Source: an optimization exercise on an open RTL-to-GDS flow (aim: small area). Production flows keep margins and buffers that such runs may drop.
Function was checked by simulation only, so behaviour that the tests miss may differ from the original.
Not every run is shown, and edits may drop behaviour that the tests do not exercise.
Power is estimated from default activity; no workload was simulated.

==> design.v <==
module apb_controller 
#(
    parameter   [31:0]  W_WIDTH_SYS     =   32  ,
    parameter   [31:0]  WIDTH_ADDR      =   32  
)
(
    input                        pclk_i     ,
    input                        psel_i     ,
    input                        penable_i  ,
    input                        presetn_i  ,
    input                        ack_w_i    ,
    input                        ack_r_i    ,
    input                        pwrite_i   ,
    input      [WIDTH_ADDR-1:0]  paddr_i    ,
    input      [W_WIDTH_SYS-1:0] pwdata_i   ,
    input                        err_w_i    ,
    input                        err_r_i    ,
    input      [W_WIDTH_SYS-1:0] rdata_i    ,
    input                        irq        ,
    output reg [W_WIDTH_SYS-1:0] prdata_o   ,
    output reg                   pslverr_o  ,
    output reg                   req_w_o    ,
    output reg                   req_r_o    ,
    output reg                   pready_o   ,
    output reg [WIDTH_ADDR-1:0]  addr_o     ,
    output reg [W_WIDTH_SYS-1:0] data_o     ,
    output reg                   write_o    
);
    reg                     r_err_i     ;
  enum logic [3:0] {
    CHECK_PSEL_PEN  ,
    CHECK_PWEN      ,
    REQ_WRITE       ,
    ACK_WRITE       ,
    WRITE_RDY       ,
    WRITE_ERR       ,
    REQ_READ        ,
    ACK_READ        ,
    READ_RDY        
  } state;
  always @(posedge pclk_i)
    if (!presetn_i) 
      begin
        state     <= CHECK_PSEL_PEN     ;
        req_w_o   <= 1'b0               ;
        req_r_o   <= 1'b0               ;
        pready_o  <= 1'b1               ;
        addr_o    <= {WIDTH_ADDR {1'b0}};
        data_o    <= {W_WIDTH_SYS{1'b0}};
        prdata_o  <= {W_WIDTH_SYS{1'b0}};
        write_o   <= 1'b0               ;
        pslverr_o <= 1'b1               ;
        r_err_i   <= '0                 ;  
      end 
    else
      case (state)
        CHECK_PSEL_PEN:
            begin
                pslverr_o   <=  1'b0    ;
                if(psel_i && penable_i)
                    begin
                        addr_o      <=  paddr_i         ;
                        data_o      <=  pwdata_i        ;
                        write_o     <=  pwrite_i        ;
                        state       <=  CHECK_PWEN      ;
                        pready_o    <=  1'b0            ;
                    end
                else
                    begin
                        state       <=  CHECK_PSEL_PEN  ;
                        pready_o    <=  1'b1            ;
                    end
            end
        CHECK_PWEN    :
            begin
                if(irq && write_o)
                    state   <=  WRITE_ERR   ;
                else    if(write_o)
                            state   <=  REQ_WRITE   ;
                        else
                            state   <=  REQ_READ    ;
            end
        REQ_WRITE     :
            begin
                if(req_w_o && ack_w_i)
                    begin
                        r_err_i <=  err_w_i     ;
                        req_w_o <=  1'b0        ;
                        state   <=  ACK_WRITE   ;
                    end
                else
                    req_w_o <=  1'b1    ;
            end
        ACK_WRITE     :
            begin
                if(!ack_w_i)
                    state   <=  WRITE_RDY   ;
            end
        WRITE_RDY     :
            begin
                addr_o      <=  '0              ;
                data_o      <=  '0              ;
                write_o     <=  '0              ;
                pready_o    <=  1'b1            ;
                pslverr_o   <=  r_err_i         ;
                state       <=  CHECK_PSEL_PEN  ;
            end
        WRITE_ERR     :
            begin
                addr_o      <=  '0              ;
                data_o      <=  '0              ;
                write_o     <=  '0              ;
                pready_o    <=  1'b1            ;
                pslverr_o   <=  1'b1            ;
                state       <=  CHECK_PSEL_PEN  ;
            end
        REQ_READ      :
            begin
                if(req_r_o && ack_r_i)
                    begin
                        prdata_o    <=  rdata_i     ;
                        r_err_i     <=  err_r_i     ;
                        req_r_o     <=  1'b0        ;
                        state       <=  ACK_READ    ;
                    end
                else
                    req_r_o <=  1'b1    ;
            end
        ACK_READ      :
            begin
                if(!ack_r_i)
                    state   <=  READ_RDY    ;
            end
        READ_RDY      :
            begin
                addr_o      <=  '0              ;
                data_o      <=  '0              ;
                write_o     <=  '0              ;
                pready_o    <=  1'b1            ;
                pslverr_o   <=  r_err_i         ;
                state       <=  CHECK_PSEL_PEN  ;
            end
        default: state <= CHECK_PSEL_PEN;
      endcase
endmodule
module fifo_ctrl #(
    parameter   [31:0]  W_WIDTH_SYS     =   32  ,
    parameter   [31:0]  WIDTH_ADDR      =   32  ,
    parameter           FIFO_DATA       =   0   ,
    parameter   [31:0]  N_NUMB_CPU      =   4   
    )
    (
        input                                           clk             ,
        input                                           rstn            ,
        output  reg                                     err_fifo_full_o ,
        input                                           req_i           ,
        input       [WIDTH_ADDR-1:0]                    addr_i          ,
        input       [W_WIDTH_SYS-1:0]                   data_i          ,
        input                                           wren_i          ,
        input       [31:0]                              numb_cpu_i      ,
        output  reg [W_WIDTH_SYS-1:0]                   rdata_o         ,
        output  reg [N_NUMB_CPU-1 : 0]                  ack_o           ,
        output  reg [FIFO_DATA-1:0]                     s_tdata_o       ,
        output  reg                                     s_tvalid_o      ,
        input                                           s_tready_i          
    );
    reg [1:0]   c_delay ;
    enum logic [3:0] {
        REQ ,
        WR  ,
        ERR ,
        FIN ,
        DEL 
    } state ;
    always @(posedge clk)
        if (!rstn)
            begin
                err_fifo_full_o <=  '0  ;         
                rdata_o         <=  '0  ;
                ack_o           <=  '0  ;
                s_tdata_o       <=  '0  ;    
                s_tvalid_o      <=  '0  ;
                c_delay         <=  '0  ;
                state           <=  REQ ;    
            end
        else
            begin
                case(state)
                REQ :
                    begin
                        if(req_i && s_tready_i && wren_i)
                            state   <=  WR  ;
                        else
                            if(req_i && !s_tready_i)
                                state   <=  ERR ;
                    end
                WR  :
                    begin
                        s_tdata_o   <=  {numb_cpu_i,addr_i,data_i}  ;
                        s_tvalid_o  <=  1'b1                        ;
                        state       <=  FIN                         ;
                    end
                ERR :
                    begin
                        err_fifo_full_o <=  1'b1        ;
                        ack_o [numb_cpu_i]  <=  1'b1    ;
                        state   <=  DEL                 ;
                    end
                FIN :
                    begin
                        s_tvalid_o          <=  1'b0    ;
                        ack_o [numb_cpu_i]  <=  1'b1    ;
                        state               <=  DEL     ;
                    end
                DEL :
                    begin
                        if(c_delay != 2'b11)
                            c_delay <=  c_delay +   1'b1    ;
                        else
                            begin
                                ack_o [numb_cpu_i]  <=  1'b0    ;
                                if(!req_i)
                                state               <=  REQ     ;
                                c_delay             <=  '0      ;
                                err_fifo_full_o     <=  1'b0    ;
                            end
                    end
                default :   state   <=  REQ ;
                endcase
            end
endmodule
module mux #(
        parameter   [31:0]  W_WIDTH_SYS     =   32  ,
        parameter   [31:0]  N_NUMB_CPU      =   3   
    ) 
    (
        input                                                   clk             ,
        input                                                   rstn            ,
        input           [N_NUMB_CPU-1 : 0]  [0:0]               req_i           ,
        input           [N_NUMB_CPU-1 : 0]  [W_WIDTH_SYS-1:0]   addr_i          ,
        input           [N_NUMB_CPU-1 : 0]  [W_WIDTH_SYS-1:0]   data_i          ,
        input           [N_NUMB_CPU-1 : 0]  [0:0]               write_i         ,
        output  reg     [N_NUMB_CPU-1: 0]                       mux_err_o       ,
        output  reg     [N_NUMB_CPU-1: 0]                       mux_req_o       ,
        output  reg     [W_WIDTH_SYS-1: 0]                      mux_addr_o      ,
        output  reg     [W_WIDTH_SYS-1: 0]                      mux_data_o      ,
        output  reg                                             mux_write_o     ,
        output  reg     [31:0]                                  mux_numb_cpu_o  ,
        input           [W_WIDTH_SYS-1: 0]                      rdata_i         ,
        output  reg     [N_NUMB_CPU-1 : 0]  [W_WIDTH_SYS-1: 0]  mux_rdata_o     ,
        input                                                   mux_err_i       ,
        input           [N_NUMB_CPU-1 : 0]                      ack_i           ,
        output  reg     [N_NUMB_CPU-1 : 0]                      mux_ack_o   
    );
	enum logic [N_NUMB_CPU-1:0] {
		CHECK_REQ_0,
		CHECK_REQ_1,
		CHECK_REQ_2,
		CHECK_REQ_3
		} state ;
	always @(posedge clk)
		if(!rstn)
			begin
				state		<=	CHECK_REQ_0	;
				mux_err_o	<=	'0	;
				mux_req_o	<=	'0	;
				mux_addr_o	<=	'0	;
				mux_data_o	<=	'0	;
				mux_write_o	<=	'0	;
				mux_rdata_o	<=	'0	;
				mux_ack_o	<=	'0	;
				mux_numb_cpu_o	<=	'0	;
			end
		else
			begin
				case(state)
					CHECK_REQ_0 :
						begin
						if(req_i[0])
							begin
							mux_err_o	[0]	<=	mux_err_i	;
							mux_req_o	[0]	<=	req_i	[0]	;
							mux_addr_o		<=	addr_i	[0]	;
							mux_data_o		<=	data_i	[0]	;
							mux_write_o		<=	write_i	[0]	;
							mux_rdata_o	[0]	<=	rdata_i		;
							mux_ack_o	[0]	<=	ack_i	[0]	;
							mux_numb_cpu_o	<=	32'd0		;
							end
						else if(!ack_i[0])
							begin
								mux_ack_o	[0]	<=	ack_i	[0]	;
								mux_req_o	[0]	<=	1'b0		;
								state	<=	CHECK_REQ_1		;
							end
						else
							mux_req_o	[0]	<=	1'b0		;
						end
					CHECK_REQ_1 :
						begin
						if(req_i[1])
							begin
							mux_err_o	[1]	<=	mux_err_i	;
							mux_req_o	[1]	<=	req_i	[1]	;
							mux_addr_o		<=	addr_i	[1]	;
							mux_data_o		<=	data_i	[1]	;
							mux_write_o		<=	write_i	[1]	;
							mux_rdata_o	[1]	<=	rdata_i		;
							mux_ack_o	[1]	<=	ack_i	[1]	;
							mux_numb_cpu_o	<=	32'd1		;
							end
						else if(!ack_i[1])
							begin
								mux_ack_o	[1]	<=	ack_i	[1]	;
								mux_req_o	[1]	<=	1'b0		;
								state	<=	CHECK_REQ_2		;
							end
						else
							mux_req_o	[1]	<=	1'b0		;
						end
					CHECK_REQ_2 :
						begin
						if(req_i[2])
							begin
							mux_err_o	[2]	<=	mux_err_i	;
							mux_req_o	[2]	<=	req_i	[2]	;
							mux_addr_o		<=	addr_i	[2]	;
							mux_data_o		<=	data_i	[2]	;
							mux_write_o		<=	write_i	[2]	;
							mux_rdata_o	[2]	<=	rdata_i		;
							mux_ack_o	[2]	<=	ack_i	[2]	;
							mux_numb_cpu_o	<=	32'd2		;
							end
						else if(!ack_i[2])
							begin
								mux_ack_o	[2]	<=	ack_i	[2]	;
								mux_req_o	[2]	<=	1'b0		;
								state	<=	CHECK_REQ_3		;
							end
						else
							mux_req_o	[2]	<=	1'b0		;
						end
					CHECK_REQ_3 :
						begin
						if(req_i[3])
							begin
							mux_err_o	[3]	<=	mux_err_i	;
							mux_req_o	[3]	<=	req_i	[3]	;
							mux_addr_o		<=	addr_i	[3]	;
							mux_data_o		<=	data_i	[3]	;
							mux_write_o		<=	write_i	[3]	;
							mux_rdata_o	[3]	<=	rdata_i		;
							mux_ack_o	[3]	<=	ack_i	[3]	;
							mux_numb_cpu_o	<=	32'd3		;
							end
						else if(!ack_i[3])
							begin
								mux_ack_o	[3]	<=	ack_i	[3]	;
								mux_req_o	[3]	<=	1'b0		;
								state	<=	CHECK_REQ_0		;
							end
						else
							mux_req_o	[3]	<=	1'b0		;
						end
					default:	state	<=	CHECK_REQ_0	;
				endcase
			end
endmodule
module reg_model #(
    parameter   FIFO_DATA   =   0,
    parameter   WIDTH_ADDR  =   0,
    parameter   W_WIDTH_SYS =   0,
    parameter   N_NUMB_CPU  =   4
    )
    (
        input                               clk         ,
        input                               rstn        ,
        input           [FIFO_DATA-1:0]     m_tdata_i   ,
        input                               m_tvalid_i  ,
        output  reg                         m_tready_o  ,
        input                               req_i       ,
        input           [WIDTH_ADDR-1:0]    addr_r_i    ,
        input           [W_WIDTH_SYS-1:0]   data_r_i    ,
        input                               write_r_i   ,
        input           [31:0]              numb_r_cpu_i,
        output  reg     [W_WIDTH_SYS-1:0]   rdata_r_o   ,
        output  reg                         err_r_o     ,
        output  reg     [N_NUMB_CPU-1:0]    ack_r_o     ,
        output  reg     [N_NUMB_CPU-1:0]    irq_o       
    );
    reg [(N_NUMB_CPU*N_NUMB_CPU)-1:0]   r_irq   ;
    genvar j;
    genvar i;
    generate
        assign  irq_o[0] =  |r_irq[(N_NUMB_CPU-1):0] ;
        for(j = 1; j < N_NUMB_CPU; j = j + 1)
        begin
            assign  irq_o[j] =  |r_irq[(j*N_NUMB_CPU)+N_NUMB_CPU-1:j*N_NUMB_CPU] ;
        end
    endgenerate
    reg [(N_NUMB_CPU*N_NUMB_CPU+N_NUMB_CPU + N_NUMB_CPU)-1:0] [W_WIDTH_SYS - 1: 0]  mem         ;
    reg                                                                             f_wr        ;
    reg [(N_NUMB_CPU*N_NUMB_CPU)-1:0]                                               f_busy      ;
    reg [1:0]                                                                       c_delay     ;
    reg [1:0]                                                                       c_delay_w   ;
    wire    [WIDTH_ADDR-1:0]    addr    ;
    wire    [W_WIDTH_SYS-1:0]   data    ;
    wire    [31:0]              numb    ;
    reg    [WIDTH_ADDR-1:0]     r_addr  ;
    reg    [W_WIDTH_SYS-1:0]    r_data  ;
    reg    [31:0]               r_numb  ;
    generate
    for(i = 0; i < WIDTH_ADDR; i++)
        begin
            assign addr[i] =  m_tdata_i[i+W_WIDTH_SYS] ;
        end
    for(i = 0; i < W_WIDTH_SYS; i++)
        begin
            assign data[i] =  m_tdata_i[i] ;
        end
    for(i = 0; i < 32; i++)
        begin
            assign numb[i] =  m_tdata_i[i+W_WIDTH_SYS+WIDTH_ADDR] ;
        end
    endgenerate
    enum logic [3:0] {
        RDY ,
        WR  ,
        WAIT,
        WAIT_RD 
    } state_wr  ;
    enum logic [3:0] {
        REQ         ,
        ERR_ADDR    ,
        READ        ,
        WAIT_R
    } state_r   ;
    always @(posedge clk) 
        if(!rstn)
            begin
                mem         <=  '0  ;
                m_tready_o  <=  '1  ;
                rdata_r_o   <=  '0  ;
                err_r_o     <=  '0  ;
                ack_r_o     <=  '0  ;
                f_wr        <=  '0  ;
                state_wr    <=  RDY ;
                r_addr      <=  '0  ;
                r_data      <=  '0  ;
                r_numb      <=  '0  ;
                f_busy      <=  '0  ;
                state_r     <=  REQ ;
                c_delay     <=  '0  ;
                c_delay_w   <=  '0  ;
                r_irq       <=  '0  ;
            end
        else
            begin
                case(state_wr)
                    RDY     :
                        begin
                            if(m_tvalid_i)
                                begin
                                    m_tready_o  <=  1       ;
                                    state_wr    <=  WR      ;
                                    r_addr      <=  addr    ;
                                    r_data      <=  data    ;
                                    r_numb      <=  numb    ;
                                end
                        end
                    WR      :
                        begin
                            m_tready_o  <=  0       ;
                            f_wr        <=  1       ;
                            if(((r_addr % N_NUMB_CPU) == 0) && r_numb == 0)
                                begin
                                    if((r_addr < (N_NUMB_CPU*N_NUMB_CPU)) && f_busy[r_addr])
                                        begin
                                            state_wr    <=  WAIT_RD ;
                                        end
                                    else
                                        begin
                                            if(r_addr < (N_NUMB_CPU*N_NUMB_CPU+N_NUMB_CPU+N_NUMB_CPU))
                                                mem[r_addr]   <=  r_data    ; 
                                            if(r_addr < (N_NUMB_CPU*N_NUMB_CPU+N_NUMB_CPU))
                                                mem[N_NUMB_CPU*N_NUMB_CPU+ (r_addr / N_NUMB_CPU)][r_numb] <= 1'b1  ;
                                            if(r_addr < (N_NUMB_CPU*N_NUMB_CPU))
                                                r_irq[r_addr] <=  1'b1    ;
                                            state_wr    <=  WAIT    ;
                                            if(r_addr < (N_NUMB_CPU*N_NUMB_CPU))
                                                f_busy[r_addr] <=   1'b1    ;
                                        end
                                end
                            else if (r_numb == (r_addr % N_NUMB_CPU))
                                begin
                                    if((r_addr < (N_NUMB_CPU*N_NUMB_CPU)) && f_busy[r_addr])
                                        begin
                                            state_wr    <=  WAIT_RD ;
                                        end
                                    else
                                        begin
                                            if(r_addr < (N_NUMB_CPU*N_NUMB_CPU+N_NUMB_CPU+N_NUMB_CPU))
                                                mem[r_addr]   <=  r_data    ; 
                                            if(r_addr < (N_NUMB_CPU*N_NUMB_CPU+N_NUMB_CPU))
                                                mem[N_NUMB_CPU*N_NUMB_CPU+ (r_addr / N_NUMB_CPU)][r_numb] <= 1'b1  ;
                                            if(r_addr < (N_NUMB_CPU*N_NUMB_CPU))
                                                r_irq[r_addr] <=  1'b1    ;
                                            state_wr    <=  WAIT    ;
                                            if(r_addr < (N_NUMB_CPU*N_NUMB_CPU))
                                                f_busy[r_addr] <=   1'b1    ;
                                        end
                                end
                                    else
                                        begin
                                           mem[N_NUMB_CPU*N_NUMB_CPU+N_NUMB_CPU+r_numb] <= mem[N_NUMB_CPU*N_NUMB_CPU+N_NUMB_CPU+r_numb] + 1 ;
                                           state_wr    <=  WAIT    ;
                                        end
                        end
                    WAIT    :
                        begin
                            f_wr        <=  1'b0    ;
                            if(c_delay_w    != 2'b11)
                                c_delay_w   <=  c_delay_w   +   1'b1    ;
                            else
                                begin
                                    c_delay_w   <=  '0      ;
                                    state_wr    <=  RDY     ;
                                end
                        end
                    WAIT_RD :
                        begin
                            f_wr        <=  1'b0    ;
                            if(!((r_addr < (N_NUMB_CPU*N_NUMB_CPU)) && f_busy[r_addr]))
                                state_wr    <= WR       ;
                        end
                    default : state_wr <=  RDY;
                endcase
                case(state_r)
                    REQ :
                        begin
                            if(req_i)
                                state_r   <=  ERR_ADDR    ;
                        end
                    ERR_ADDR :
                        begin
                            if(addr_r_i > ((N_NUMB_CPU*N_NUMB_CPU+N_NUMB_CPU + N_NUMB_CPU)-1))
                                begin
                                    ack_r_o[numb_r_cpu_i]   <=  1'b1    ;
                                    err_r_o                 <=  1'b1    ;
                                    state_r                 <=  WAIT_R  ;
                                end
                            else if(!f_wr)
                                state_r <=  READ    ;
                        end
                    READ:
                        begin
                            if ((addr_r_i >= (N_NUMB_CPU*numb_r_cpu_i)) && (addr_r_i <= ((N_NUMB_CPU*numb_r_cpu_i) + N_NUMB_CPU - 1)))
                                begin
                                    rdata_r_o               <=  (addr_r_i < (N_NUMB_CPU*N_NUMB_CPU+N_NUMB_CPU+N_NUMB_CPU)) ? mem[addr_r_i] : {W_WIDTH_SYS{1'b0}};
                                    r_irq[addr_r_i]         <=  1'b0    ;
                                    state_r                 <=  WAIT_R  ;
                                    f_busy[addr_r_i]        <=  1'b0    ;
                                    ack_r_o[numb_r_cpu_i]   <=  1'b1    ;
                                    mem[N_NUMB_CPU*N_NUMB_CPU+(numb_r_cpu_i)][addr_r_i % N_NUMB_CPU] <= 1'b0  ; 
                                end
                            else
                                begin
                                    rdata_r_o               <=  (addr_r_i < (N_NUMB_CPU*N_NUMB_CPU+N_NUMB_CPU+N_NUMB_CPU)) ? mem[addr_r_i] : {W_WIDTH_SYS{1'b0}};
                                    state_r                 <=  WAIT_R          ;
                                    ack_r_o[numb_r_cpu_i]   <=  1'b1            ; 
                                end
                        end
                    WAIT_R:
                        begin
                            if (c_delay != 2'b11)
                                c_delay <=  c_delay + 1;
                            else
                                begin
                                    c_delay                 <=  '0      ;
                                    ack_r_o[numb_r_cpu_i]   <=  1'b0    ;
                                    err_r_o                 <=  1'b0    ;
                                    if(!req_i)
                                    state_r                 <=  REQ     ;
                                end
                        end
                    default : state_r                 <=  REQ     ;
                endcase
            end
endmodule
`resetall
`timescale 1ns / 1ps
`default_nettype none
module axis_fifo #
(
    parameter DEPTH = 4096,
    parameter DATA_WIDTH = 8,
    parameter KEEP_ENABLE = 1'b1 ,
    parameter KEEP_WIDTH = ((DATA_WIDTH+7)/8),
    parameter LAST_ENABLE = 0,
    parameter ID_ENABLE = 0,
    parameter ID_WIDTH = 8,
    parameter DEST_ENABLE = 0,
    parameter DEST_WIDTH = 8,
    parameter USER_ENABLE = 0,
    parameter USER_WIDTH = 1,
    parameter RAM_PIPELINE = 32,
    parameter OUTPUT_FIFO_ENABLE = 0,
    parameter FRAME_FIFO = 0,
    parameter USER_BAD_FRAME_VALUE = 1'b1,
    parameter USER_BAD_FRAME_MASK = 1'b1,
    parameter DROP_OVERSIZE_FRAME = FRAME_FIFO,
    parameter DROP_BAD_FRAME = 0,
    parameter DROP_WHEN_FULL = 0
)
(
    input  wire                   clk,
    input  wire                   rst,
    input  wire [DATA_WIDTH-1:0]  s_axis_tdata,
    input  wire [KEEP_WIDTH-1:0]  s_axis_tkeep,
    input  wire                   s_axis_tvalid,
    output wire                   s_axis_tready,
    input  wire                   s_axis_tlast,
    input  wire [ID_WIDTH-1:0]    s_axis_tid,
    input  wire [DEST_WIDTH-1:0]  s_axis_tdest,
    input  wire [USER_WIDTH-1:0]  s_axis_tuser,
    output wire [DATA_WIDTH-1:0]  m_axis_tdata,
    output wire [KEEP_WIDTH-1:0]  m_axis_tkeep,
    output wire                   m_axis_tvalid,
    input  wire                   m_axis_tready,
    output wire                   m_axis_tlast,
    output wire [ID_WIDTH-1:0]    m_axis_tid,
    output wire [DEST_WIDTH-1:0]  m_axis_tdest,
    output wire [USER_WIDTH-1:0]  m_axis_tuser,
    output wire                   status_overflow,
    output wire                   status_bad_frame,
    output wire                   status_good_frame
);
parameter ADDR_WIDTH = (KEEP_ENABLE && KEEP_WIDTH > 1) ? $clog2(DEPTH/KEEP_WIDTH) : $clog2(DEPTH);
parameter OUTPUT_FIFO_ADDR_WIDTH = RAM_PIPELINE < 2 ? 3 : $clog2(RAM_PIPELINE*2+7);
initial begin
    if (FRAME_FIFO && !LAST_ENABLE) begin
        $error("Error: FRAME_FIFO set requires LAST_ENABLE set (instance %m)");
        $finish;
    end
    if (DROP_OVERSIZE_FRAME && !FRAME_FIFO) begin
        $error("Error: DROP_OVERSIZE_FRAME set requires FRAME_FIFO set (instance %m)");
        $finish;
    end
    if (DROP_BAD_FRAME && !(FRAME_FIFO && DROP_OVERSIZE_FRAME)) begin
        $error("Error: DROP_BAD_FRAME set requires FRAME_FIFO and DROP_OVERSIZE_FRAME set (instance %m)");
        $finish;
    end
    if (DROP_WHEN_FULL && !(FRAME_FIFO && DROP_OVERSIZE_FRAME)) begin
        $error("Error: DROP_WHEN_FULL set requires FRAME_FIFO and DROP_OVERSIZE_FRAME set (instance %m)");
        $finish;
    end
    if (DROP_BAD_FRAME && (USER_BAD_FRAME_MASK & {USER_WIDTH{1'b1}}) == 0) begin
        $error("Error: Invalid USER_BAD_FRAME_MASK value (instance %m)");
        $finish;
    end
end
localparam KEEP_OFFSET = DATA_WIDTH;
localparam LAST_OFFSET = KEEP_OFFSET + (KEEP_ENABLE ? KEEP_WIDTH : 0);
localparam ID_OFFSET   = LAST_OFFSET + (LAST_ENABLE ? 1          : 0);
localparam DEST_OFFSET = ID_OFFSET   + (ID_ENABLE   ? ID_WIDTH   : 0);
localparam USER_OFFSET = DEST_OFFSET + (DEST_ENABLE ? DEST_WIDTH : 0);
localparam WIDTH       = USER_OFFSET + (USER_ENABLE ? USER_WIDTH : 0);
reg [ADDR_WIDTH:0] wr_ptr_reg;
reg [ADDR_WIDTH:0] wr_ptr_cur_reg;
reg [ADDR_WIDTH:0] rd_ptr_reg;
(* ramstyle = "no_rw_check" *)
reg [WIDTH-1:0] mem[(2**ADDR_WIDTH)-1:0];
reg [WIDTH-1:0] mem_read_data_reg;
reg mem_read_data_valid_reg;
(* shreg_extract = "no" *)
reg [WIDTH-1:0] m_axis_pipe_reg[RAM_PIPELINE+1-1:0];
reg [RAM_PIPELINE+1-1:0] m_axis_tvalid_pipe_reg;
wire full = wr_ptr_reg == (rd_ptr_reg ^ {1'b1, {ADDR_WIDTH{1'b0}}});
wire full_cur = wr_ptr_cur_reg == (rd_ptr_reg ^ {1'b1, {ADDR_WIDTH{1'b0}}});
wire empty = wr_ptr_reg == rd_ptr_reg;
wire full_wr = wr_ptr_reg == (wr_ptr_cur_reg ^ {1'b1, {ADDR_WIDTH{1'b0}}});
reg drop_frame_reg;
reg send_frame_reg;
reg overflow_reg;
reg bad_frame_reg;
reg good_frame_reg;
assign s_axis_tready = FRAME_FIFO ? (!full_cur || (full_wr && DROP_OVERSIZE_FRAME) || DROP_WHEN_FULL) : !full;
wire [WIDTH-1:0] s_axis;
generate
    assign s_axis[DATA_WIDTH-1:0] = s_axis_tdata;
    if (KEEP_ENABLE) assign s_axis[KEEP_OFFSET +: KEEP_WIDTH] = s_axis_tkeep;
    if (LAST_ENABLE) assign s_axis[LAST_OFFSET]               = s_axis_tlast;
    if (ID_ENABLE)   assign s_axis[ID_OFFSET   +: ID_WIDTH]   = s_axis_tid;
    if (DEST_ENABLE) assign s_axis[DEST_OFFSET +: DEST_WIDTH] = s_axis_tdest;
    if (USER_ENABLE) assign s_axis[USER_OFFSET +: USER_WIDTH] = s_axis_tuser;
endgenerate
wire [WIDTH-1:0] m_axis = RAM_PIPELINE ? m_axis_pipe_reg[RAM_PIPELINE+1-1] : mem_read_data_reg;
wire                   m_axis_tvalid_pipe = m_axis_tvalid_pipe_reg[RAM_PIPELINE+1-1];
wire [DATA_WIDTH-1:0]  m_axis_tdata_pipe  = m_axis[DATA_WIDTH-1:0];
wire [KEEP_WIDTH-1:0]  m_axis_tkeep_pipe  = KEEP_ENABLE ? m_axis[KEEP_OFFSET +: KEEP_WIDTH] : {KEEP_WIDTH{1'b1}};
wire                   m_axis_tlast_pipe  = LAST_ENABLE ? m_axis[LAST_OFFSET] : 1'b1;
wire [ID_WIDTH-1:0]    m_axis_tid_pipe    = ID_ENABLE   ? m_axis[ID_OFFSET +: ID_WIDTH] : {ID_WIDTH{1'b0}};
wire [DEST_WIDTH-1:0]  m_axis_tdest_pipe  = DEST_ENABLE ? m_axis[DEST_OFFSET +: DEST_WIDTH] : {DEST_WIDTH{1'b0}};
wire [USER_WIDTH-1:0]  m_axis_tuser_pipe  = USER_ENABLE ? m_axis[USER_OFFSET +: USER_WIDTH] : {USER_WIDTH{1'b0}};
wire pipe_ready;
assign status_overflow = overflow_reg;
assign status_bad_frame = bad_frame_reg;
assign status_good_frame = good_frame_reg;
always @(posedge clk) begin
    overflow_reg <= 1'b0;
    bad_frame_reg <= 1'b0;
    good_frame_reg <= 1'b0;
    if (s_axis_tready && s_axis_tvalid) begin
        if (!FRAME_FIFO) begin
            mem[wr_ptr_reg[ADDR_WIDTH-1:0]] <= s_axis;
            wr_ptr_reg <= wr_ptr_reg + 1;
        end else if ((full_cur && DROP_WHEN_FULL) || (full_wr && DROP_OVERSIZE_FRAME) || drop_frame_reg) begin
            drop_frame_reg <= 1'b1;
            if (s_axis_tlast) begin
                wr_ptr_cur_reg <= wr_ptr_reg;
                drop_frame_reg <= 1'b0;
                overflow_reg <= 1'b1;
            end
        end else begin
            mem[wr_ptr_cur_reg[ADDR_WIDTH-1:0]] <= s_axis;
            wr_ptr_cur_reg <= wr_ptr_cur_reg + 1;
            if (s_axis_tlast || (!DROP_OVERSIZE_FRAME && (full_wr || send_frame_reg))) begin
                send_frame_reg <= !s_axis_tlast;
                if (s_axis_tlast && DROP_BAD_FRAME && USER_BAD_FRAME_MASK & ~(s_axis_tuser ^ USER_BAD_FRAME_VALUE)) begin
                    wr_ptr_cur_reg <= wr_ptr_reg;
                    bad_frame_reg <= 1'b1;
                end else begin
                    wr_ptr_reg <= wr_ptr_cur_reg + 1;
                    good_frame_reg <= s_axis_tlast;
                end
            end
        end
    end else if (s_axis_tvalid && full_wr && FRAME_FIFO && !DROP_OVERSIZE_FRAME) begin
        send_frame_reg <= 1'b1;
        wr_ptr_reg <= wr_ptr_cur_reg;
    end
    if (rst) begin
        wr_ptr_reg <= {ADDR_WIDTH+1{1'b0}};
        wr_ptr_cur_reg <= {ADDR_WIDTH+1{1'b0}};
        drop_frame_reg <= 1'b0;
        send_frame_reg <= 1'b0;
        overflow_reg <= 1'b0;
        bad_frame_reg <= 1'b0;
        good_frame_reg <= 1'b0;
    end
end
integer j;
always @(posedge clk) begin
    if (OUTPUT_FIFO_ENABLE || m_axis_tready) begin
        m_axis_tvalid_pipe_reg[RAM_PIPELINE+1-1] <= 1'b0;
    end
    for (j = RAM_PIPELINE+1-1; j > 0; j = j - 1) begin
        if (OUTPUT_FIFO_ENABLE || m_axis_tready || ((~m_axis_tvalid_pipe_reg) >> j)) begin
            m_axis_tvalid_pipe_reg[j] <= m_axis_tvalid_pipe_reg[j-1];
            m_axis_pipe_reg[j] <= j == 1 ? mem_read_data_reg : m_axis_pipe_reg[j-1];
            m_axis_tvalid_pipe_reg[j-1] <= 1'b0;
        end
    end
    if (OUTPUT_FIFO_ENABLE || m_axis_tready || ~m_axis_tvalid_pipe_reg) begin
        m_axis_tvalid_pipe_reg[0] <= 1'b0;
        mem_read_data_reg <= mem[rd_ptr_reg[ADDR_WIDTH-1:0]];
        if (!empty && pipe_ready) begin
            m_axis_tvalid_pipe_reg[0] <= 1'b1;
            rd_ptr_reg <= rd_ptr_reg + 1;
        end
    end
    if (rst) begin
        rd_ptr_reg <= {ADDR_WIDTH+1{1'b0}};
        m_axis_tvalid_pipe_reg <= 0;
    end
end
generate
if (!OUTPUT_FIFO_ENABLE) begin
    assign pipe_ready = 1'b1;
    assign m_axis_tvalid = m_axis_tvalid_pipe;
    assign m_axis_tdata = m_axis_tdata_pipe;
    assign m_axis_tkeep = m_axis_tkeep_pipe;
    assign m_axis_tlast = m_axis_tlast_pipe;
    assign m_axis_tid   = m_axis_tid_pipe;
    assign m_axis_tdest = m_axis_tdest_pipe;
    assign m_axis_tuser = m_axis_tuser_pipe;
end else begin
    reg [DATA_WIDTH-1:0] m_axis_tdata_reg;
    reg [KEEP_WIDTH-1:0] m_axis_tkeep_reg;
    reg                  m_axis_tvalid_reg;
    reg                  m_axis_tlast_reg;
    reg [ID_WIDTH-1:0]   m_axis_tid_reg;
    reg [DEST_WIDTH-1:0] m_axis_tdest_reg;
    reg [USER_WIDTH-1:0] m_axis_tuser_reg;
    reg [OUTPUT_FIFO_ADDR_WIDTH+1-1:0] out_fifo_wr_ptr_reg;
    reg [OUTPUT_FIFO_ADDR_WIDTH+1-1:0] out_fifo_rd_ptr_reg;
    reg out_fifo_half_full_reg;
    wire out_fifo_full = out_fifo_wr_ptr_reg == (out_fifo_rd_ptr_reg ^ {1'b1, {OUTPUT_FIFO_ADDR_WIDTH{1'b0}}});
    wire out_fifo_empty = out_fifo_wr_ptr_reg == out_fifo_rd_ptr_reg;
    (* ram_style = "distributed", ramstyle = "no_rw_check, mlab" *)
    reg [DATA_WIDTH-1:0] out_fifo_tdata[2**OUTPUT_FIFO_ADDR_WIDTH-1:0];
    (* ram_style = "distributed", ramstyle = "no_rw_check, mlab" *)
    reg [KEEP_WIDTH-1:0] out_fifo_tkeep[2**OUTPUT_FIFO_ADDR_WIDTH-1:0];
    (* ram_style = "distributed", ramstyle = "no_rw_check, mlab" *)
    reg                  out_fifo_tlast[2**OUTPUT_FIFO_ADDR_WIDTH-1:0];
    (* ram_style = "distributed", ramstyle = "no_rw_check, mlab" *)
    reg [ID_WIDTH-1:0]   out_fifo_tid[2**OUTPUT_FIFO_ADDR_WIDTH-1:0];
    (* ram_style = "distributed", ramstyle = "no_rw_check, mlab" *)
    reg [DEST_WIDTH-1:0] out_fifo_tdest[2**OUTPUT_FIFO_ADDR_WIDTH-1:0];
    (* ram_style = "distributed", ramstyle = "no_rw_check, mlab" *)
    reg [USER_WIDTH-1:0] out_fifo_tuser[2**OUTPUT_FIFO_ADDR_WIDTH-1:0];
    assign pipe_ready = !out_fifo_half_full_reg;
    assign m_axis_tdata  = m_axis_tdata_reg;
    assign m_axis_tkeep  = KEEP_ENABLE ? m_axis_tkeep_reg : {KEEP_WIDTH{1'b1}};
    assign m_axis_tvalid = m_axis_tvalid_reg;
    assign m_axis_tlast  = LAST_ENABLE ? m_axis_tlast_reg : 1'b1;
    assign m_axis_tid    = ID_ENABLE   ? m_axis_tid_reg   : {ID_WIDTH{1'b0}};
    assign m_axis_tdest  = DEST_ENABLE ? m_axis_tdest_reg : {DEST_WIDTH{1'b0}};
    assign m_axis_tuser  = USER_ENABLE ? m_axis_tuser_reg : {USER_WIDTH{1'b0}};
    always @(posedge clk) begin
        m_axis_tvalid_reg <= m_axis_tvalid_reg && !m_axis_tready;
        out_fifo_half_full_reg <= $unsigned(out_fifo_wr_ptr_reg - out_fifo_rd_ptr_reg) >= 2**(OUTPUT_FIFO_ADDR_WIDTH-1);
        if (!out_fifo_full && m_axis_tvalid_pipe) begin
            out_fifo_tdata[out_fifo_wr_ptr_reg[OUTPUT_FIFO_ADDR_WIDTH-1:0]] <= m_axis_tdata_pipe;
            out_fifo_tkeep[out_fifo_wr_ptr_reg[OUTPUT_FIFO_ADDR_WIDTH-1:0]] <= m_axis_tkeep_pipe;
            out_fifo_tlast[out_fifo_wr_ptr_reg[OUTPUT_FIFO_ADDR_WIDTH-1:0]] <= m_axis_tlast_pipe;
            out_fifo_tid[out_fifo_wr_ptr_reg[OUTPUT_FIFO_ADDR_WIDTH-1:0]] <= m_axis_tid_pipe;
            out_fifo_tdest[out_fifo_wr_ptr_reg[OUTPUT_FIFO_ADDR_WIDTH-1:0]] <= m_axis_tdest_pipe;
            out_fifo_tuser[out_fifo_wr_ptr_reg[OUTPUT_FIFO_ADDR_WIDTH-1:0]] <= m_axis_tuser_pipe;
            out_fifo_wr_ptr_reg <= out_fifo_wr_ptr_reg + 1;
        end
        if (!out_fifo_empty && (!m_axis_tvalid_reg || m_axis_tready)) begin
            m_axis_tdata_reg <= out_fifo_tdata[out_fifo_rd_ptr_reg[OUTPUT_FIFO_ADDR_WIDTH-1:0]];
            m_axis_tkeep_reg <= out_fifo_tkeep[out_fifo_rd_ptr_reg[OUTPUT_FIFO_ADDR_WIDTH-1:0]];
            m_axis_tvalid_reg <= 1'b1;
            m_axis_tlast_reg <= out_fifo_tlast[out_fifo_rd_ptr_reg[OUTPUT_FIFO_ADDR_WIDTH-1:0]];
            m_axis_tid_reg <= out_fifo_tid[out_fifo_rd_ptr_reg[OUTPUT_FIFO_ADDR_WIDTH-1:0]];
            m_axis_tdest_reg <= out_fifo_tdest[out_fifo_rd_ptr_reg[OUTPUT_FIFO_ADDR_WIDTH-1:0]];
            m_axis_tuser_reg <= out_fifo_tuser[out_fifo_rd_ptr_reg[OUTPUT_FIFO_ADDR_WIDTH-1:0]];
            out_fifo_rd_ptr_reg <= out_fifo_rd_ptr_reg + 1;
        end
        if (rst) begin
            out_fifo_wr_ptr_reg <= 0;
            out_fifo_rd_ptr_reg <= 0;
            m_axis_tvalid_reg <= 1'b0;
        end
    end
end
endgenerate
endmodule
`resetall
module top_mailbox
    #(
        parameter   [31:0]  W_WIDTH_SYS     =   32  ,
        parameter   [31:0]  N_NUMB_CPU      =   4   ,
        parameter   [31:0]  K_FIFO_DEPTH    =   32  ,
        parameter   [31:0]  WIDTH_ADDR      =   32  ,
        parameter           FIFO_DATA       =   W_WIDTH_SYS + WIDTH_ADDR + 32
    )
    (
        input  wire                                         pclk_i     ,
        input  wire                                         presetn_i  ,
        input  wire [N_NUMB_CPU-1: 0]                       psel_i     ,
        input  wire [N_NUMB_CPU-1: 0]                       penable_i  ,
        input  wire [N_NUMB_CPU-1: 0]                       pwrite_i   ,
        input  wire [N_NUMB_CPU*W_WIDTH_SYS-1:0]            paddr_i    ,
        input  wire [N_NUMB_CPU*WIDTH_ADDR-1:0]             pwdata_i   ,
        output wire [N_NUMB_CPU*W_WIDTH_SYS-1:0]            prdata_o   ,
        output wire [N_NUMB_CPU-1: 0]                       pslverr_o  ,
        output wire [N_NUMB_CPU-1: 0]                       pready_o   ,
        output wire [N_NUMB_CPU-1: 0]                       irq        
    );
    genvar  i   ;
    wire                        [N_NUMB_CPU-1 : 0]  w_ack_apb_ctrl      ;
    wire                        [N_NUMB_CPU-1 : 0]  w_err_w_apb_ctrl    ;
    wire                        [N_NUMB_CPU-1 : 0]  w_err_r_apb_ctrl    ;
    wire    [N_NUMB_CPU-1 : 0]  [W_WIDTH_SYS-1: 0]  w_rdata_apb_ctrl    ;
    wire    [N_NUMB_CPU-1 : 0]  [WIDTH_ADDR-1: 0]   w_addr_mux          ;
    wire                        [WIDTH_ADDR-1: 0]   w_addr_w_mux        ;
    wire                        [WIDTH_ADDR-1: 0]   w_addr_r_mux        ;
    wire    [N_NUMB_CPU-1 : 0]  [W_WIDTH_SYS-1: 0]  w_data_mux          ;
    wire                        [W_WIDTH_SYS-1: 0]  w_data_w_mux        ;
    wire                        [W_WIDTH_SYS-1: 0]  w_data_r_mux        ;
    wire                        [N_NUMB_CPU-1 : 0]  w_wren_mux          ;
    wire                        [N_NUMB_CPU-1 : 0]  w_req_mux           ;
    wire    [N_NUMB_CPU-1:0]                        w_req_w_mx          ;
    wire    [N_NUMB_CPU-1:0]                        w_req_r_mx          ;
    wire    [N_NUMB_CPU-1:0]                        w_req_w_mx_reg      ;
    wire    [N_NUMB_CPU-1:0]                        w_req_r_mx_reg      ;
    wire    [WIDTH_ADDR-1: 0]                       w_addr_mx           ;
    wire    [W_WIDTH_SYS-1: 0]                      w_data_mx           ;
    wire                                            w_write_w_mx        ;
    wire                                            w_write_r_mx        ;
    wire    [W_WIDTH_SYS-1: 0]                      w_rdata_w_mx        ;
    wire    [W_WIDTH_SYS-1: 0]                      w_rdata_r_mx        ;
    wire                                            w_err_w_mx          ;
    wire    [N_NUMB_CPU-1:0]                        w_ack_w_mx          ;
    wire    [N_NUMB_CPU-1:0]                        w_ack_r_mx          ;
    wire    [31:0]                                  w_mux_numb_w_cpu    ;
    wire    [31:0]                                  w_mux_numb_r_cpu    ;
    wire    [N_NUMB_CPU-1:0]                        w_irq               ;
    wire    [N_NUMB_CPU-1 : 0]                      w_ack_w             ;
    wire    [FIFO_DATA-1:0]                         w_fifo_sdata        ;
    wire                                            w_fifo_stvalid      ;
    wire                                            w_fifo_stready      ;
    wire    [FIFO_DATA-1:0]                         w_m_tdata           ; 
    wire                                            w_m_tvalid          ;
    wire                                            w_m_tready          ;
    wire                                            w_err_r             ;
    wire    [N_NUMB_CPU-1:0]                        w_ack_r             ;
    wire    [W_WIDTH_SYS-1: 0]                      w_rdata_r           ;
    wire                                            w_req_r             ;
    wire                                            w_req_w             ;    
    assign  w_req_w = |w_req_w_mx_reg [N_NUMB_CPU-1:0];
    assign  w_req_r = |w_req_r_mx_reg [N_NUMB_CPU-1:0];
    assign  irq =   w_irq   ;
    if(W_WIDTH_SYS > 1024 || W_WIDTH_SYS < 8)
            begin : instances_width_error
                initial
                begin
                $error("Error: Incorrect number of parameter 8 > W_WIDTH_SYS < 1024");
                $finish;
                end
            end   : instances_width_error
    if(2**$clog2(W_WIDTH_SYS) != W_WIDTH_SYS)
            begin : instances_width1_error
                initial
                begin
                $error("Error: W_WIDTH_SYS word must be even power of two");
                $finish;
                end
            end   : instances_width1_error
    if(K_FIFO_DEPTH != 32)
            begin : instances_fifo_error
                initial
                begin
                $error("Error: Incorrect number of parameter K_FIFO_DEPTH != 32 Prostite");
                $finish;
                end
            end   : instances_fifo_error
    if(N_NUMB_CPU < 1)
            begin : instances_cpu_error
                initial
                begin
                $error("Error: Incorrect number of parameter N_NUMB_CPU < 1");
                $finish;
                end
            end   : instances_cpu_error
    generate
        for (i = 0; i < N_NUMB_CPU; i=i+1)
        begin   :   gen_apb_ctrl
            apb_controller #(
                .W_WIDTH_SYS(W_WIDTH_SYS),
                .WIDTH_ADDR (WIDTH_ADDR )
            ) 
            apb_ctrl_inst
            (
                .pclk_i     (pclk_i                )   ,
                .presetn_i  (presetn_i             )   ,
                .psel_i     (psel_i             [i])   ,
                .penable_i  (penable_i          [i])   ,
                .pwrite_i   (pwrite_i           [i])   ,
                .paddr_i    (paddr_i  [i*W_WIDTH_SYS +: W_WIDTH_SYS])   ,
                .pwdata_i   (pwdata_i [i*WIDTH_ADDR  +: WIDTH_ADDR ])   ,
                .prdata_o   (prdata_o [i*W_WIDTH_SYS +: W_WIDTH_SYS])   ,
                .pslverr_o  (pslverr_o          [i])   ,
                .pready_o   (pready_o           [i])   ,
                .ack_w_i    (w_ack_w_mx         [i])   ,
                .ack_r_i    (w_ack_r_mx         [i])   ,
                .req_w_o    (w_req_w_mx         [i])   ,
                .req_r_o    (w_req_r_mx         [i])   ,
                .err_w_i    (w_err_w_apb_ctrl   [i])   ,
                .err_r_i    (w_err_r_apb_ctrl   [i])   ,
                .rdata_i    (w_rdata_apb_ctrl   [i])   ,
                .irq        (w_irq              [i])   ,    
                .addr_o     (w_addr_mux         [i])   ,
                .data_o     (w_data_mux         [i])   ,
                .write_o    (w_wren_mux         [i])    
            );
        end     :   gen_apb_ctrl
    endgenerate
    mux 
    #(
        .W_WIDTH_SYS(W_WIDTH_SYS),  
        .N_NUMB_CPU (N_NUMB_CPU) 
    ) write_mux
    (
        .clk            (pclk_i             ),
        .rstn           (presetn_i          ),
        .req_i          (w_req_w_mx         ),
        .addr_i         (w_addr_mux         ),
        .data_i         (w_data_mux         ),
        .write_i        (w_wren_mux         ),
        .mux_err_o      (w_err_w_apb_ctrl   ),
        .mux_req_o      (w_req_w_mx_reg     ),  
        .mux_addr_o     (w_addr_w_mux       ),  
        .mux_data_o     (w_data_w_mux       ),  
        .mux_write_o    (w_write_w_mx       ),  
        .mux_numb_cpu_o (w_mux_numb_w_cpu   ),  
        .rdata_i        (w_rdata_w_mx       ),  
        .mux_rdata_o    (        ),
        .mux_err_i      (w_err_w_mx         ),  
        .ack_i          (w_ack_w            ),  
        .mux_ack_o      (w_ack_w_mx         )  
    );
    fifo_ctrl #(
        .W_WIDTH_SYS    (W_WIDTH_SYS),
        .WIDTH_ADDR     (WIDTH_ADDR ),
        .FIFO_DATA      (FIFO_DATA  ), 
        .N_NUMB_CPU     (N_NUMB_CPU ) 
    ) fifo_ctrl
    (
        .clk            (pclk_i),
        .rstn           (presetn_i),
        .err_fifo_full_o(w_err_w_mx),
        .req_i          (w_req_w),
        .addr_i         (w_addr_w_mux),
        .data_i         (w_data_w_mux),
        .wren_i         (w_write_w_mx),
        .numb_cpu_i     (w_mux_numb_w_cpu),
        .rdata_o        (w_rdata_w_mx),
        .ack_o          (w_ack_w),
        .s_tdata_o      (w_fifo_sdata),
        .s_tvalid_o     (w_fifo_stvalid),
        .s_tready_i     (w_fifo_stready)
    );
    axis_fifo #(
        .DATA_WIDTH(FIFO_DATA),
        .DEPTH(K_FIFO_DEPTH)      
    )   fifo_wr
    (
        .clk             (pclk_i         ),
        .rst             (!presetn_i     ),
        .s_axis_tdata    (w_fifo_sdata   ),
        .s_axis_tvalid   (w_fifo_stvalid ),
        .s_axis_tkeep    ('1),
        .s_axis_tlast    (1'b1) ,
        .s_axis_tid      ('0),
        .s_axis_tdest    ('0),
        .s_axis_tuser    ('0),
        .s_axis_tready   (w_fifo_stready ),
        .m_axis_tdata    (w_m_tdata      ),
        .m_axis_tvalid   (w_m_tvalid     ),
        .m_axis_tready   (w_m_tready     )
    );
    mux 
    #(
        .W_WIDTH_SYS(W_WIDTH_SYS),  
        .N_NUMB_CPU (N_NUMB_CPU) 
    ) read_mux
    (
        .clk            (pclk_i             ),
        .rstn           (presetn_i          ),
        .req_i          (w_req_r_mx         ),
        .addr_i         (w_addr_mux         ),
        .data_i         (w_data_mux         ),
        .write_i        (w_wren_mux         ),
        .mux_err_o      (w_err_r_apb_ctrl   ),
        .mux_req_o      (w_req_r_mx_reg     ),  
        .mux_addr_o     (w_addr_r_mux       ),  
        .mux_data_o     (w_data_r_mux       ),  
        .mux_write_o    (w_write_r_mx       ),  
        .mux_numb_cpu_o (w_mux_numb_r_cpu   ),  
        .rdata_i        (w_rdata_r          ),  
        .mux_rdata_o    (w_rdata_apb_ctrl   ),
        .mux_err_i      (w_err_r            ),  
        .ack_i          (w_ack_r            ),  
        .mux_ack_o      (w_ack_r_mx         )  
    );
    reg_model
    #(
        .FIFO_DATA(FIFO_DATA),
        .WIDTH_ADDR(WIDTH_ADDR),
        .W_WIDTH_SYS(W_WIDTH_SYS),
        .N_NUMB_CPU (N_NUMB_CPU)    
    ) reg_model_inst
    (
        .clk            (pclk_i             ),
        .rstn           (presetn_i          ),
        .m_tdata_i      (w_m_tdata          ),
        .m_tvalid_i     (w_m_tvalid         ),
        .m_tready_o     (w_m_tready         ),
        .req_i          (w_req_r            ),
        .addr_r_i       (w_addr_r_mux       ),
        .data_r_i       (w_data_r_mux       ),
        .write_r_i      (w_write_r_mx       ),
        .numb_r_cpu_i   (w_mux_numb_r_cpu   ),
        .rdata_r_o      (w_rdata_r          ),
        .err_r_o        (w_err_r            ),
        .ack_r_o        (w_ack_r            ),
        .irq_o          (w_irq              )
    );
endmodule
==> run.sh <==
#!/bin/bash
# synth_recipe.tcl (not shown) runs the flow's synth.tcl, then flattens the netlist and writes it again
# the make line also repeats each setting of config.mk as NAME=value (left out here)
make -C /OpenROAD-flow-scripts/flow DESIGN_CONFIG=/design/flow/config.mk WORK_HOME=/design/flow/orfs CLKGATE_MAP_FILE= SYNTH_SCRIPT=/design/flow/synth_recipe.tcl finish
==> config.mk <==
export PLATFORM = sky130hd
export DESIGN_NAME = top_mailbox
export DESIGN_NICKNAME = top_mailbox
export VERILOG_FILES = /design/flow/design.v
export SDC_FILE = /design/flow/constraint.sdc
export NUM_CORES = 4
export LEC_CHECK = 0
export CAP_MARGIN = 20
export CORE_MARGIN = 2
export CORE_UTILIZATION = 40
export SLEW_MARGIN = 20
==> constraint.sdc <==
create_clock -name core_clock -period 10.0 [get_ports {pclk_i}]
set_input_delay 2.0000 -clock core_clock [delete_from_list [all_inputs] [get_ports {pclk_i}]]
set_output_delay 2.0000 -clock core_clock [all_outputs]
set_load 0.01 [all_outputs]
==> impl_metrics.toml, run 1 <==
[clocking]
tritoncts = "built"
clock-sinks = 4018
cts.clk_slew.worst_paths_ps = 60
cts_setup_buffers = 0
cts-buffers-inserted = 392
clock-root-buffer = "sky130_fd_sc_hd__clkbuf_16"

[layout]
layout.cells.most_common = "sky130_fd_sc_hd__edfxtp_1"
final_core_utilization = 0.461
most_frequent_cells_in_the_layout = "sky130_fd_sc_hd__edfxtp_1 (2310), sky130_fd_sc_hd__nand2_1 (2245), sky130_fd_sc_hd__dfxtp_1 (1680)"
final_nets = 12700
area_growth_syn_to_layout_pct = 14.7

[sta]
finalWorstSetupSlack_ps = 3480
worst_slew_pin_slew_ps = 1340
period_needed_ps = 6520
finalHoldWorstSlack_ps = 376
timing.final.setup_violations = 0
tns_ps = 0
slew-limit-headroom = 0.0952
fin_skew_ps = 67.6
final_min_period_over_clock_period = 0.652

[pwr]
power_report.internal_total_mw = 27.1
vdd_ir_drop_max_mv = 0.179
netSwitchingFraction = 0.251
combinationalPower_mw = 3.46
share_of_power_burned_in_the_clock_network = 0.405
total_power_mw = 36.2

[grt]
grt_remaining_overflow = 0
track_usage = 0.220
first_global_vias = 93600

[worst_setup_path]
worst-endpoint-arrival_ps = 7320
timing.critical_path.slowest_cell_delay_ps = 940
required_time_of_the_worst_setup_path_ps = 10800
timing.critical_path.slowest_stage_cell = "sky130_fd_sc_hd__and3_1"
critical_path.n_buffers_inverters = 0

[floorplan]
initial_utilization = 0.402
core_area_um2 = 373000
floorplan.die_area_um2 = 380000
num_io_pins = 410
die_w_um = 616

[drt]
post_drt_via_cell_ratio = 5.58
drt-pass1-iter-count = 12
drt_first_iter_violations = 11700
wl_per_cell_um = 24.3
routed_wl_mm = 430

[synth]
synth_most_common_cell = "sky130_fd_sc_hd__edfxtp_1"
post_synth_mux_area_share = 0.0527
syn_inst = 12200
ys_seq_area_frac = 0.691
ys_async_sr_fraction = 0
synth_area_leaders = "sky130_fd_sc_hd__edfxtp_1 (46%), sky130_fd_sc_hd__dfxtp_1 (23%), sky130_fd_sc_hd__nand2_1 (5.7%)"
yosys.area.top_type = "sky130_fd_sc_hd__edfxtp_1"
number_of_flops_mapped_to_enable_cells_by_yosys = 2310
fraction_of_the_mapped_netlist_area_in_compound_gates = 0.116
post_synth_most_frequent_cells = "sky130_fd_sc_hd__edfxtp_1 (2310), sky130_fd_sc_hd__nand2_1 (2265), sky130_fd_sc_hd__dfxtp_1 (1708), sky130_fd_sc_hd__a21oi_1 (1328), sky130_fd_sc_hd__nor2_1 (815)"
synthSimpleGateAreaFrac = 0.103
ys_dominant_reg_cell = "sky130_fd_sc_hd__edfxtp_1"

[placed_design]
gp_routability_congestion = 0.957
placement.io_buffers = 409

[run_status]
status = "timing/DRC/antenna clean"

[job]
timing.max_cap.violations = 0

[worst_hold_path]
worst_hold_path_type = "flop to flop"
[run 1: layout make-up]
cell class	count	area, um2
Fill cell	33300	201000
Inverter	105	402
Clock inverter	181	1860
Multi-Input combinational cell	7201	42900
Sequential cell	4018	104000
Tap cell	4972	6220
Clock buffer	542	10900
Timing Repair Buffer	644	6000
Antenna cell	29	72.6
[run 1: final timing paths]
| kind | from | depth (start not counted) | slack [ps] | end |
|---|---|---|---|---|
| min | fifo_wr.m_axis_pipe_reg[20][15] | 0 | 380 | fifo_wr.m_axis_pipe_reg[21][15] |
| max reg2reg | reg_model_inst.r_addr[9] | 11 | 3480 | reg_model_inst.mem[608] |
| min reg2reg | fifo_wr.m_axis_pipe_reg[20][15] | 0 | 380 | fifo_wr.m_axis_pipe_reg[21][15] |
| max | reg_model_inst.r_addr[9] | 11 | 3480 | reg_model_inst.mem[608] |
[run 1: layer usage]
metal,part of all wire,GRT usage
met1,0.40,0.289
met4,0.059,0.113
met5,0.00025,0
met3,0.096,0.0574
met2,0.44,0.335
==> run_1/layer_met3.png <==
Scale bar: 200 um.
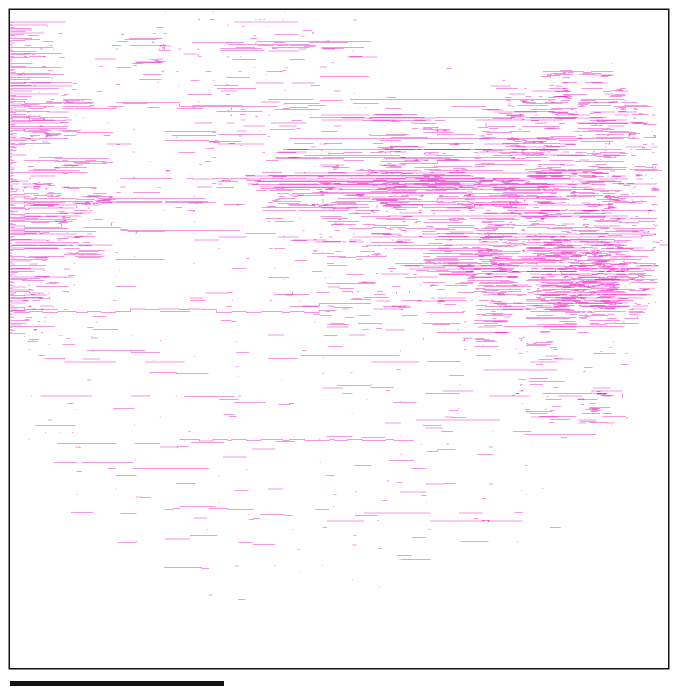
- nets with wire on the layer: 1222
- wire length on this layer: 41.4 mm
- main direction: horizontal
- longest straight run: 313 um
- share of all routed wire: 9.6%

==> run_1/detail.png <==
Scale bar: 10 um. Window x 139 to 169, y 447 to 477 um. Cells in grey, sequential cells in the stronger grey; small squares are vias.
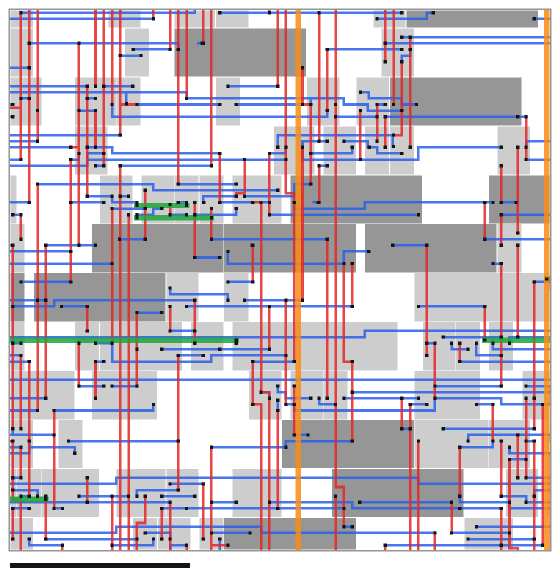
- red: metal 2
- blue: metal 1
- green: metal 3
- orange: metal 4
- cells with their middle in the window: 62
- most frequent: dfxtp_1 (10), a21oi_1 (9), nand2_1 (9)
- netlist names of flops here include: write_mux.mux_req_o (3), fifo_ctrl.c_delay (2), write_mux.mux_err_o (2)
- sequential cells in the window: 10

==> run_1/clk_routes.png <==
Scale bar: 200 um.
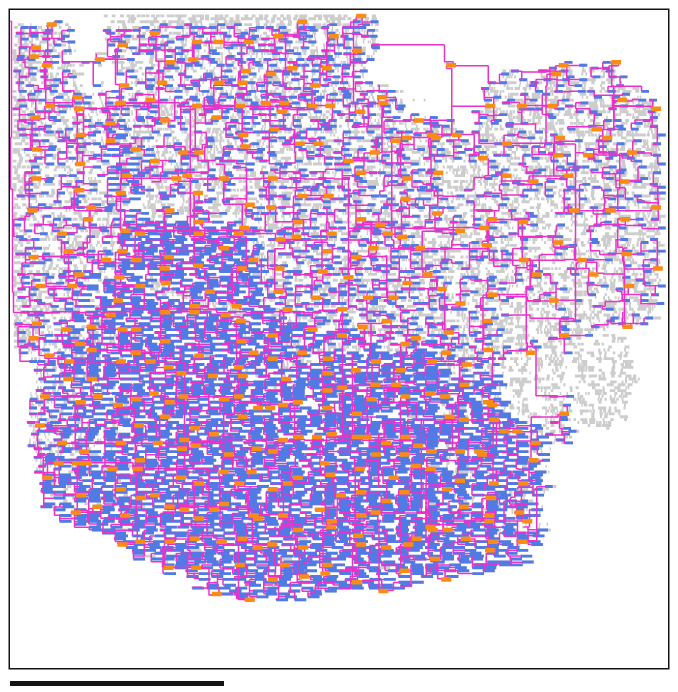
- magenta: clock wires (length 45.3 mm)
- blue: flip-flops (count 4018)
- orange: clock drivers (count 392)
- flops lie: all over the die
- routed clock nets: 393

==> run 2: a larger rewrite; changed files in full <==
==> design.v <==
module apb_controller
(
    input                   pclk_i     ,
    input                   psel_i     ,
    input                   penable_i  ,
    input                   presetn_i  ,
    input                   ack_w_i    ,
    input                   ack_r_i    ,
    input                   pwrite_i   ,
    input      [31:0]       paddr_i    ,
    input      [31:0]       pwdata_i   ,
    input                   err_w_i    ,
    input                   err_r_i    ,
    input      [31:0]       rdata_i    ,
    input                   irq        ,
    output reg [31:0]       prdata_o   ,
    output reg              pslverr_o  ,
    output reg              req_w_o    ,
    output reg              req_r_o    ,
    output reg              pready_o   ,
    output reg [5:0]        addr_o     ,
    output reg [31:0]       data_o
);
    localparam [3:0] CHECK_PSEL_PEN = 4'd0,
                     CHECK_PWEN     = 4'd1,
                     REQ_WRITE      = 4'd2,
                     ACK_WRITE      = 4'd3,
                     WRITE_RDY      = 4'd4,
                     WRITE_ERR      = 4'd5,
                     REQ_READ       = 4'd6,
                     ACK_READ       = 4'd7,
                     READ_RDY       = 4'd8;
    reg  [3:0]  state   ;
    reg         r_err_i ;
    reg         write_o ;
    always @(posedge pclk_i)
        if (presetn_i && state == CHECK_PSEL_PEN && psel_i && penable_i) begin
            addr_o  <= {|paddr_i[31:5], paddr_i[4:0]};
            data_o  <= pwdata_i;
            write_o <= pwrite_i;
        end
    always @(posedge pclk_i)
        if (!presetn_i) begin
            state     <= CHECK_PSEL_PEN;
            req_w_o   <= 1'b0;
            req_r_o   <= 1'b0;
            pready_o  <= 1'b1;
            prdata_o  <= 32'd0;
            pslverr_o <= 1'b1;
            r_err_i   <= 1'b0;
        end else
            case (state)
                CHECK_PSEL_PEN: begin
                    pslverr_o <= 1'b0;
                    if (psel_i && penable_i) begin
                        state    <= CHECK_PWEN;
                        pready_o <= 1'b0;
                    end else
                        pready_o <= 1'b1;
                end
                CHECK_PWEN:
                    if (irq && write_o)  state <= WRITE_ERR;
                    else if (write_o)    state <= REQ_WRITE;
                    else                 state <= REQ_READ;
                REQ_WRITE:
                    if (req_w_o && ack_w_i) begin
                        r_err_i <= err_w_i;
                        req_w_o <= 1'b0;
                        state   <= ACK_WRITE;
                    end else
                        req_w_o <= 1'b1;
                ACK_WRITE:
                    if (!ack_w_i) state <= WRITE_RDY;
                WRITE_RDY, READ_RDY: begin
                    pready_o  <= 1'b1;
                    pslverr_o <= r_err_i;
                    state     <= CHECK_PSEL_PEN;
                end
                WRITE_ERR: begin
                    pready_o  <= 1'b1;
                    pslverr_o <= 1'b1;
                    state     <= CHECK_PSEL_PEN;
                end
                REQ_READ:
                    if (req_r_o && ack_r_i) begin
                        prdata_o <= rdata_i;
                        r_err_i  <= err_r_i;
                        req_r_o  <= 1'b0;
                        state    <= ACK_READ;
                    end else
                        req_r_o <= 1'b1;
                ACK_READ:
                    if (!ack_r_i) state <= READ_RDY;
                default: state <= CHECK_PSEL_PEN;
            endcase
endmodule
module fifo_ctrl
    (
        input               clk             ,
        input               rstn            ,
        output reg          err_fifo_full_o ,
        input               req_i           ,
        input       [1:0]   numb_cpu_i      ,
        output reg  [3:0]   ack_o           ,
        output reg          s_tvalid_o      ,
        input               s_tready_i
    );
    localparam [2:0] REQ = 3'd0, WR = 3'd1, ERR = 3'd2, FIN = 3'd3, DEL = 3'd4;
    reg [1:0] c_delay;
    reg [2:0] state;
    always @(posedge clk)
        if (!rstn) begin
            err_fifo_full_o <= 1'b0;
            ack_o           <= 4'd0;
            s_tvalid_o      <= 1'b0;
            c_delay         <= 2'd0;
            state           <= REQ;
        end else
            case (state)
                REQ:
                    if (req_i && s_tready_i)  state <= WR;
                    else if (req_i)           state <= ERR;
                WR: begin
                    s_tvalid_o <= 1'b1;
                    state      <= FIN;
                end
                ERR: begin
                    err_fifo_full_o    <= 1'b1;
                    ack_o[numb_cpu_i]  <= 1'b1;
                    state              <= DEL;
                end
                FIN: begin
                    s_tvalid_o         <= 1'b0;
                    ack_o[numb_cpu_i]  <= 1'b1;
                    state              <= DEL;
                end
                DEL:
                    if (c_delay != 2'b11)
                        c_delay <= c_delay + 2'd1;
                    else begin
                        ack_o[numb_cpu_i] <= 1'b0;
                        if (!req_i) state <= REQ;
                        c_delay         <= 2'd0;
                        err_fifo_full_o <= 1'b0;
                    end
                default: state <= REQ;
            endcase
endmodule
module mux
    (
        input               clk             ,
        input               rstn            ,
        input       [3:0]   req_i           ,
        output reg  [3:0]   mux_err_o       ,
        output reg  [3:0]   mux_req_o       ,
        output reg  [1:0]   mux_numb_cpu_o  ,
        input               mux_err_i       ,
        input       [3:0]   ack_i           ,
        output reg  [3:0]   mux_ack_o
    );
    reg [1:0] state;
    always @(posedge clk)
        if (!rstn) begin
            state          <= 2'd0;
            mux_err_o      <= 4'd0;
            mux_req_o      <= 4'd0;
            mux_ack_o      <= 4'd0;
            mux_numb_cpu_o <= 2'd0;
        end else begin
            if (req_i[state]) begin
                mux_err_o[state] <= mux_err_i;
                mux_req_o[state] <= 1'b1;
                mux_ack_o[state] <= ack_i[state];
                mux_numb_cpu_o   <= state;
            end else begin
                mux_req_o[state] <= 1'b0;
                if (!ack_i[state]) begin
                    mux_ack_o[state] <= 1'b0;
                    state            <= state + 2'd1;
                end
            end
        end
endmodule
module reg_model
    (
        input               clk         ,
        input               rstn        ,
        input       [36:0]  m_tdata_i   ,
        input               m_tvalid_i  ,
        output reg          m_tready_o  ,
        input               req_i       ,
        input       [5:0]   addr_r_i    ,
        input       [1:0]   numb_r_cpu_i,
        output reg  [31:0]  rdata_r_o   ,
        output reg          err_r_o     ,
        output reg  [3:0]   ack_r_o     ,
        output      [3:0]   irq_o
    );
    reg [15:0]          f_busy      ;
    reg [24*32-1:0]     mem         ;
    reg                 f_wr        ;
    reg [1:0]           c_delay     ;
    reg [1:0]           c_delay_w   ;
    reg [31:0]          r_data      ;
    reg [2:0]           r_cls       ;
    reg [1:0]           r_numb      ;
    genvar g;
    generate
        for (g = 0; g < 4; g = g + 1) begin : g_irq
            assign irq_o[g] = |f_busy[4*g +: 4];
        end
    endgenerate
    localparam [1:0] RDY = 2'd0, WR = 2'd1, WAIT = 2'd2, WAIT_RD = 2'd3;
    localparam [1:0] REQ = 2'd0, ERR_ADDR = 2'd1, READ = 2'd2, WAIT_R = 2'd3;
    reg [1:0] state_wr;
    reg [1:0] state_r;
    wire [3:0]  w_slot    = {r_cls[1:0], r_numb};
    wire        w_is_slot = !r_cls[2];
    wire        w_busy    = w_is_slot && f_busy[w_slot];
    wire [4:0]  w_reg     = {r_cls, r_numb};
    wire        w_go      = (state_wr == WR) && (r_cls != 3'd7) && !w_busy;
    wire        w_wdata   = w_go && (r_cls <= 3'd5);
    wire        w_wstat   = w_go && (r_cls <= 3'd4);
    wire        w_inc     = (state_wr == WR) && (r_cls == 3'd7);
    wire [31:0] w_cnt     = mem[32*(20 + r_numb) +: 32] + 32'd1;
    wire        r_big     = addr_r_i[5];
    wire [4:0]  r_a       = addr_r_i[4:0];
    wire        r_bad     = r_big || (r_a[4] && r_a[3]);
    wire        r_own     = !r_big && !r_a[4] && (r_a[3:2] == numb_r_cpu_i);
    wire [31:0] r_word    = r_a[4] ? mem[32*{2'b10, r_a[2:0]} +: 32] : mem[32*{1'b0, r_a[3:0]} +: 32];
    wire        r_clr     = (state_r == READ) && r_own;
    always @(posedge clk)
        if (rstn && state_wr == RDY && m_tvalid_i) begin
            r_data <= m_tdata_i[31:0];
            r_cls  <= m_tdata_i[34:32];
            r_numb <= m_tdata_i[36:35];
        end
    integer n;
    always @(posedge clk)
        if (!rstn)
            mem <= {24*32{1'b0}};
        else
            for (n = 0; n < 24; n = n + 1) begin
                if (w_wdata && w_reg == n)
                    mem[32*n +: 32] <= r_data;
                if (n >= 20 && w_inc && r_numb == n - 20)
                    mem[32*n +: 32] <= w_cnt;
                if (n >= 16 && n <= 20 && w_wstat && r_cls == n - 16)
                    mem[32*n + r_numb] <= 1'b1;
                if (n >= 16 && n <= 19 && r_clr && numb_r_cpu_i == n - 16)
                    mem[32*n + r_a[1:0]] <= 1'b0;
            end
    always @(posedge clk)
        if (!rstn)
            f_busy <= 16'd0;
        else
            for (n = 0; n < 16; n = n + 1) begin
                if (w_go && w_is_slot && w_slot == n)
                    f_busy[n] <= 1'b1;
                if (r_clr && r_a[3:0] == n)
                    f_busy[n] <= 1'b0;
            end
    always @(posedge clk)
        if (!rstn) begin
            m_tready_o  <= 1'b1;
            rdata_r_o   <= 32'd0;
            err_r_o     <= 1'b0;
            ack_r_o     <= 4'd0;
            f_wr        <= 1'b0;
            state_wr    <= RDY;
            state_r     <= REQ;
            c_delay     <= 2'd0;
            c_delay_w   <= 2'd0;
        end else begin
            case (state_wr)
                RDY:
                    if (m_tvalid_i) begin
                        m_tready_o <= 1'b1;
                        state_wr   <= WR;
                    end
                WR: begin
                    m_tready_o <= 1'b0;
                    f_wr       <= 1'b1;
                    if (r_cls != 3'd7 && w_busy)
                        state_wr <= WAIT_RD;
                    else
                        state_wr <= WAIT;
                end
                WAIT: begin
                    f_wr <= 1'b0;
                    if (c_delay_w != 2'b11)
                        c_delay_w <= c_delay_w + 2'd1;
                    else begin
                        c_delay_w <= 2'd0;
                        state_wr  <= RDY;
                    end
                end
                WAIT_RD: begin
                    f_wr <= 1'b0;
                    if (!w_busy)
                        state_wr <= WR;
                end
            endcase
            case (state_r)
                REQ:
                    if (req_i) state_r <= ERR_ADDR;
                ERR_ADDR:
                    if (r_bad) begin
                        ack_r_o[numb_r_cpu_i] <= 1'b1;
                        err_r_o               <= 1'b1;
                        state_r               <= WAIT_R;
                    end else if (!f_wr)
                        state_r <= READ;
                READ: begin
                    rdata_r_o             <= r_word;
                    ack_r_o[numb_r_cpu_i] <= 1'b1;
                    state_r               <= WAIT_R;
                end
                WAIT_R:
                    if (c_delay != 2'b11)
                        c_delay <= c_delay + 2'd1;
                    else begin
                        c_delay               <= 2'd0;
                        ack_r_o[numb_r_cpu_i] <= 1'b0;
                        err_r_o               <= 1'b0;
                        if (!req_i) state_r <= REQ;
                    end
            endcase
        end
endmodule
module axis_fifo #
(
    parameter DATA_WIDTH = 37
)
(
    input  wire                   clk,
    input  wire                   rst,
    input  wire [DATA_WIDTH-1:0]  s_axis_tdata,
    input  wire                   s_axis_tvalid,
    output wire                   s_axis_tready,
    output wire [DATA_WIDTH-1:0]  m_axis_tdata,
    output wire                   m_axis_tvalid,
    input  wire                   m_axis_tready
);
    localparam NST = 33;
    reg [1:0]            wr_ptr_reg;
    reg [1:0]            rd_ptr_reg;
    reg [DATA_WIDTH-1:0] mem0, mem1;
    reg [DATA_WIDTH-1:0] pipe [0:NST-1];
    reg [NST-1:0]        valid;
    wire full  = wr_ptr_reg == (rd_ptr_reg ^ 2'b10);
    wire empty = wr_ptr_reg == rd_ptr_reg;
    assign s_axis_tready = !full;
    assign m_axis_tdata  = pipe[NST-1];
    assign m_axis_tvalid = valid[NST-1];
    wire [NST-1:0] hole_at_or_after;
    genvar g;
    generate
        for (g = 0; g < NST; g = g + 1) begin : g_hole
            if (g == NST-1) begin : g_last
                assign hole_at_or_after[g] = !valid[g];
            end else begin : g_mid
                assign hole_at_or_after[g] = !valid[g] || hole_at_or_after[g+1];
            end
        end
    endgenerate
    wire [NST-1:0] adv = {NST{m_axis_tready}} | hole_at_or_after;
    always @(posedge clk)
        if (s_axis_tvalid && !full) begin
            if (wr_ptr_reg[0]) mem1 <= s_axis_tdata;
            else               mem0 <= s_axis_tdata;
        end
    always @(posedge clk) begin
        if (adv[0])
            pipe[0] <= rd_ptr_reg[0] ? mem1 : mem0;
    end
    generate
        for (g = 1; g < NST; g = g + 1) begin : g_pipe
            always @(posedge clk)
                if (adv[g]) pipe[g] <= pipe[g-1];
        end
    endgenerate
    integer j;
    always @(posedge clk)
        if (rst) begin
            wr_ptr_reg <= 2'd0;
            rd_ptr_reg <= 2'd0;
            valid      <= {NST{1'b0}};
        end else begin
            if (s_axis_tvalid && !full)
                wr_ptr_reg <= wr_ptr_reg + 2'd1;
            if (m_axis_tready)
                valid[NST-1] <= 1'b0;
            for (j = NST-1; j > 0; j = j - 1)
                if (adv[j]) begin
                    valid[j]   <= valid[j-1];
                    valid[j-1] <= 1'b0;
                end
            if (adv[0]) begin
                valid[0] <= 1'b0;
                if (!empty) begin
                    valid[0]   <= 1'b1;
                    rd_ptr_reg <= rd_ptr_reg + 2'd1;
                end
            end
        end
endmodule
module top_mailbox
    #(
        parameter   [31:0]  W_WIDTH_SYS     =   32  ,
        parameter   [31:0]  N_NUMB_CPU      =   4   ,
        parameter   [31:0]  K_FIFO_DEPTH    =   32  ,
        parameter   [31:0]  WIDTH_ADDR      =   32  ,
        parameter           FIFO_DATA       =   W_WIDTH_SYS + WIDTH_ADDR + 32
    )
    (
        input  wire                                         pclk_i     ,
        input  wire                                         presetn_i  ,
        input  wire [N_NUMB_CPU-1: 0]                       psel_i     ,
        input  wire [N_NUMB_CPU-1: 0]                       penable_i  ,
        input  wire [N_NUMB_CPU-1: 0]                       pwrite_i   ,
        input  wire [N_NUMB_CPU*W_WIDTH_SYS-1:0]            paddr_i    ,
        input  wire [N_NUMB_CPU*WIDTH_ADDR-1:0]             pwdata_i   ,
        output wire [N_NUMB_CPU*W_WIDTH_SYS-1:0]            prdata_o   ,
        output wire [N_NUMB_CPU-1: 0]                       pslverr_o  ,
        output wire [N_NUMB_CPU-1: 0]                       pready_o   ,
        output wire [N_NUMB_CPU-1: 0]                       irq
    );
    genvar  i;
    wire [3:0]          w_req_w_mx, w_req_r_mx;
    wire [3:0]          w_ack_w_mx, w_ack_r_mx;
    wire [3:0]          w_err_w_apb, w_err_r_apb;
    wire [3:0]          w_req_w_reg, w_req_r_reg;
    wire [1:0]          w_numb_w, w_numb_r;
    wire [5:0]          w_addr [0:3];
    wire [31:0]         w_data [0:3];
    wire [3:0]          w_irq;
    wire                w_err_fifo_full;
    wire [3:0]          w_ack_w;
    wire                w_fifo_svalid, w_fifo_sready;
    wire [36:0]         w_m_tdata;
    wire                w_m_tvalid, w_m_tready;
    wire [31:0]         w_rdata_r;
    wire                w_err_r;
    wire [3:0]          w_ack_r;
    assign irq = w_irq;
    generate
        for (i = 0; i < 4; i = i + 1) begin : gen_apb_ctrl
            apb_controller apb_ctrl_inst (
                .pclk_i     (pclk_i),
                .presetn_i  (presetn_i),
                .psel_i     (psel_i[i]),
                .penable_i  (penable_i[i]),
                .pwrite_i   (pwrite_i[i]),
                .paddr_i    (paddr_i [i*32 +: 32]),
                .pwdata_i   (pwdata_i[i*32 +: 32]),
                .prdata_o   (prdata_o[i*32 +: 32]),
                .pslverr_o  (pslverr_o[i]),
                .pready_o   (pready_o[i]),
                .ack_w_i    (w_ack_w_mx[i]),
                .ack_r_i    (w_ack_r_mx[i]),
                .req_w_o    (w_req_w_mx[i]),
                .req_r_o    (w_req_r_mx[i]),
                .err_w_i    (w_err_w_apb[i]),
                .err_r_i    (w_err_r_apb[i]),
                .rdata_i    (w_rdata_r),
                .irq        (w_irq[i]),
                .addr_o     (w_addr[i]),
                .data_o     (w_data[i])
            );
        end
    endgenerate
    mux write_mux (
        .clk            (pclk_i),
        .rstn           (presetn_i),
        .req_i          (w_req_w_mx),
        .mux_err_o      (w_err_w_apb),
        .mux_req_o      (w_req_w_reg),
        .mux_numb_cpu_o (w_numb_w),
        .mux_err_i      (w_err_fifo_full),
        .ack_i          (w_ack_w),
        .mux_ack_o      (w_ack_w_mx)
    );
    fifo_ctrl fifo_ctrl (
        .clk            (pclk_i),
        .rstn           (presetn_i),
        .err_fifo_full_o(w_err_fifo_full),
        .req_i          (|w_req_w_reg),
        .numb_cpu_i     (w_numb_w),
        .ack_o          (w_ack_w),
        .s_tvalid_o     (w_fifo_svalid),
        .s_tready_i     (w_fifo_sready)
    );
    wire [5:0]  w_wa    = w_addr[w_numb_w];
    wire        w_match = w_wa[1:0] == w_numb_w;
    wire [2:0]  w_cls   = !w_match                           ? 3'd7 :
                          (w_wa[5] || (w_wa[4] && w_wa[3])) ? 3'd6 :
                                                              w_wa[4:2];
    axis_fifo #(.DATA_WIDTH(37)) fifo_wr (
        .clk            (pclk_i),
        .rst            (!presetn_i),
        .s_axis_tdata   ({w_numb_w, w_cls, w_data[w_numb_w]}),
        .s_axis_tvalid  (w_fifo_svalid),
        .s_axis_tready  (w_fifo_sready),
        .m_axis_tdata   (w_m_tdata),
        .m_axis_tvalid  (w_m_tvalid),
        .m_axis_tready  (w_m_tready)
    );
    mux read_mux (
        .clk            (pclk_i),
        .rstn           (presetn_i),
        .req_i          (w_req_r_mx),
        .mux_err_o      (w_err_r_apb),
        .mux_req_o      (w_req_r_reg),
        .mux_numb_cpu_o (w_numb_r),
        .mux_err_i      (w_err_r),
        .ack_i          (w_ack_r),
        .mux_ack_o      (w_ack_r_mx)
    );
    reg_model reg_model_inst (
        .clk            (pclk_i),
        .rstn           (presetn_i),
        .m_tdata_i      (w_m_tdata),
        .m_tvalid_i     (w_m_tvalid),
        .m_tready_o     (w_m_tready),
        .req_i          (|w_req_r_reg),
        .addr_r_i       (w_addr[w_numb_r]),
        .numb_r_cpu_i   (w_numb_r),
        .rdata_r_o      (w_rdata_r),
        .err_r_o        (w_err_r),
        .ack_r_o        (w_ack_r),
        .irq_o          (w_irq)
    );
endmodule
==> impl_metrics.toml, run 2 <==
[run_status]
status = "timing/DRC/antenna clean"

[sta]
finalWorstSetupSlack_ps = 5220
timing.final.setup_violations = 0
worst_slew_pin_slew_ps = 1280
final_min_period_over_clock_period = 0.478
slew-limit-headroom = 0.149
period_needed_ps = 4780
finalHoldWorstSlack_ps = 383
fin_skew_ps = 56.7

[drt]
post_drt_via_cell_ratio = 5.40
dr_wl_met3_mm = 22.2
wl_per_cell_um = 21.8
wl_met1_mm = 96.9
wl_met2_mm = 111
drt-pass1-iter-count = 6
routed_wl_mm = 240
topRoutingLayerUsed = "met4"

[clocking]
tritoncts = "built"
cts.clk_slew.worst_paths_ps = 60
clock-sinks = 2563
clock-root-buffer = "sky130_fd_sc_hd__clkbuf_16"
cts_setup_buffers = 0

[worst_setup_path]
timing.critical_path.slowest_cell_delay_ps = 640
worst-endpoint-arrival_ps = 2780
critical_path.n_buffers_inverters = 3
required_time_of_the_worst_setup_path_ps = 8000

[layout]
area_growth_syn_to_layout_pct = 16.7
final_nets = 7948
n_fill_cell = 20500
layout.cells.most_common = "sky130_fd_sc_hd__nand2_1"

[placed_design]
gp_routability_congestion = 0.873
placement.io_buffers = 409

[floorplan]
die_w_um = 490
initial_utilization = 0.402
core_area_um2 = 235000
num_io_pins = 410

[job]
timing.max_cap.violations = 0

[synth]
ys_seq_area_frac = 0.701
synth_most_common_cell = "sky130_fd_sc_hd__nand2_1"
synth_area_leaders = "sky130_fd_sc_hd__edfxtp_1 (47%), sky130_fd_sc_hd__dfxtp_1 (23%), sky130_fd_sc_hd__nand2_1 (7.3%)"
fraction_of_the_mapped_netlist_area_in_compound_gates = 0.0770
post_synth_mux_area_share = 0.0848
syn_inst = 7352
yosys.area.top_type = "sky130_fd_sc_hd__edfxtp_1"
ys_async_sr_fraction = 0

[pwr]
netSwitchingFraction = 0.207
vdd_ir_drop_max_mv = 0.155
power_report.internal_total_mw = 20.3
total_power_mw = 25.6
share_of_power_burned_in_the_clock_network = 0.381

[grt]
grtUsageMet3 = 0.0468
grt_remaining_overflow = 0
grt_most_used_layer = "met2"

[worst_hold_path]
worst_hold_path_type = "flop to flop"
## run 2: power groups by stage
stage                     Sequential, mW  Combinational (mW)  Clock (mW)
final                               14.7                1.15        9.77
after global routing                15.0                1.25        10.4
after CTS                           14.8                1.15        9.99
after detailed placement            15.0                1.15           0
after global placement              14.9                1.12           0
after floorplan                     14.6               0.827           0
## run 2: cell type report
class | count | area (um2) | area share
flip-flops and latches | 2563 | 66200 | 0.601
multi-input cells | 4233 | 25900 | 0.235
clock buffers | 370 | 7720 | 0.0701
repair buffers | 535 | 5190 | 0.0471
well taps | 3150 | 3940 | 0.0358
clock inverters | 99 | 925 | 0.00840
inverters | 52 | 203 | 0.00184
diodes | 3 | 7.51 | 0.0000682
## run 2: final timing paths
path | depth (start not counted) | start | slack [ps] | to
max | 4 | reg_model_inst.f_busy[7] | 5220 | irq[1]
min | 0 | fifo_wr.pipe[24][29] | 380 | fifo_wr.pipe[25][29]
max reg2reg | 8 | read_mux.mux_numb_cpu_o[1] | 5850 | reg_model_inst.rdata_r_o[15]
min reg2reg | 0 | fifo_wr.pipe[24][29] | 380 | fifo_wr.pipe[25][29]
==> run_2/clk_routes.png <==
Scale bar: 100 um.
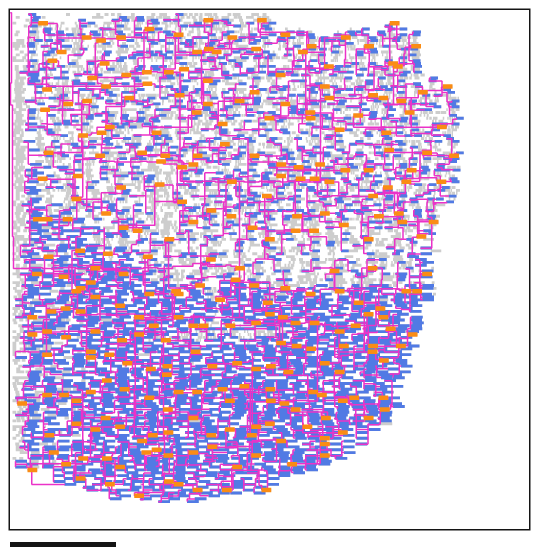
- blue: flip-flops (count 2563)
- orange: clock drivers (count 277)
- magenta: clock wires (length 29.0 mm)
- routed clock nets: 278
- flops lie: all over the die

==> run_2/detail.png <==
Scale bar: 10 um. Window x 107 to 137, y 352 to 382 um. Cells in grey, sequential cells in the stronger grey; small squares are vias.
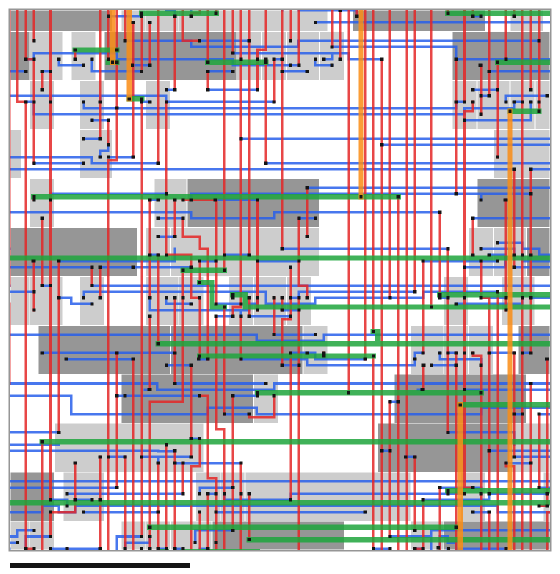
- red: metal 2
- orange: metal 4
- blue: metal 1
- green: metal 3
- netlist names of flops here include: reg_model_inst.mem (11), reg_model_inst.f_busy (1)
- sequential cells in the window: 12
- cells with their middle in the window: 58
- most frequent: nand2_1 (23), a21oi_1 (12), dfxtp_1 (12)

==> run_2/layer_met3.png <==
Scale bar: 100 um.
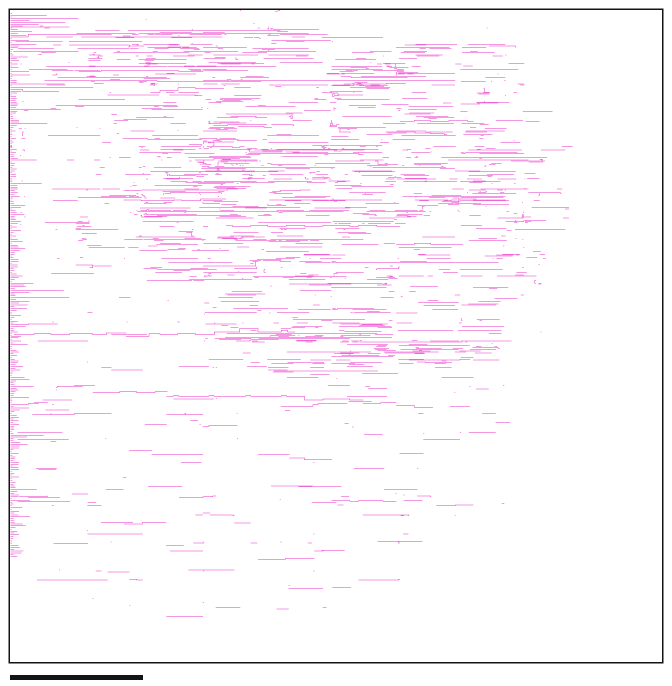
- main direction: horizontal
- share of all routed wire: 9.3%
- nets with wire on the layer: 828
- wire length on this layer: 22.2 mm
- longest straight run: 168 um

==> inputs of run 3 (changes only) <==
--- a/design.v
+++ b/design.v
@@ -39,13 +39,16 @@
             data_o  <= pwdata_i;
             write_o <= pwrite_i;
         end
+    wire rd_done = (state == REQ_READ) && req_r_o && ack_r_i;
+    always @(posedge pclk_i)
+        if (!presetn_i || rd_done)
+            prdata_o <= {32{presetn_i}} & rdata_i;
     always @(posedge pclk_i)
         if (!presetn_i) begin
             state     <= CHECK_PSEL_PEN;
             req_w_o   <= 1'b0;
             req_r_o   <= 1'b0;
             pready_o  <= 1'b1;
-            prdata_o  <= 32'd0;
             pslverr_o <= 1'b1;
             r_err_i   <= 1'b0;
         end else
@@ -83,7 +86,6 @@
                 end
                 REQ_READ:
                     if (req_r_o && ack_r_i) begin
-                        prdata_o <= rdata_i;
                         r_err_i  <= err_r_i;
                         req_r_o  <= 1'b0;
                         state    <= ACK_READ;
@@ -235,21 +237,45 @@
             r_cls  <= m_tdata_i[34:32];
             r_numb <= m_tdata_i[36:35];
         end
-    integer n;
-    always @(posedge clk)
-        if (!rstn)
-            mem <= {24*32{1'b0}};
-        else
-            for (n = 0; n < 24; n = n + 1) begin
-                if (w_wdata && w_reg == n)
-                    mem[32*n +: 32] <= r_data;
-                if (n >= 20 && w_inc && r_numb == n - 20)
-                    mem[32*n +: 32] <= w_cnt;
-                if (n >= 16 && n <= 20 && w_wstat && r_cls == n - 16)
-                    mem[32*n + r_numb] <= 1'b1;
-                if (n >= 16 && n <= 19 && r_clr && numb_r_cpu_i == n - 16)
-                    mem[32*n + r_a[1:0]] <= 1'b0;
+    wire [31:0] d_data = {32{rstn}} & r_data;
+    wire [31:0] d_cnt  = {32{rstn}} & (w_inc ? w_cnt : r_data);
+    generate
+        for (g = 0; g < 24; g = g + 1) begin : g_reg
+            wire wd = w_wdata && (w_reg == g);
+            if (g < 16) begin : g_slot
+                always @(posedge clk)
+                    if (!rstn || wd) mem[32*g +: 32] <= d_data;
+            end else if (g < 20) begin : g_stat
+                always @(posedge clk)
+                    if (!rstn || wd) mem[32*g+4 +: 28] <= d_data[31:4];
+                genvar b;
+                for (b = 0; b < 4; b = b + 1) begin : g_bit
+                    wire set = w_wstat && (r_cls == g - 16) && (r_numb == b);
+                    wire clr = r_clr && (numb_r_cpu_i == g - 16) && (r_a[1:0] == b);
+                    always @(posedge clk)
+                        if (!rstn || clr || set || wd)
+                            mem[32*g+b] <= rstn && !clr && (set || r_data[b]);
+                end
+            end else begin : g_cnt
+                wire inc = w_inc && (r_numb == g - 20);
+                if (g == 20) begin : g_set
+                    always @(posedge clk)
+                        if (!rstn || wd || inc) mem[32*g+4 +: 28] <= d_cnt[31:4];
+                    genvar b;
+                    for (b = 0; b < 4; b = b + 1) begin : g_bit
+                        wire set = w_wstat && (r_cls == 3'd4) && (r_numb == b);
+                        always @(posedge clk)
+                            if (!rstn || set || wd || inc)
+                                mem[32*g+b] <= rstn && (set || d_cnt[b]);
+                    end
+                end else begin : g_plain
+                    always @(posedge clk)
+                        if (!rstn || wd || inc) mem[32*g +: 32] <= d_cnt;
+                end
             end
+        end
+    endgenerate
+    integer n;
     always @(posedge clk)
         if (!rstn)
             f_busy <= 16'd0;
==> impl_metrics.toml, run 3 <==
[run_status]
status = "timing/DRC/antenna clean"

[grt]
grt_remaining_overflow = 0
use_met2 = 0.250
grtUsageMet3 = 0.0277

[layout]
layout.nonclk_buf_frac = 0.0436
final_nets = 5187
antennaDiodeCount = 9
count_of_clock_buffers_in_the_final_design = 372
multi_input_area_share = 0.135
layout.cells.most_common = "sky130_fd_sc_hd__edfxtp_1"
most_frequent_cells_in_the_layout = "sky130_fd_sc_hd__edfxtp_1 (2384), sky130_fd_sc_hd__clkdlybuf4s50_1 (408), sky130_fd_sc_hd__clkbuf_16 (284)"
layout.cells.largest_class = "flip-flops and latches"
non_clock_buffers = 477
layout.non_clock_inverters = 61

[worst_setup_path]
worst_setup_path_startpoint = "reg_model_inst.f_busy[7]"
worst-endpoint-arrival_ps = 2920
required_time_of_the_worst_setup_path_ps = 8000
r2r-start = "fifo_wr.valid[32]"

[synth]
synth_area_leaders = "sky130_fd_sc_hd__edfxtp_1 (79%), sky130_fd_sc_hd__mux4_2 (6.7%), sky130_fd_sc_hd__dfxtp_1 (4.0%)"
yosys.area.top_type = "sky130_fd_sc_hd__edfxtp_1"
synth_most_common_cell = "sky130_fd_sc_hd__edfxtp_1"
ys_async_sr_fraction = 0
post_synth_most_frequent_cells = "sky130_fd_sc_hd__edfxtp_1 (2384), sky130_fd_sc_hd__mux4_2 (271), sky130_fd_sc_hd__nor2_1 (191), sky130_fd_sc_hd__dfxtp_1 (179), sky130_fd_sc_hd__nand2_1 (156)"

[sta]
timing.final.setup_violations = 0
tns_ps = 0
worst_slew_pin_slew_ps = 1100
slew-limit-headroom = 0.260
fin_skew_ps = 76.5

[drt]
wl_met1_mm = 74.4
routed_wl_mm = 176
drt_first_iter_violations = 3653
wl_per_cell_um = 21.8

[floorplan]
core_area_um2 = 225000
die_w_um = 480

[clocking]
cts_setup_buffers = 0
cts-buffers-inserted = 277
tritoncts = "built"

[pwr]
total_power_mw = 26.6

[placed_design]
placement.io_buffers = 409

[worst_hold_path]
worst_hold_path_type = "flop to flop"
-- run 3: power by group --
group	internal, mW	switching (mW)	leakage [nW]	total [mW]
clock network	5.74	3.83	4.15	9.57
registers	14.9	0.711	25.8	15.6
logic	0.681	0.804	6.37	1.48
-- run 3: kinds of logic (layout without fill, tap and decap cells) --
family / count (synthesis) / count (layout) / share of synthesized area
DFF: 2563 / 2563 / 0.830
and+or+nand+nor: 689 / 689 / 0.0386
muxes: 425 / 425 / 0.0856
AOI/OAI and AO/OA: 358 / 358 / 0.0275
buffers and inverters: 246 / 1012 / 0.0128
xor gates and xnor gates: 33 / 33 / 0.00319
adders and majority gates: 16 / 16 / 0.00221
other: 0 / 9 / 0
-- run 3: metrics by stage --
| step | std cells | worst slack [ps] |
|---|---|---|
| floorplan | 4330 | 5000 |
| global placement | 7612 | 4880 |
| finish | 8097 | 5080 |
| detailed placement | 7613 | 4770 |
| CTS | 8087 | 4930 |
| global route | 8092 | 4940 |
-- run 3: critical path: stages, from the launching register on --
cell	delay (ps)
sky130_fd_sc_hd__dfxtp_1	320
sky130_fd_sc_hd__nor4_1	930
sky130_fd_sc_hd__inv_1	210
sky130_fd_sc_hd__clkdlybuf4s50_1	610
==> run_3/clk_routes.png <==
Scale bar: 100 um.
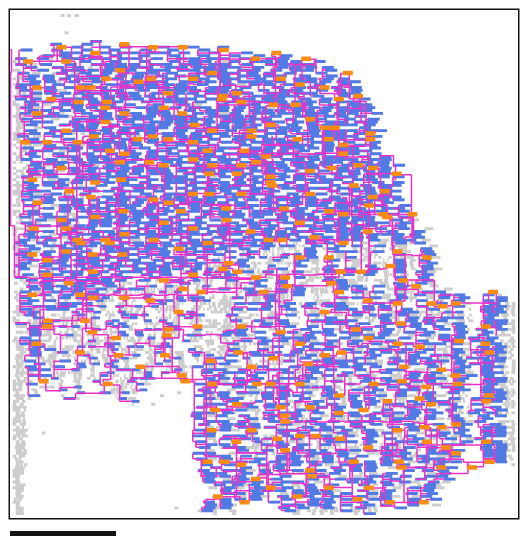
- orange: clock drivers (count 277)
- magenta: clock wires (length 27.9 mm)
- blue: flip-flops (count 2563)
- routed clock nets: 278

==> run_3/detail.png <==
Scale bar: 10 um. Window x 105 to 135, y 345 to 375 um. Cells in grey, sequential cells in the stronger grey; small squares are vias.
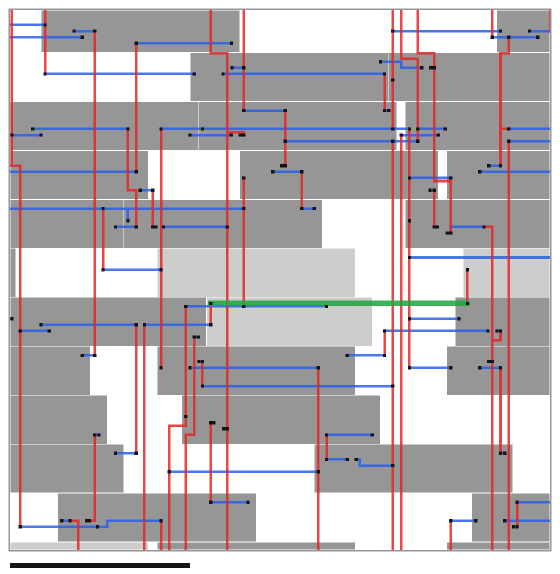
- blue: metal 1
- red: metal 2
- green: metal 3
- netlist names of flops here include: fifo_wr.pipe (19)
- most frequent: edfxtp_1 (19), clkbuf_16 (2), bufinv_16 (1)
- cells with their middle in the window: 22
- sequential cells in the window: 19

==> run_3/layer_met3.png <==
Scale bar: 100 um.
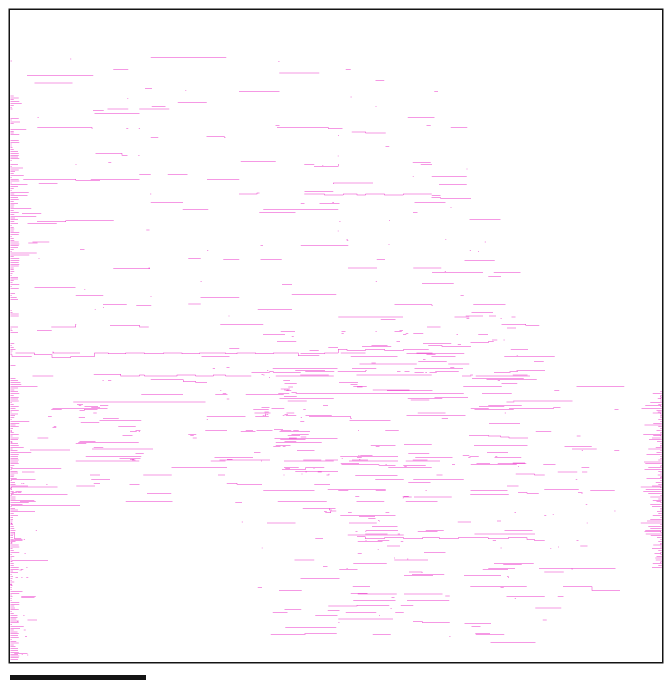
- longest straight run: 123 um
- wire length on this layer: 10500 um

==> inputs of run 4 (changes only) <==
--- a/config.mk
+++ b/config.mk
@@ -8,4 +8,6 @@
 export CAP_MARGIN = 20
 export CORE_MARGIN = 2
 export CORE_UTILIZATION = 40
+export CTS_CLUSTER_DIAMETER = 100
+export CTS_CLUSTER_SIZE = 25
 export SLEW_MARGIN = 20
==> impl_metrics.toml, run 4 <==
[floorplan]
tap_cells = 2992
num_io_pins = 410
die_w_um = 480
floorplan.die_area_um2 = 230000
initial_utilization = 0.403

[grt]
grt_most_used_layer = "met2"
grtUsageMet3 = 0.0206
track_usage = 0.148
first_global_vias = 40800
use_met2 = 0.252

[synth]
syn_inst = 4330
synth_largest_type_area_fraction = 0.790
yosys.area.top_type = "sky130_fd_sc_hd__edfxtp_1"
number_of_flops_mapped_to_enable_cells_by_yosys = 2384
post_synth_most_frequent_cells = "sky130_fd_sc_hd__edfxtp_1 (2384), sky130_fd_sc_hd__mux4_2 (271), sky130_fd_sc_hd__nor2_1 (191), sky130_fd_sc_hd__dfxtp_1 (179), sky130_fd_sc_hd__nand2_1 (156)"
synth_most_common_cell = "sky130_fd_sc_hd__edfxtp_1"
synth_area_leaders = "sky130_fd_sc_hd__edfxtp_1 (79%), sky130_fd_sc_hd__mux4_2 (6.7%), sky130_fd_sc_hd__dfxtp_1 (4.0%)"
ys_dominant_reg_cell = "sky130_fd_sc_hd__edfxtp_1"
syn-mean-instance-area_um2 = 20.9

[drt]
vias = 40300
wl_met1_mm = 73.3
wl_per_cell_um = 22.2
dr_wl_met3_mm = 9.24
post_drt_via_cell_ratio = 5.16
wl_met2_mm = 86.2
topRoutingLayerUsed = "met4"
drt-pass1-iter-count = 6

[layout]
layout.non_clock_inverters = 61
n_fill_cell = 18900
antennaDiodeCount = 13
multiInputGateArea_um2 = 14400
most_frequent_cells_in_the_layout = "sky130_fd_sc_hd__edfxtp_1 (2384), sky130_fd_sc_hd__clkdlybuf4s50_1 (408), sky130_fd_sc_hd__mux4_2 (268)"
final_cells = 7803
register_area_um2 = 75200
non_clock_buffers = 477
final_core_utilization = 0.451
count_of_clock_buffers_in_the_final_design = 165
layout.cells.largest_class = "flip-flops and latches"
seq_area_frac = 0.740
seq_cell_count = 2563
area_growth_syn_to_layout_pct = 12.1
clockNetworkAreaShare = 0.0328

[clocking]
cts.clk_slew.worst_paths_ps = 100
cts_setup_buffers = 0
clock-sinks = 2563
tritoncts = "built"

[sta]
worst_slew_pin_slew_ps = 1210
final_hold_violations = 0
final_min_period_over_clock_period = 0.500
fin_skew_ps = 106
tns_ps = 0
finalWorstSetupSlack_ps = 5000
slew-limit-headroom = 0.183

[pwr]
share_comb_of_total_power = 0.067
top_power_group = "registers"
vdd_ir_drop_max_mv = 0.180
combinationalPower_mw = 1.49
share_of_power_burned_in_the_clock_network = 0.237
power.switching_mw = 4.62
clockNetworkPower_mw = 5.29
power_report.internal_total_mw = 17.7

[run_status]
status = "timing/DRC/antenna clean"

[placed_design]
place_inst = 7613
gp_routability_congestion = 0.912
detailedPlace.worstSlack_ps = 4770
placement.io_buffers = 409

[worst_hold_path]
worst_hold_path_type = "flop to flop"

[worst_setup_path]
required_time_of_the_worst_setup_path_ps = 8000

[job]
timing.max_cap.violations = 0
[run 4: cell counts after synthesis]
No cell type changed its count.
[run 4: final timing paths]
kind,start,endpoint,slack (ps),depth (start not counted)
min reg2reg,fifo_wr.pipe[24][16],fifo_wr.pipe[25][16],350,0
min,fifo_wr.pipe[24][16],fifo_wr.pipe[25][16],350,0
max,reg_model_inst.f_busy[11],irq[2],5000,3
max reg2reg,fifo_wr.valid[32],fifo_wr.pipe[0][27],5760,9
[run 4: cells by family (layout without fill, tap and decap cells)]
group | count (synthesis) | after routing | share of synthesized area
flops | 2563 | 2563 | 0.830
simple gates | 689 | 689 | 0.0386
mux | 425 | 425 | 0.0856
compound gates | 358 | 358 | 0.0275
buf+inv | 246 | 714 | 0.0128
xor+xnor | 33 | 33 | 0.00319
fa+ha+maj | 16 | 16 | 0.00221
other cells | 0 | 13 | 0
[run 4: worst max-delay path, cell delays in order (launching register included)]
cell and delay [ps]:
sky130_fd_sc_hd__dfxtp_1 340, sky130_fd_sc_hd__nor4_1 1020, sky130_fd_sc_hd__inv_1 240, sky130_fd_sc_hd__clkdlybuf4s50_1 590
==> run_4/layer_met3.png <==
Scale bar: 100 um.
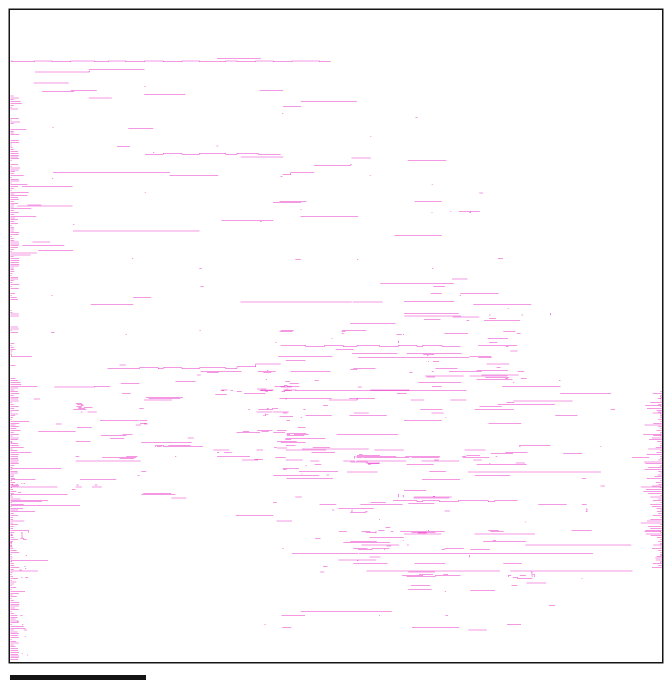
- longest straight run: 172 um
- main direction: horizontal
- share of all routed wire: 5.3%
- wire length on this layer: 9240 um

==> run_4/clk_routes.png <==
Scale bar: 100 um.
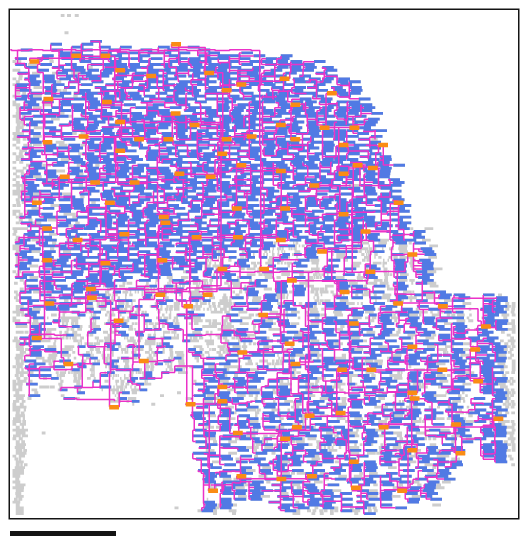
- blue: flip-flops (count 2563)
- orange: clock drivers (count 114)
- magenta: clock wires (length 24.5 mm)
- routed clock nets: 115
- flops lie: all over the die

==> run_4/detail.png <==
Scale bar: 10 um. Window x 105 to 135, y 345 to 375 um. Cells in grey, sequential cells in the stronger grey; small squares are vias.
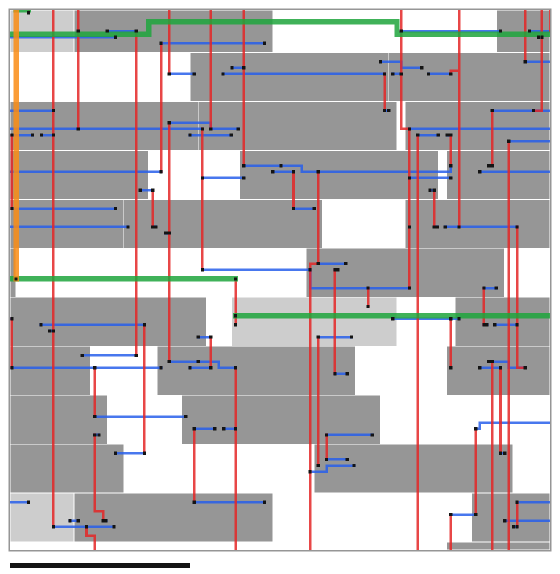
- green: metal 3
- orange: metal 4
- blue: metal 1
- red: metal 2
- cells with their middle in the window: 21
- netlist names of flops here include: fifo_wr.pipe (20)
- sequential cells in the window: 20
- most frequent: edfxtp_1 (20), clkbuf_16 (1)

==> port drivers added, routing unchanged <==
In the flow no input, the clock included, has a driving cell. The finished layouts below were timed again as built, in two steps. Step 1 (the two cells are an assumption about what drives the block):
set clk [get_ports {pclk_i}]
set_driving_cell -lib_cell sky130_fd_sc_hd__clkbuf_16 $clk
set_driving_cell -lib_cell sky130_fd_sc_hd__buf_2 [delete_from_list [all_inputs] $clk]
Step 2 also shifts input and output timing later by t, the mid clock arrival at the registers, as if the neighbouring blocks saw the same clock. Slacks: ideal / step 1 / step 2; pairs: ideal / step 1.
run	shift t [ns]	slack for setup (ns)	hold WS [ns]	slew at the worst register clock pin (ns)
run 1	1.034	3.483 / 3.483 / 3.483	0.376 / 0.376 / 0.376	0.07 / 0.07
run 2	1.006	5.225 / 5.118 / 4.849	0.383 / 0.383 / 0.383	0.07 / 0.07
run 3	0.960	5.082 / 4.994 / 4.755	0.363 / 0.363 / 0.363	0.07 / 0.07
run 4	0.859	5.002 / 4.916 / 4.726	0.354 / 0.354 / 0.354	0.11 / 0.11
After both steps setup and hold are still met in every run listed. The setup slack of run 2, which loses most, moves by -0.107 ns with the drivers and by -0.376 ns with both steps.
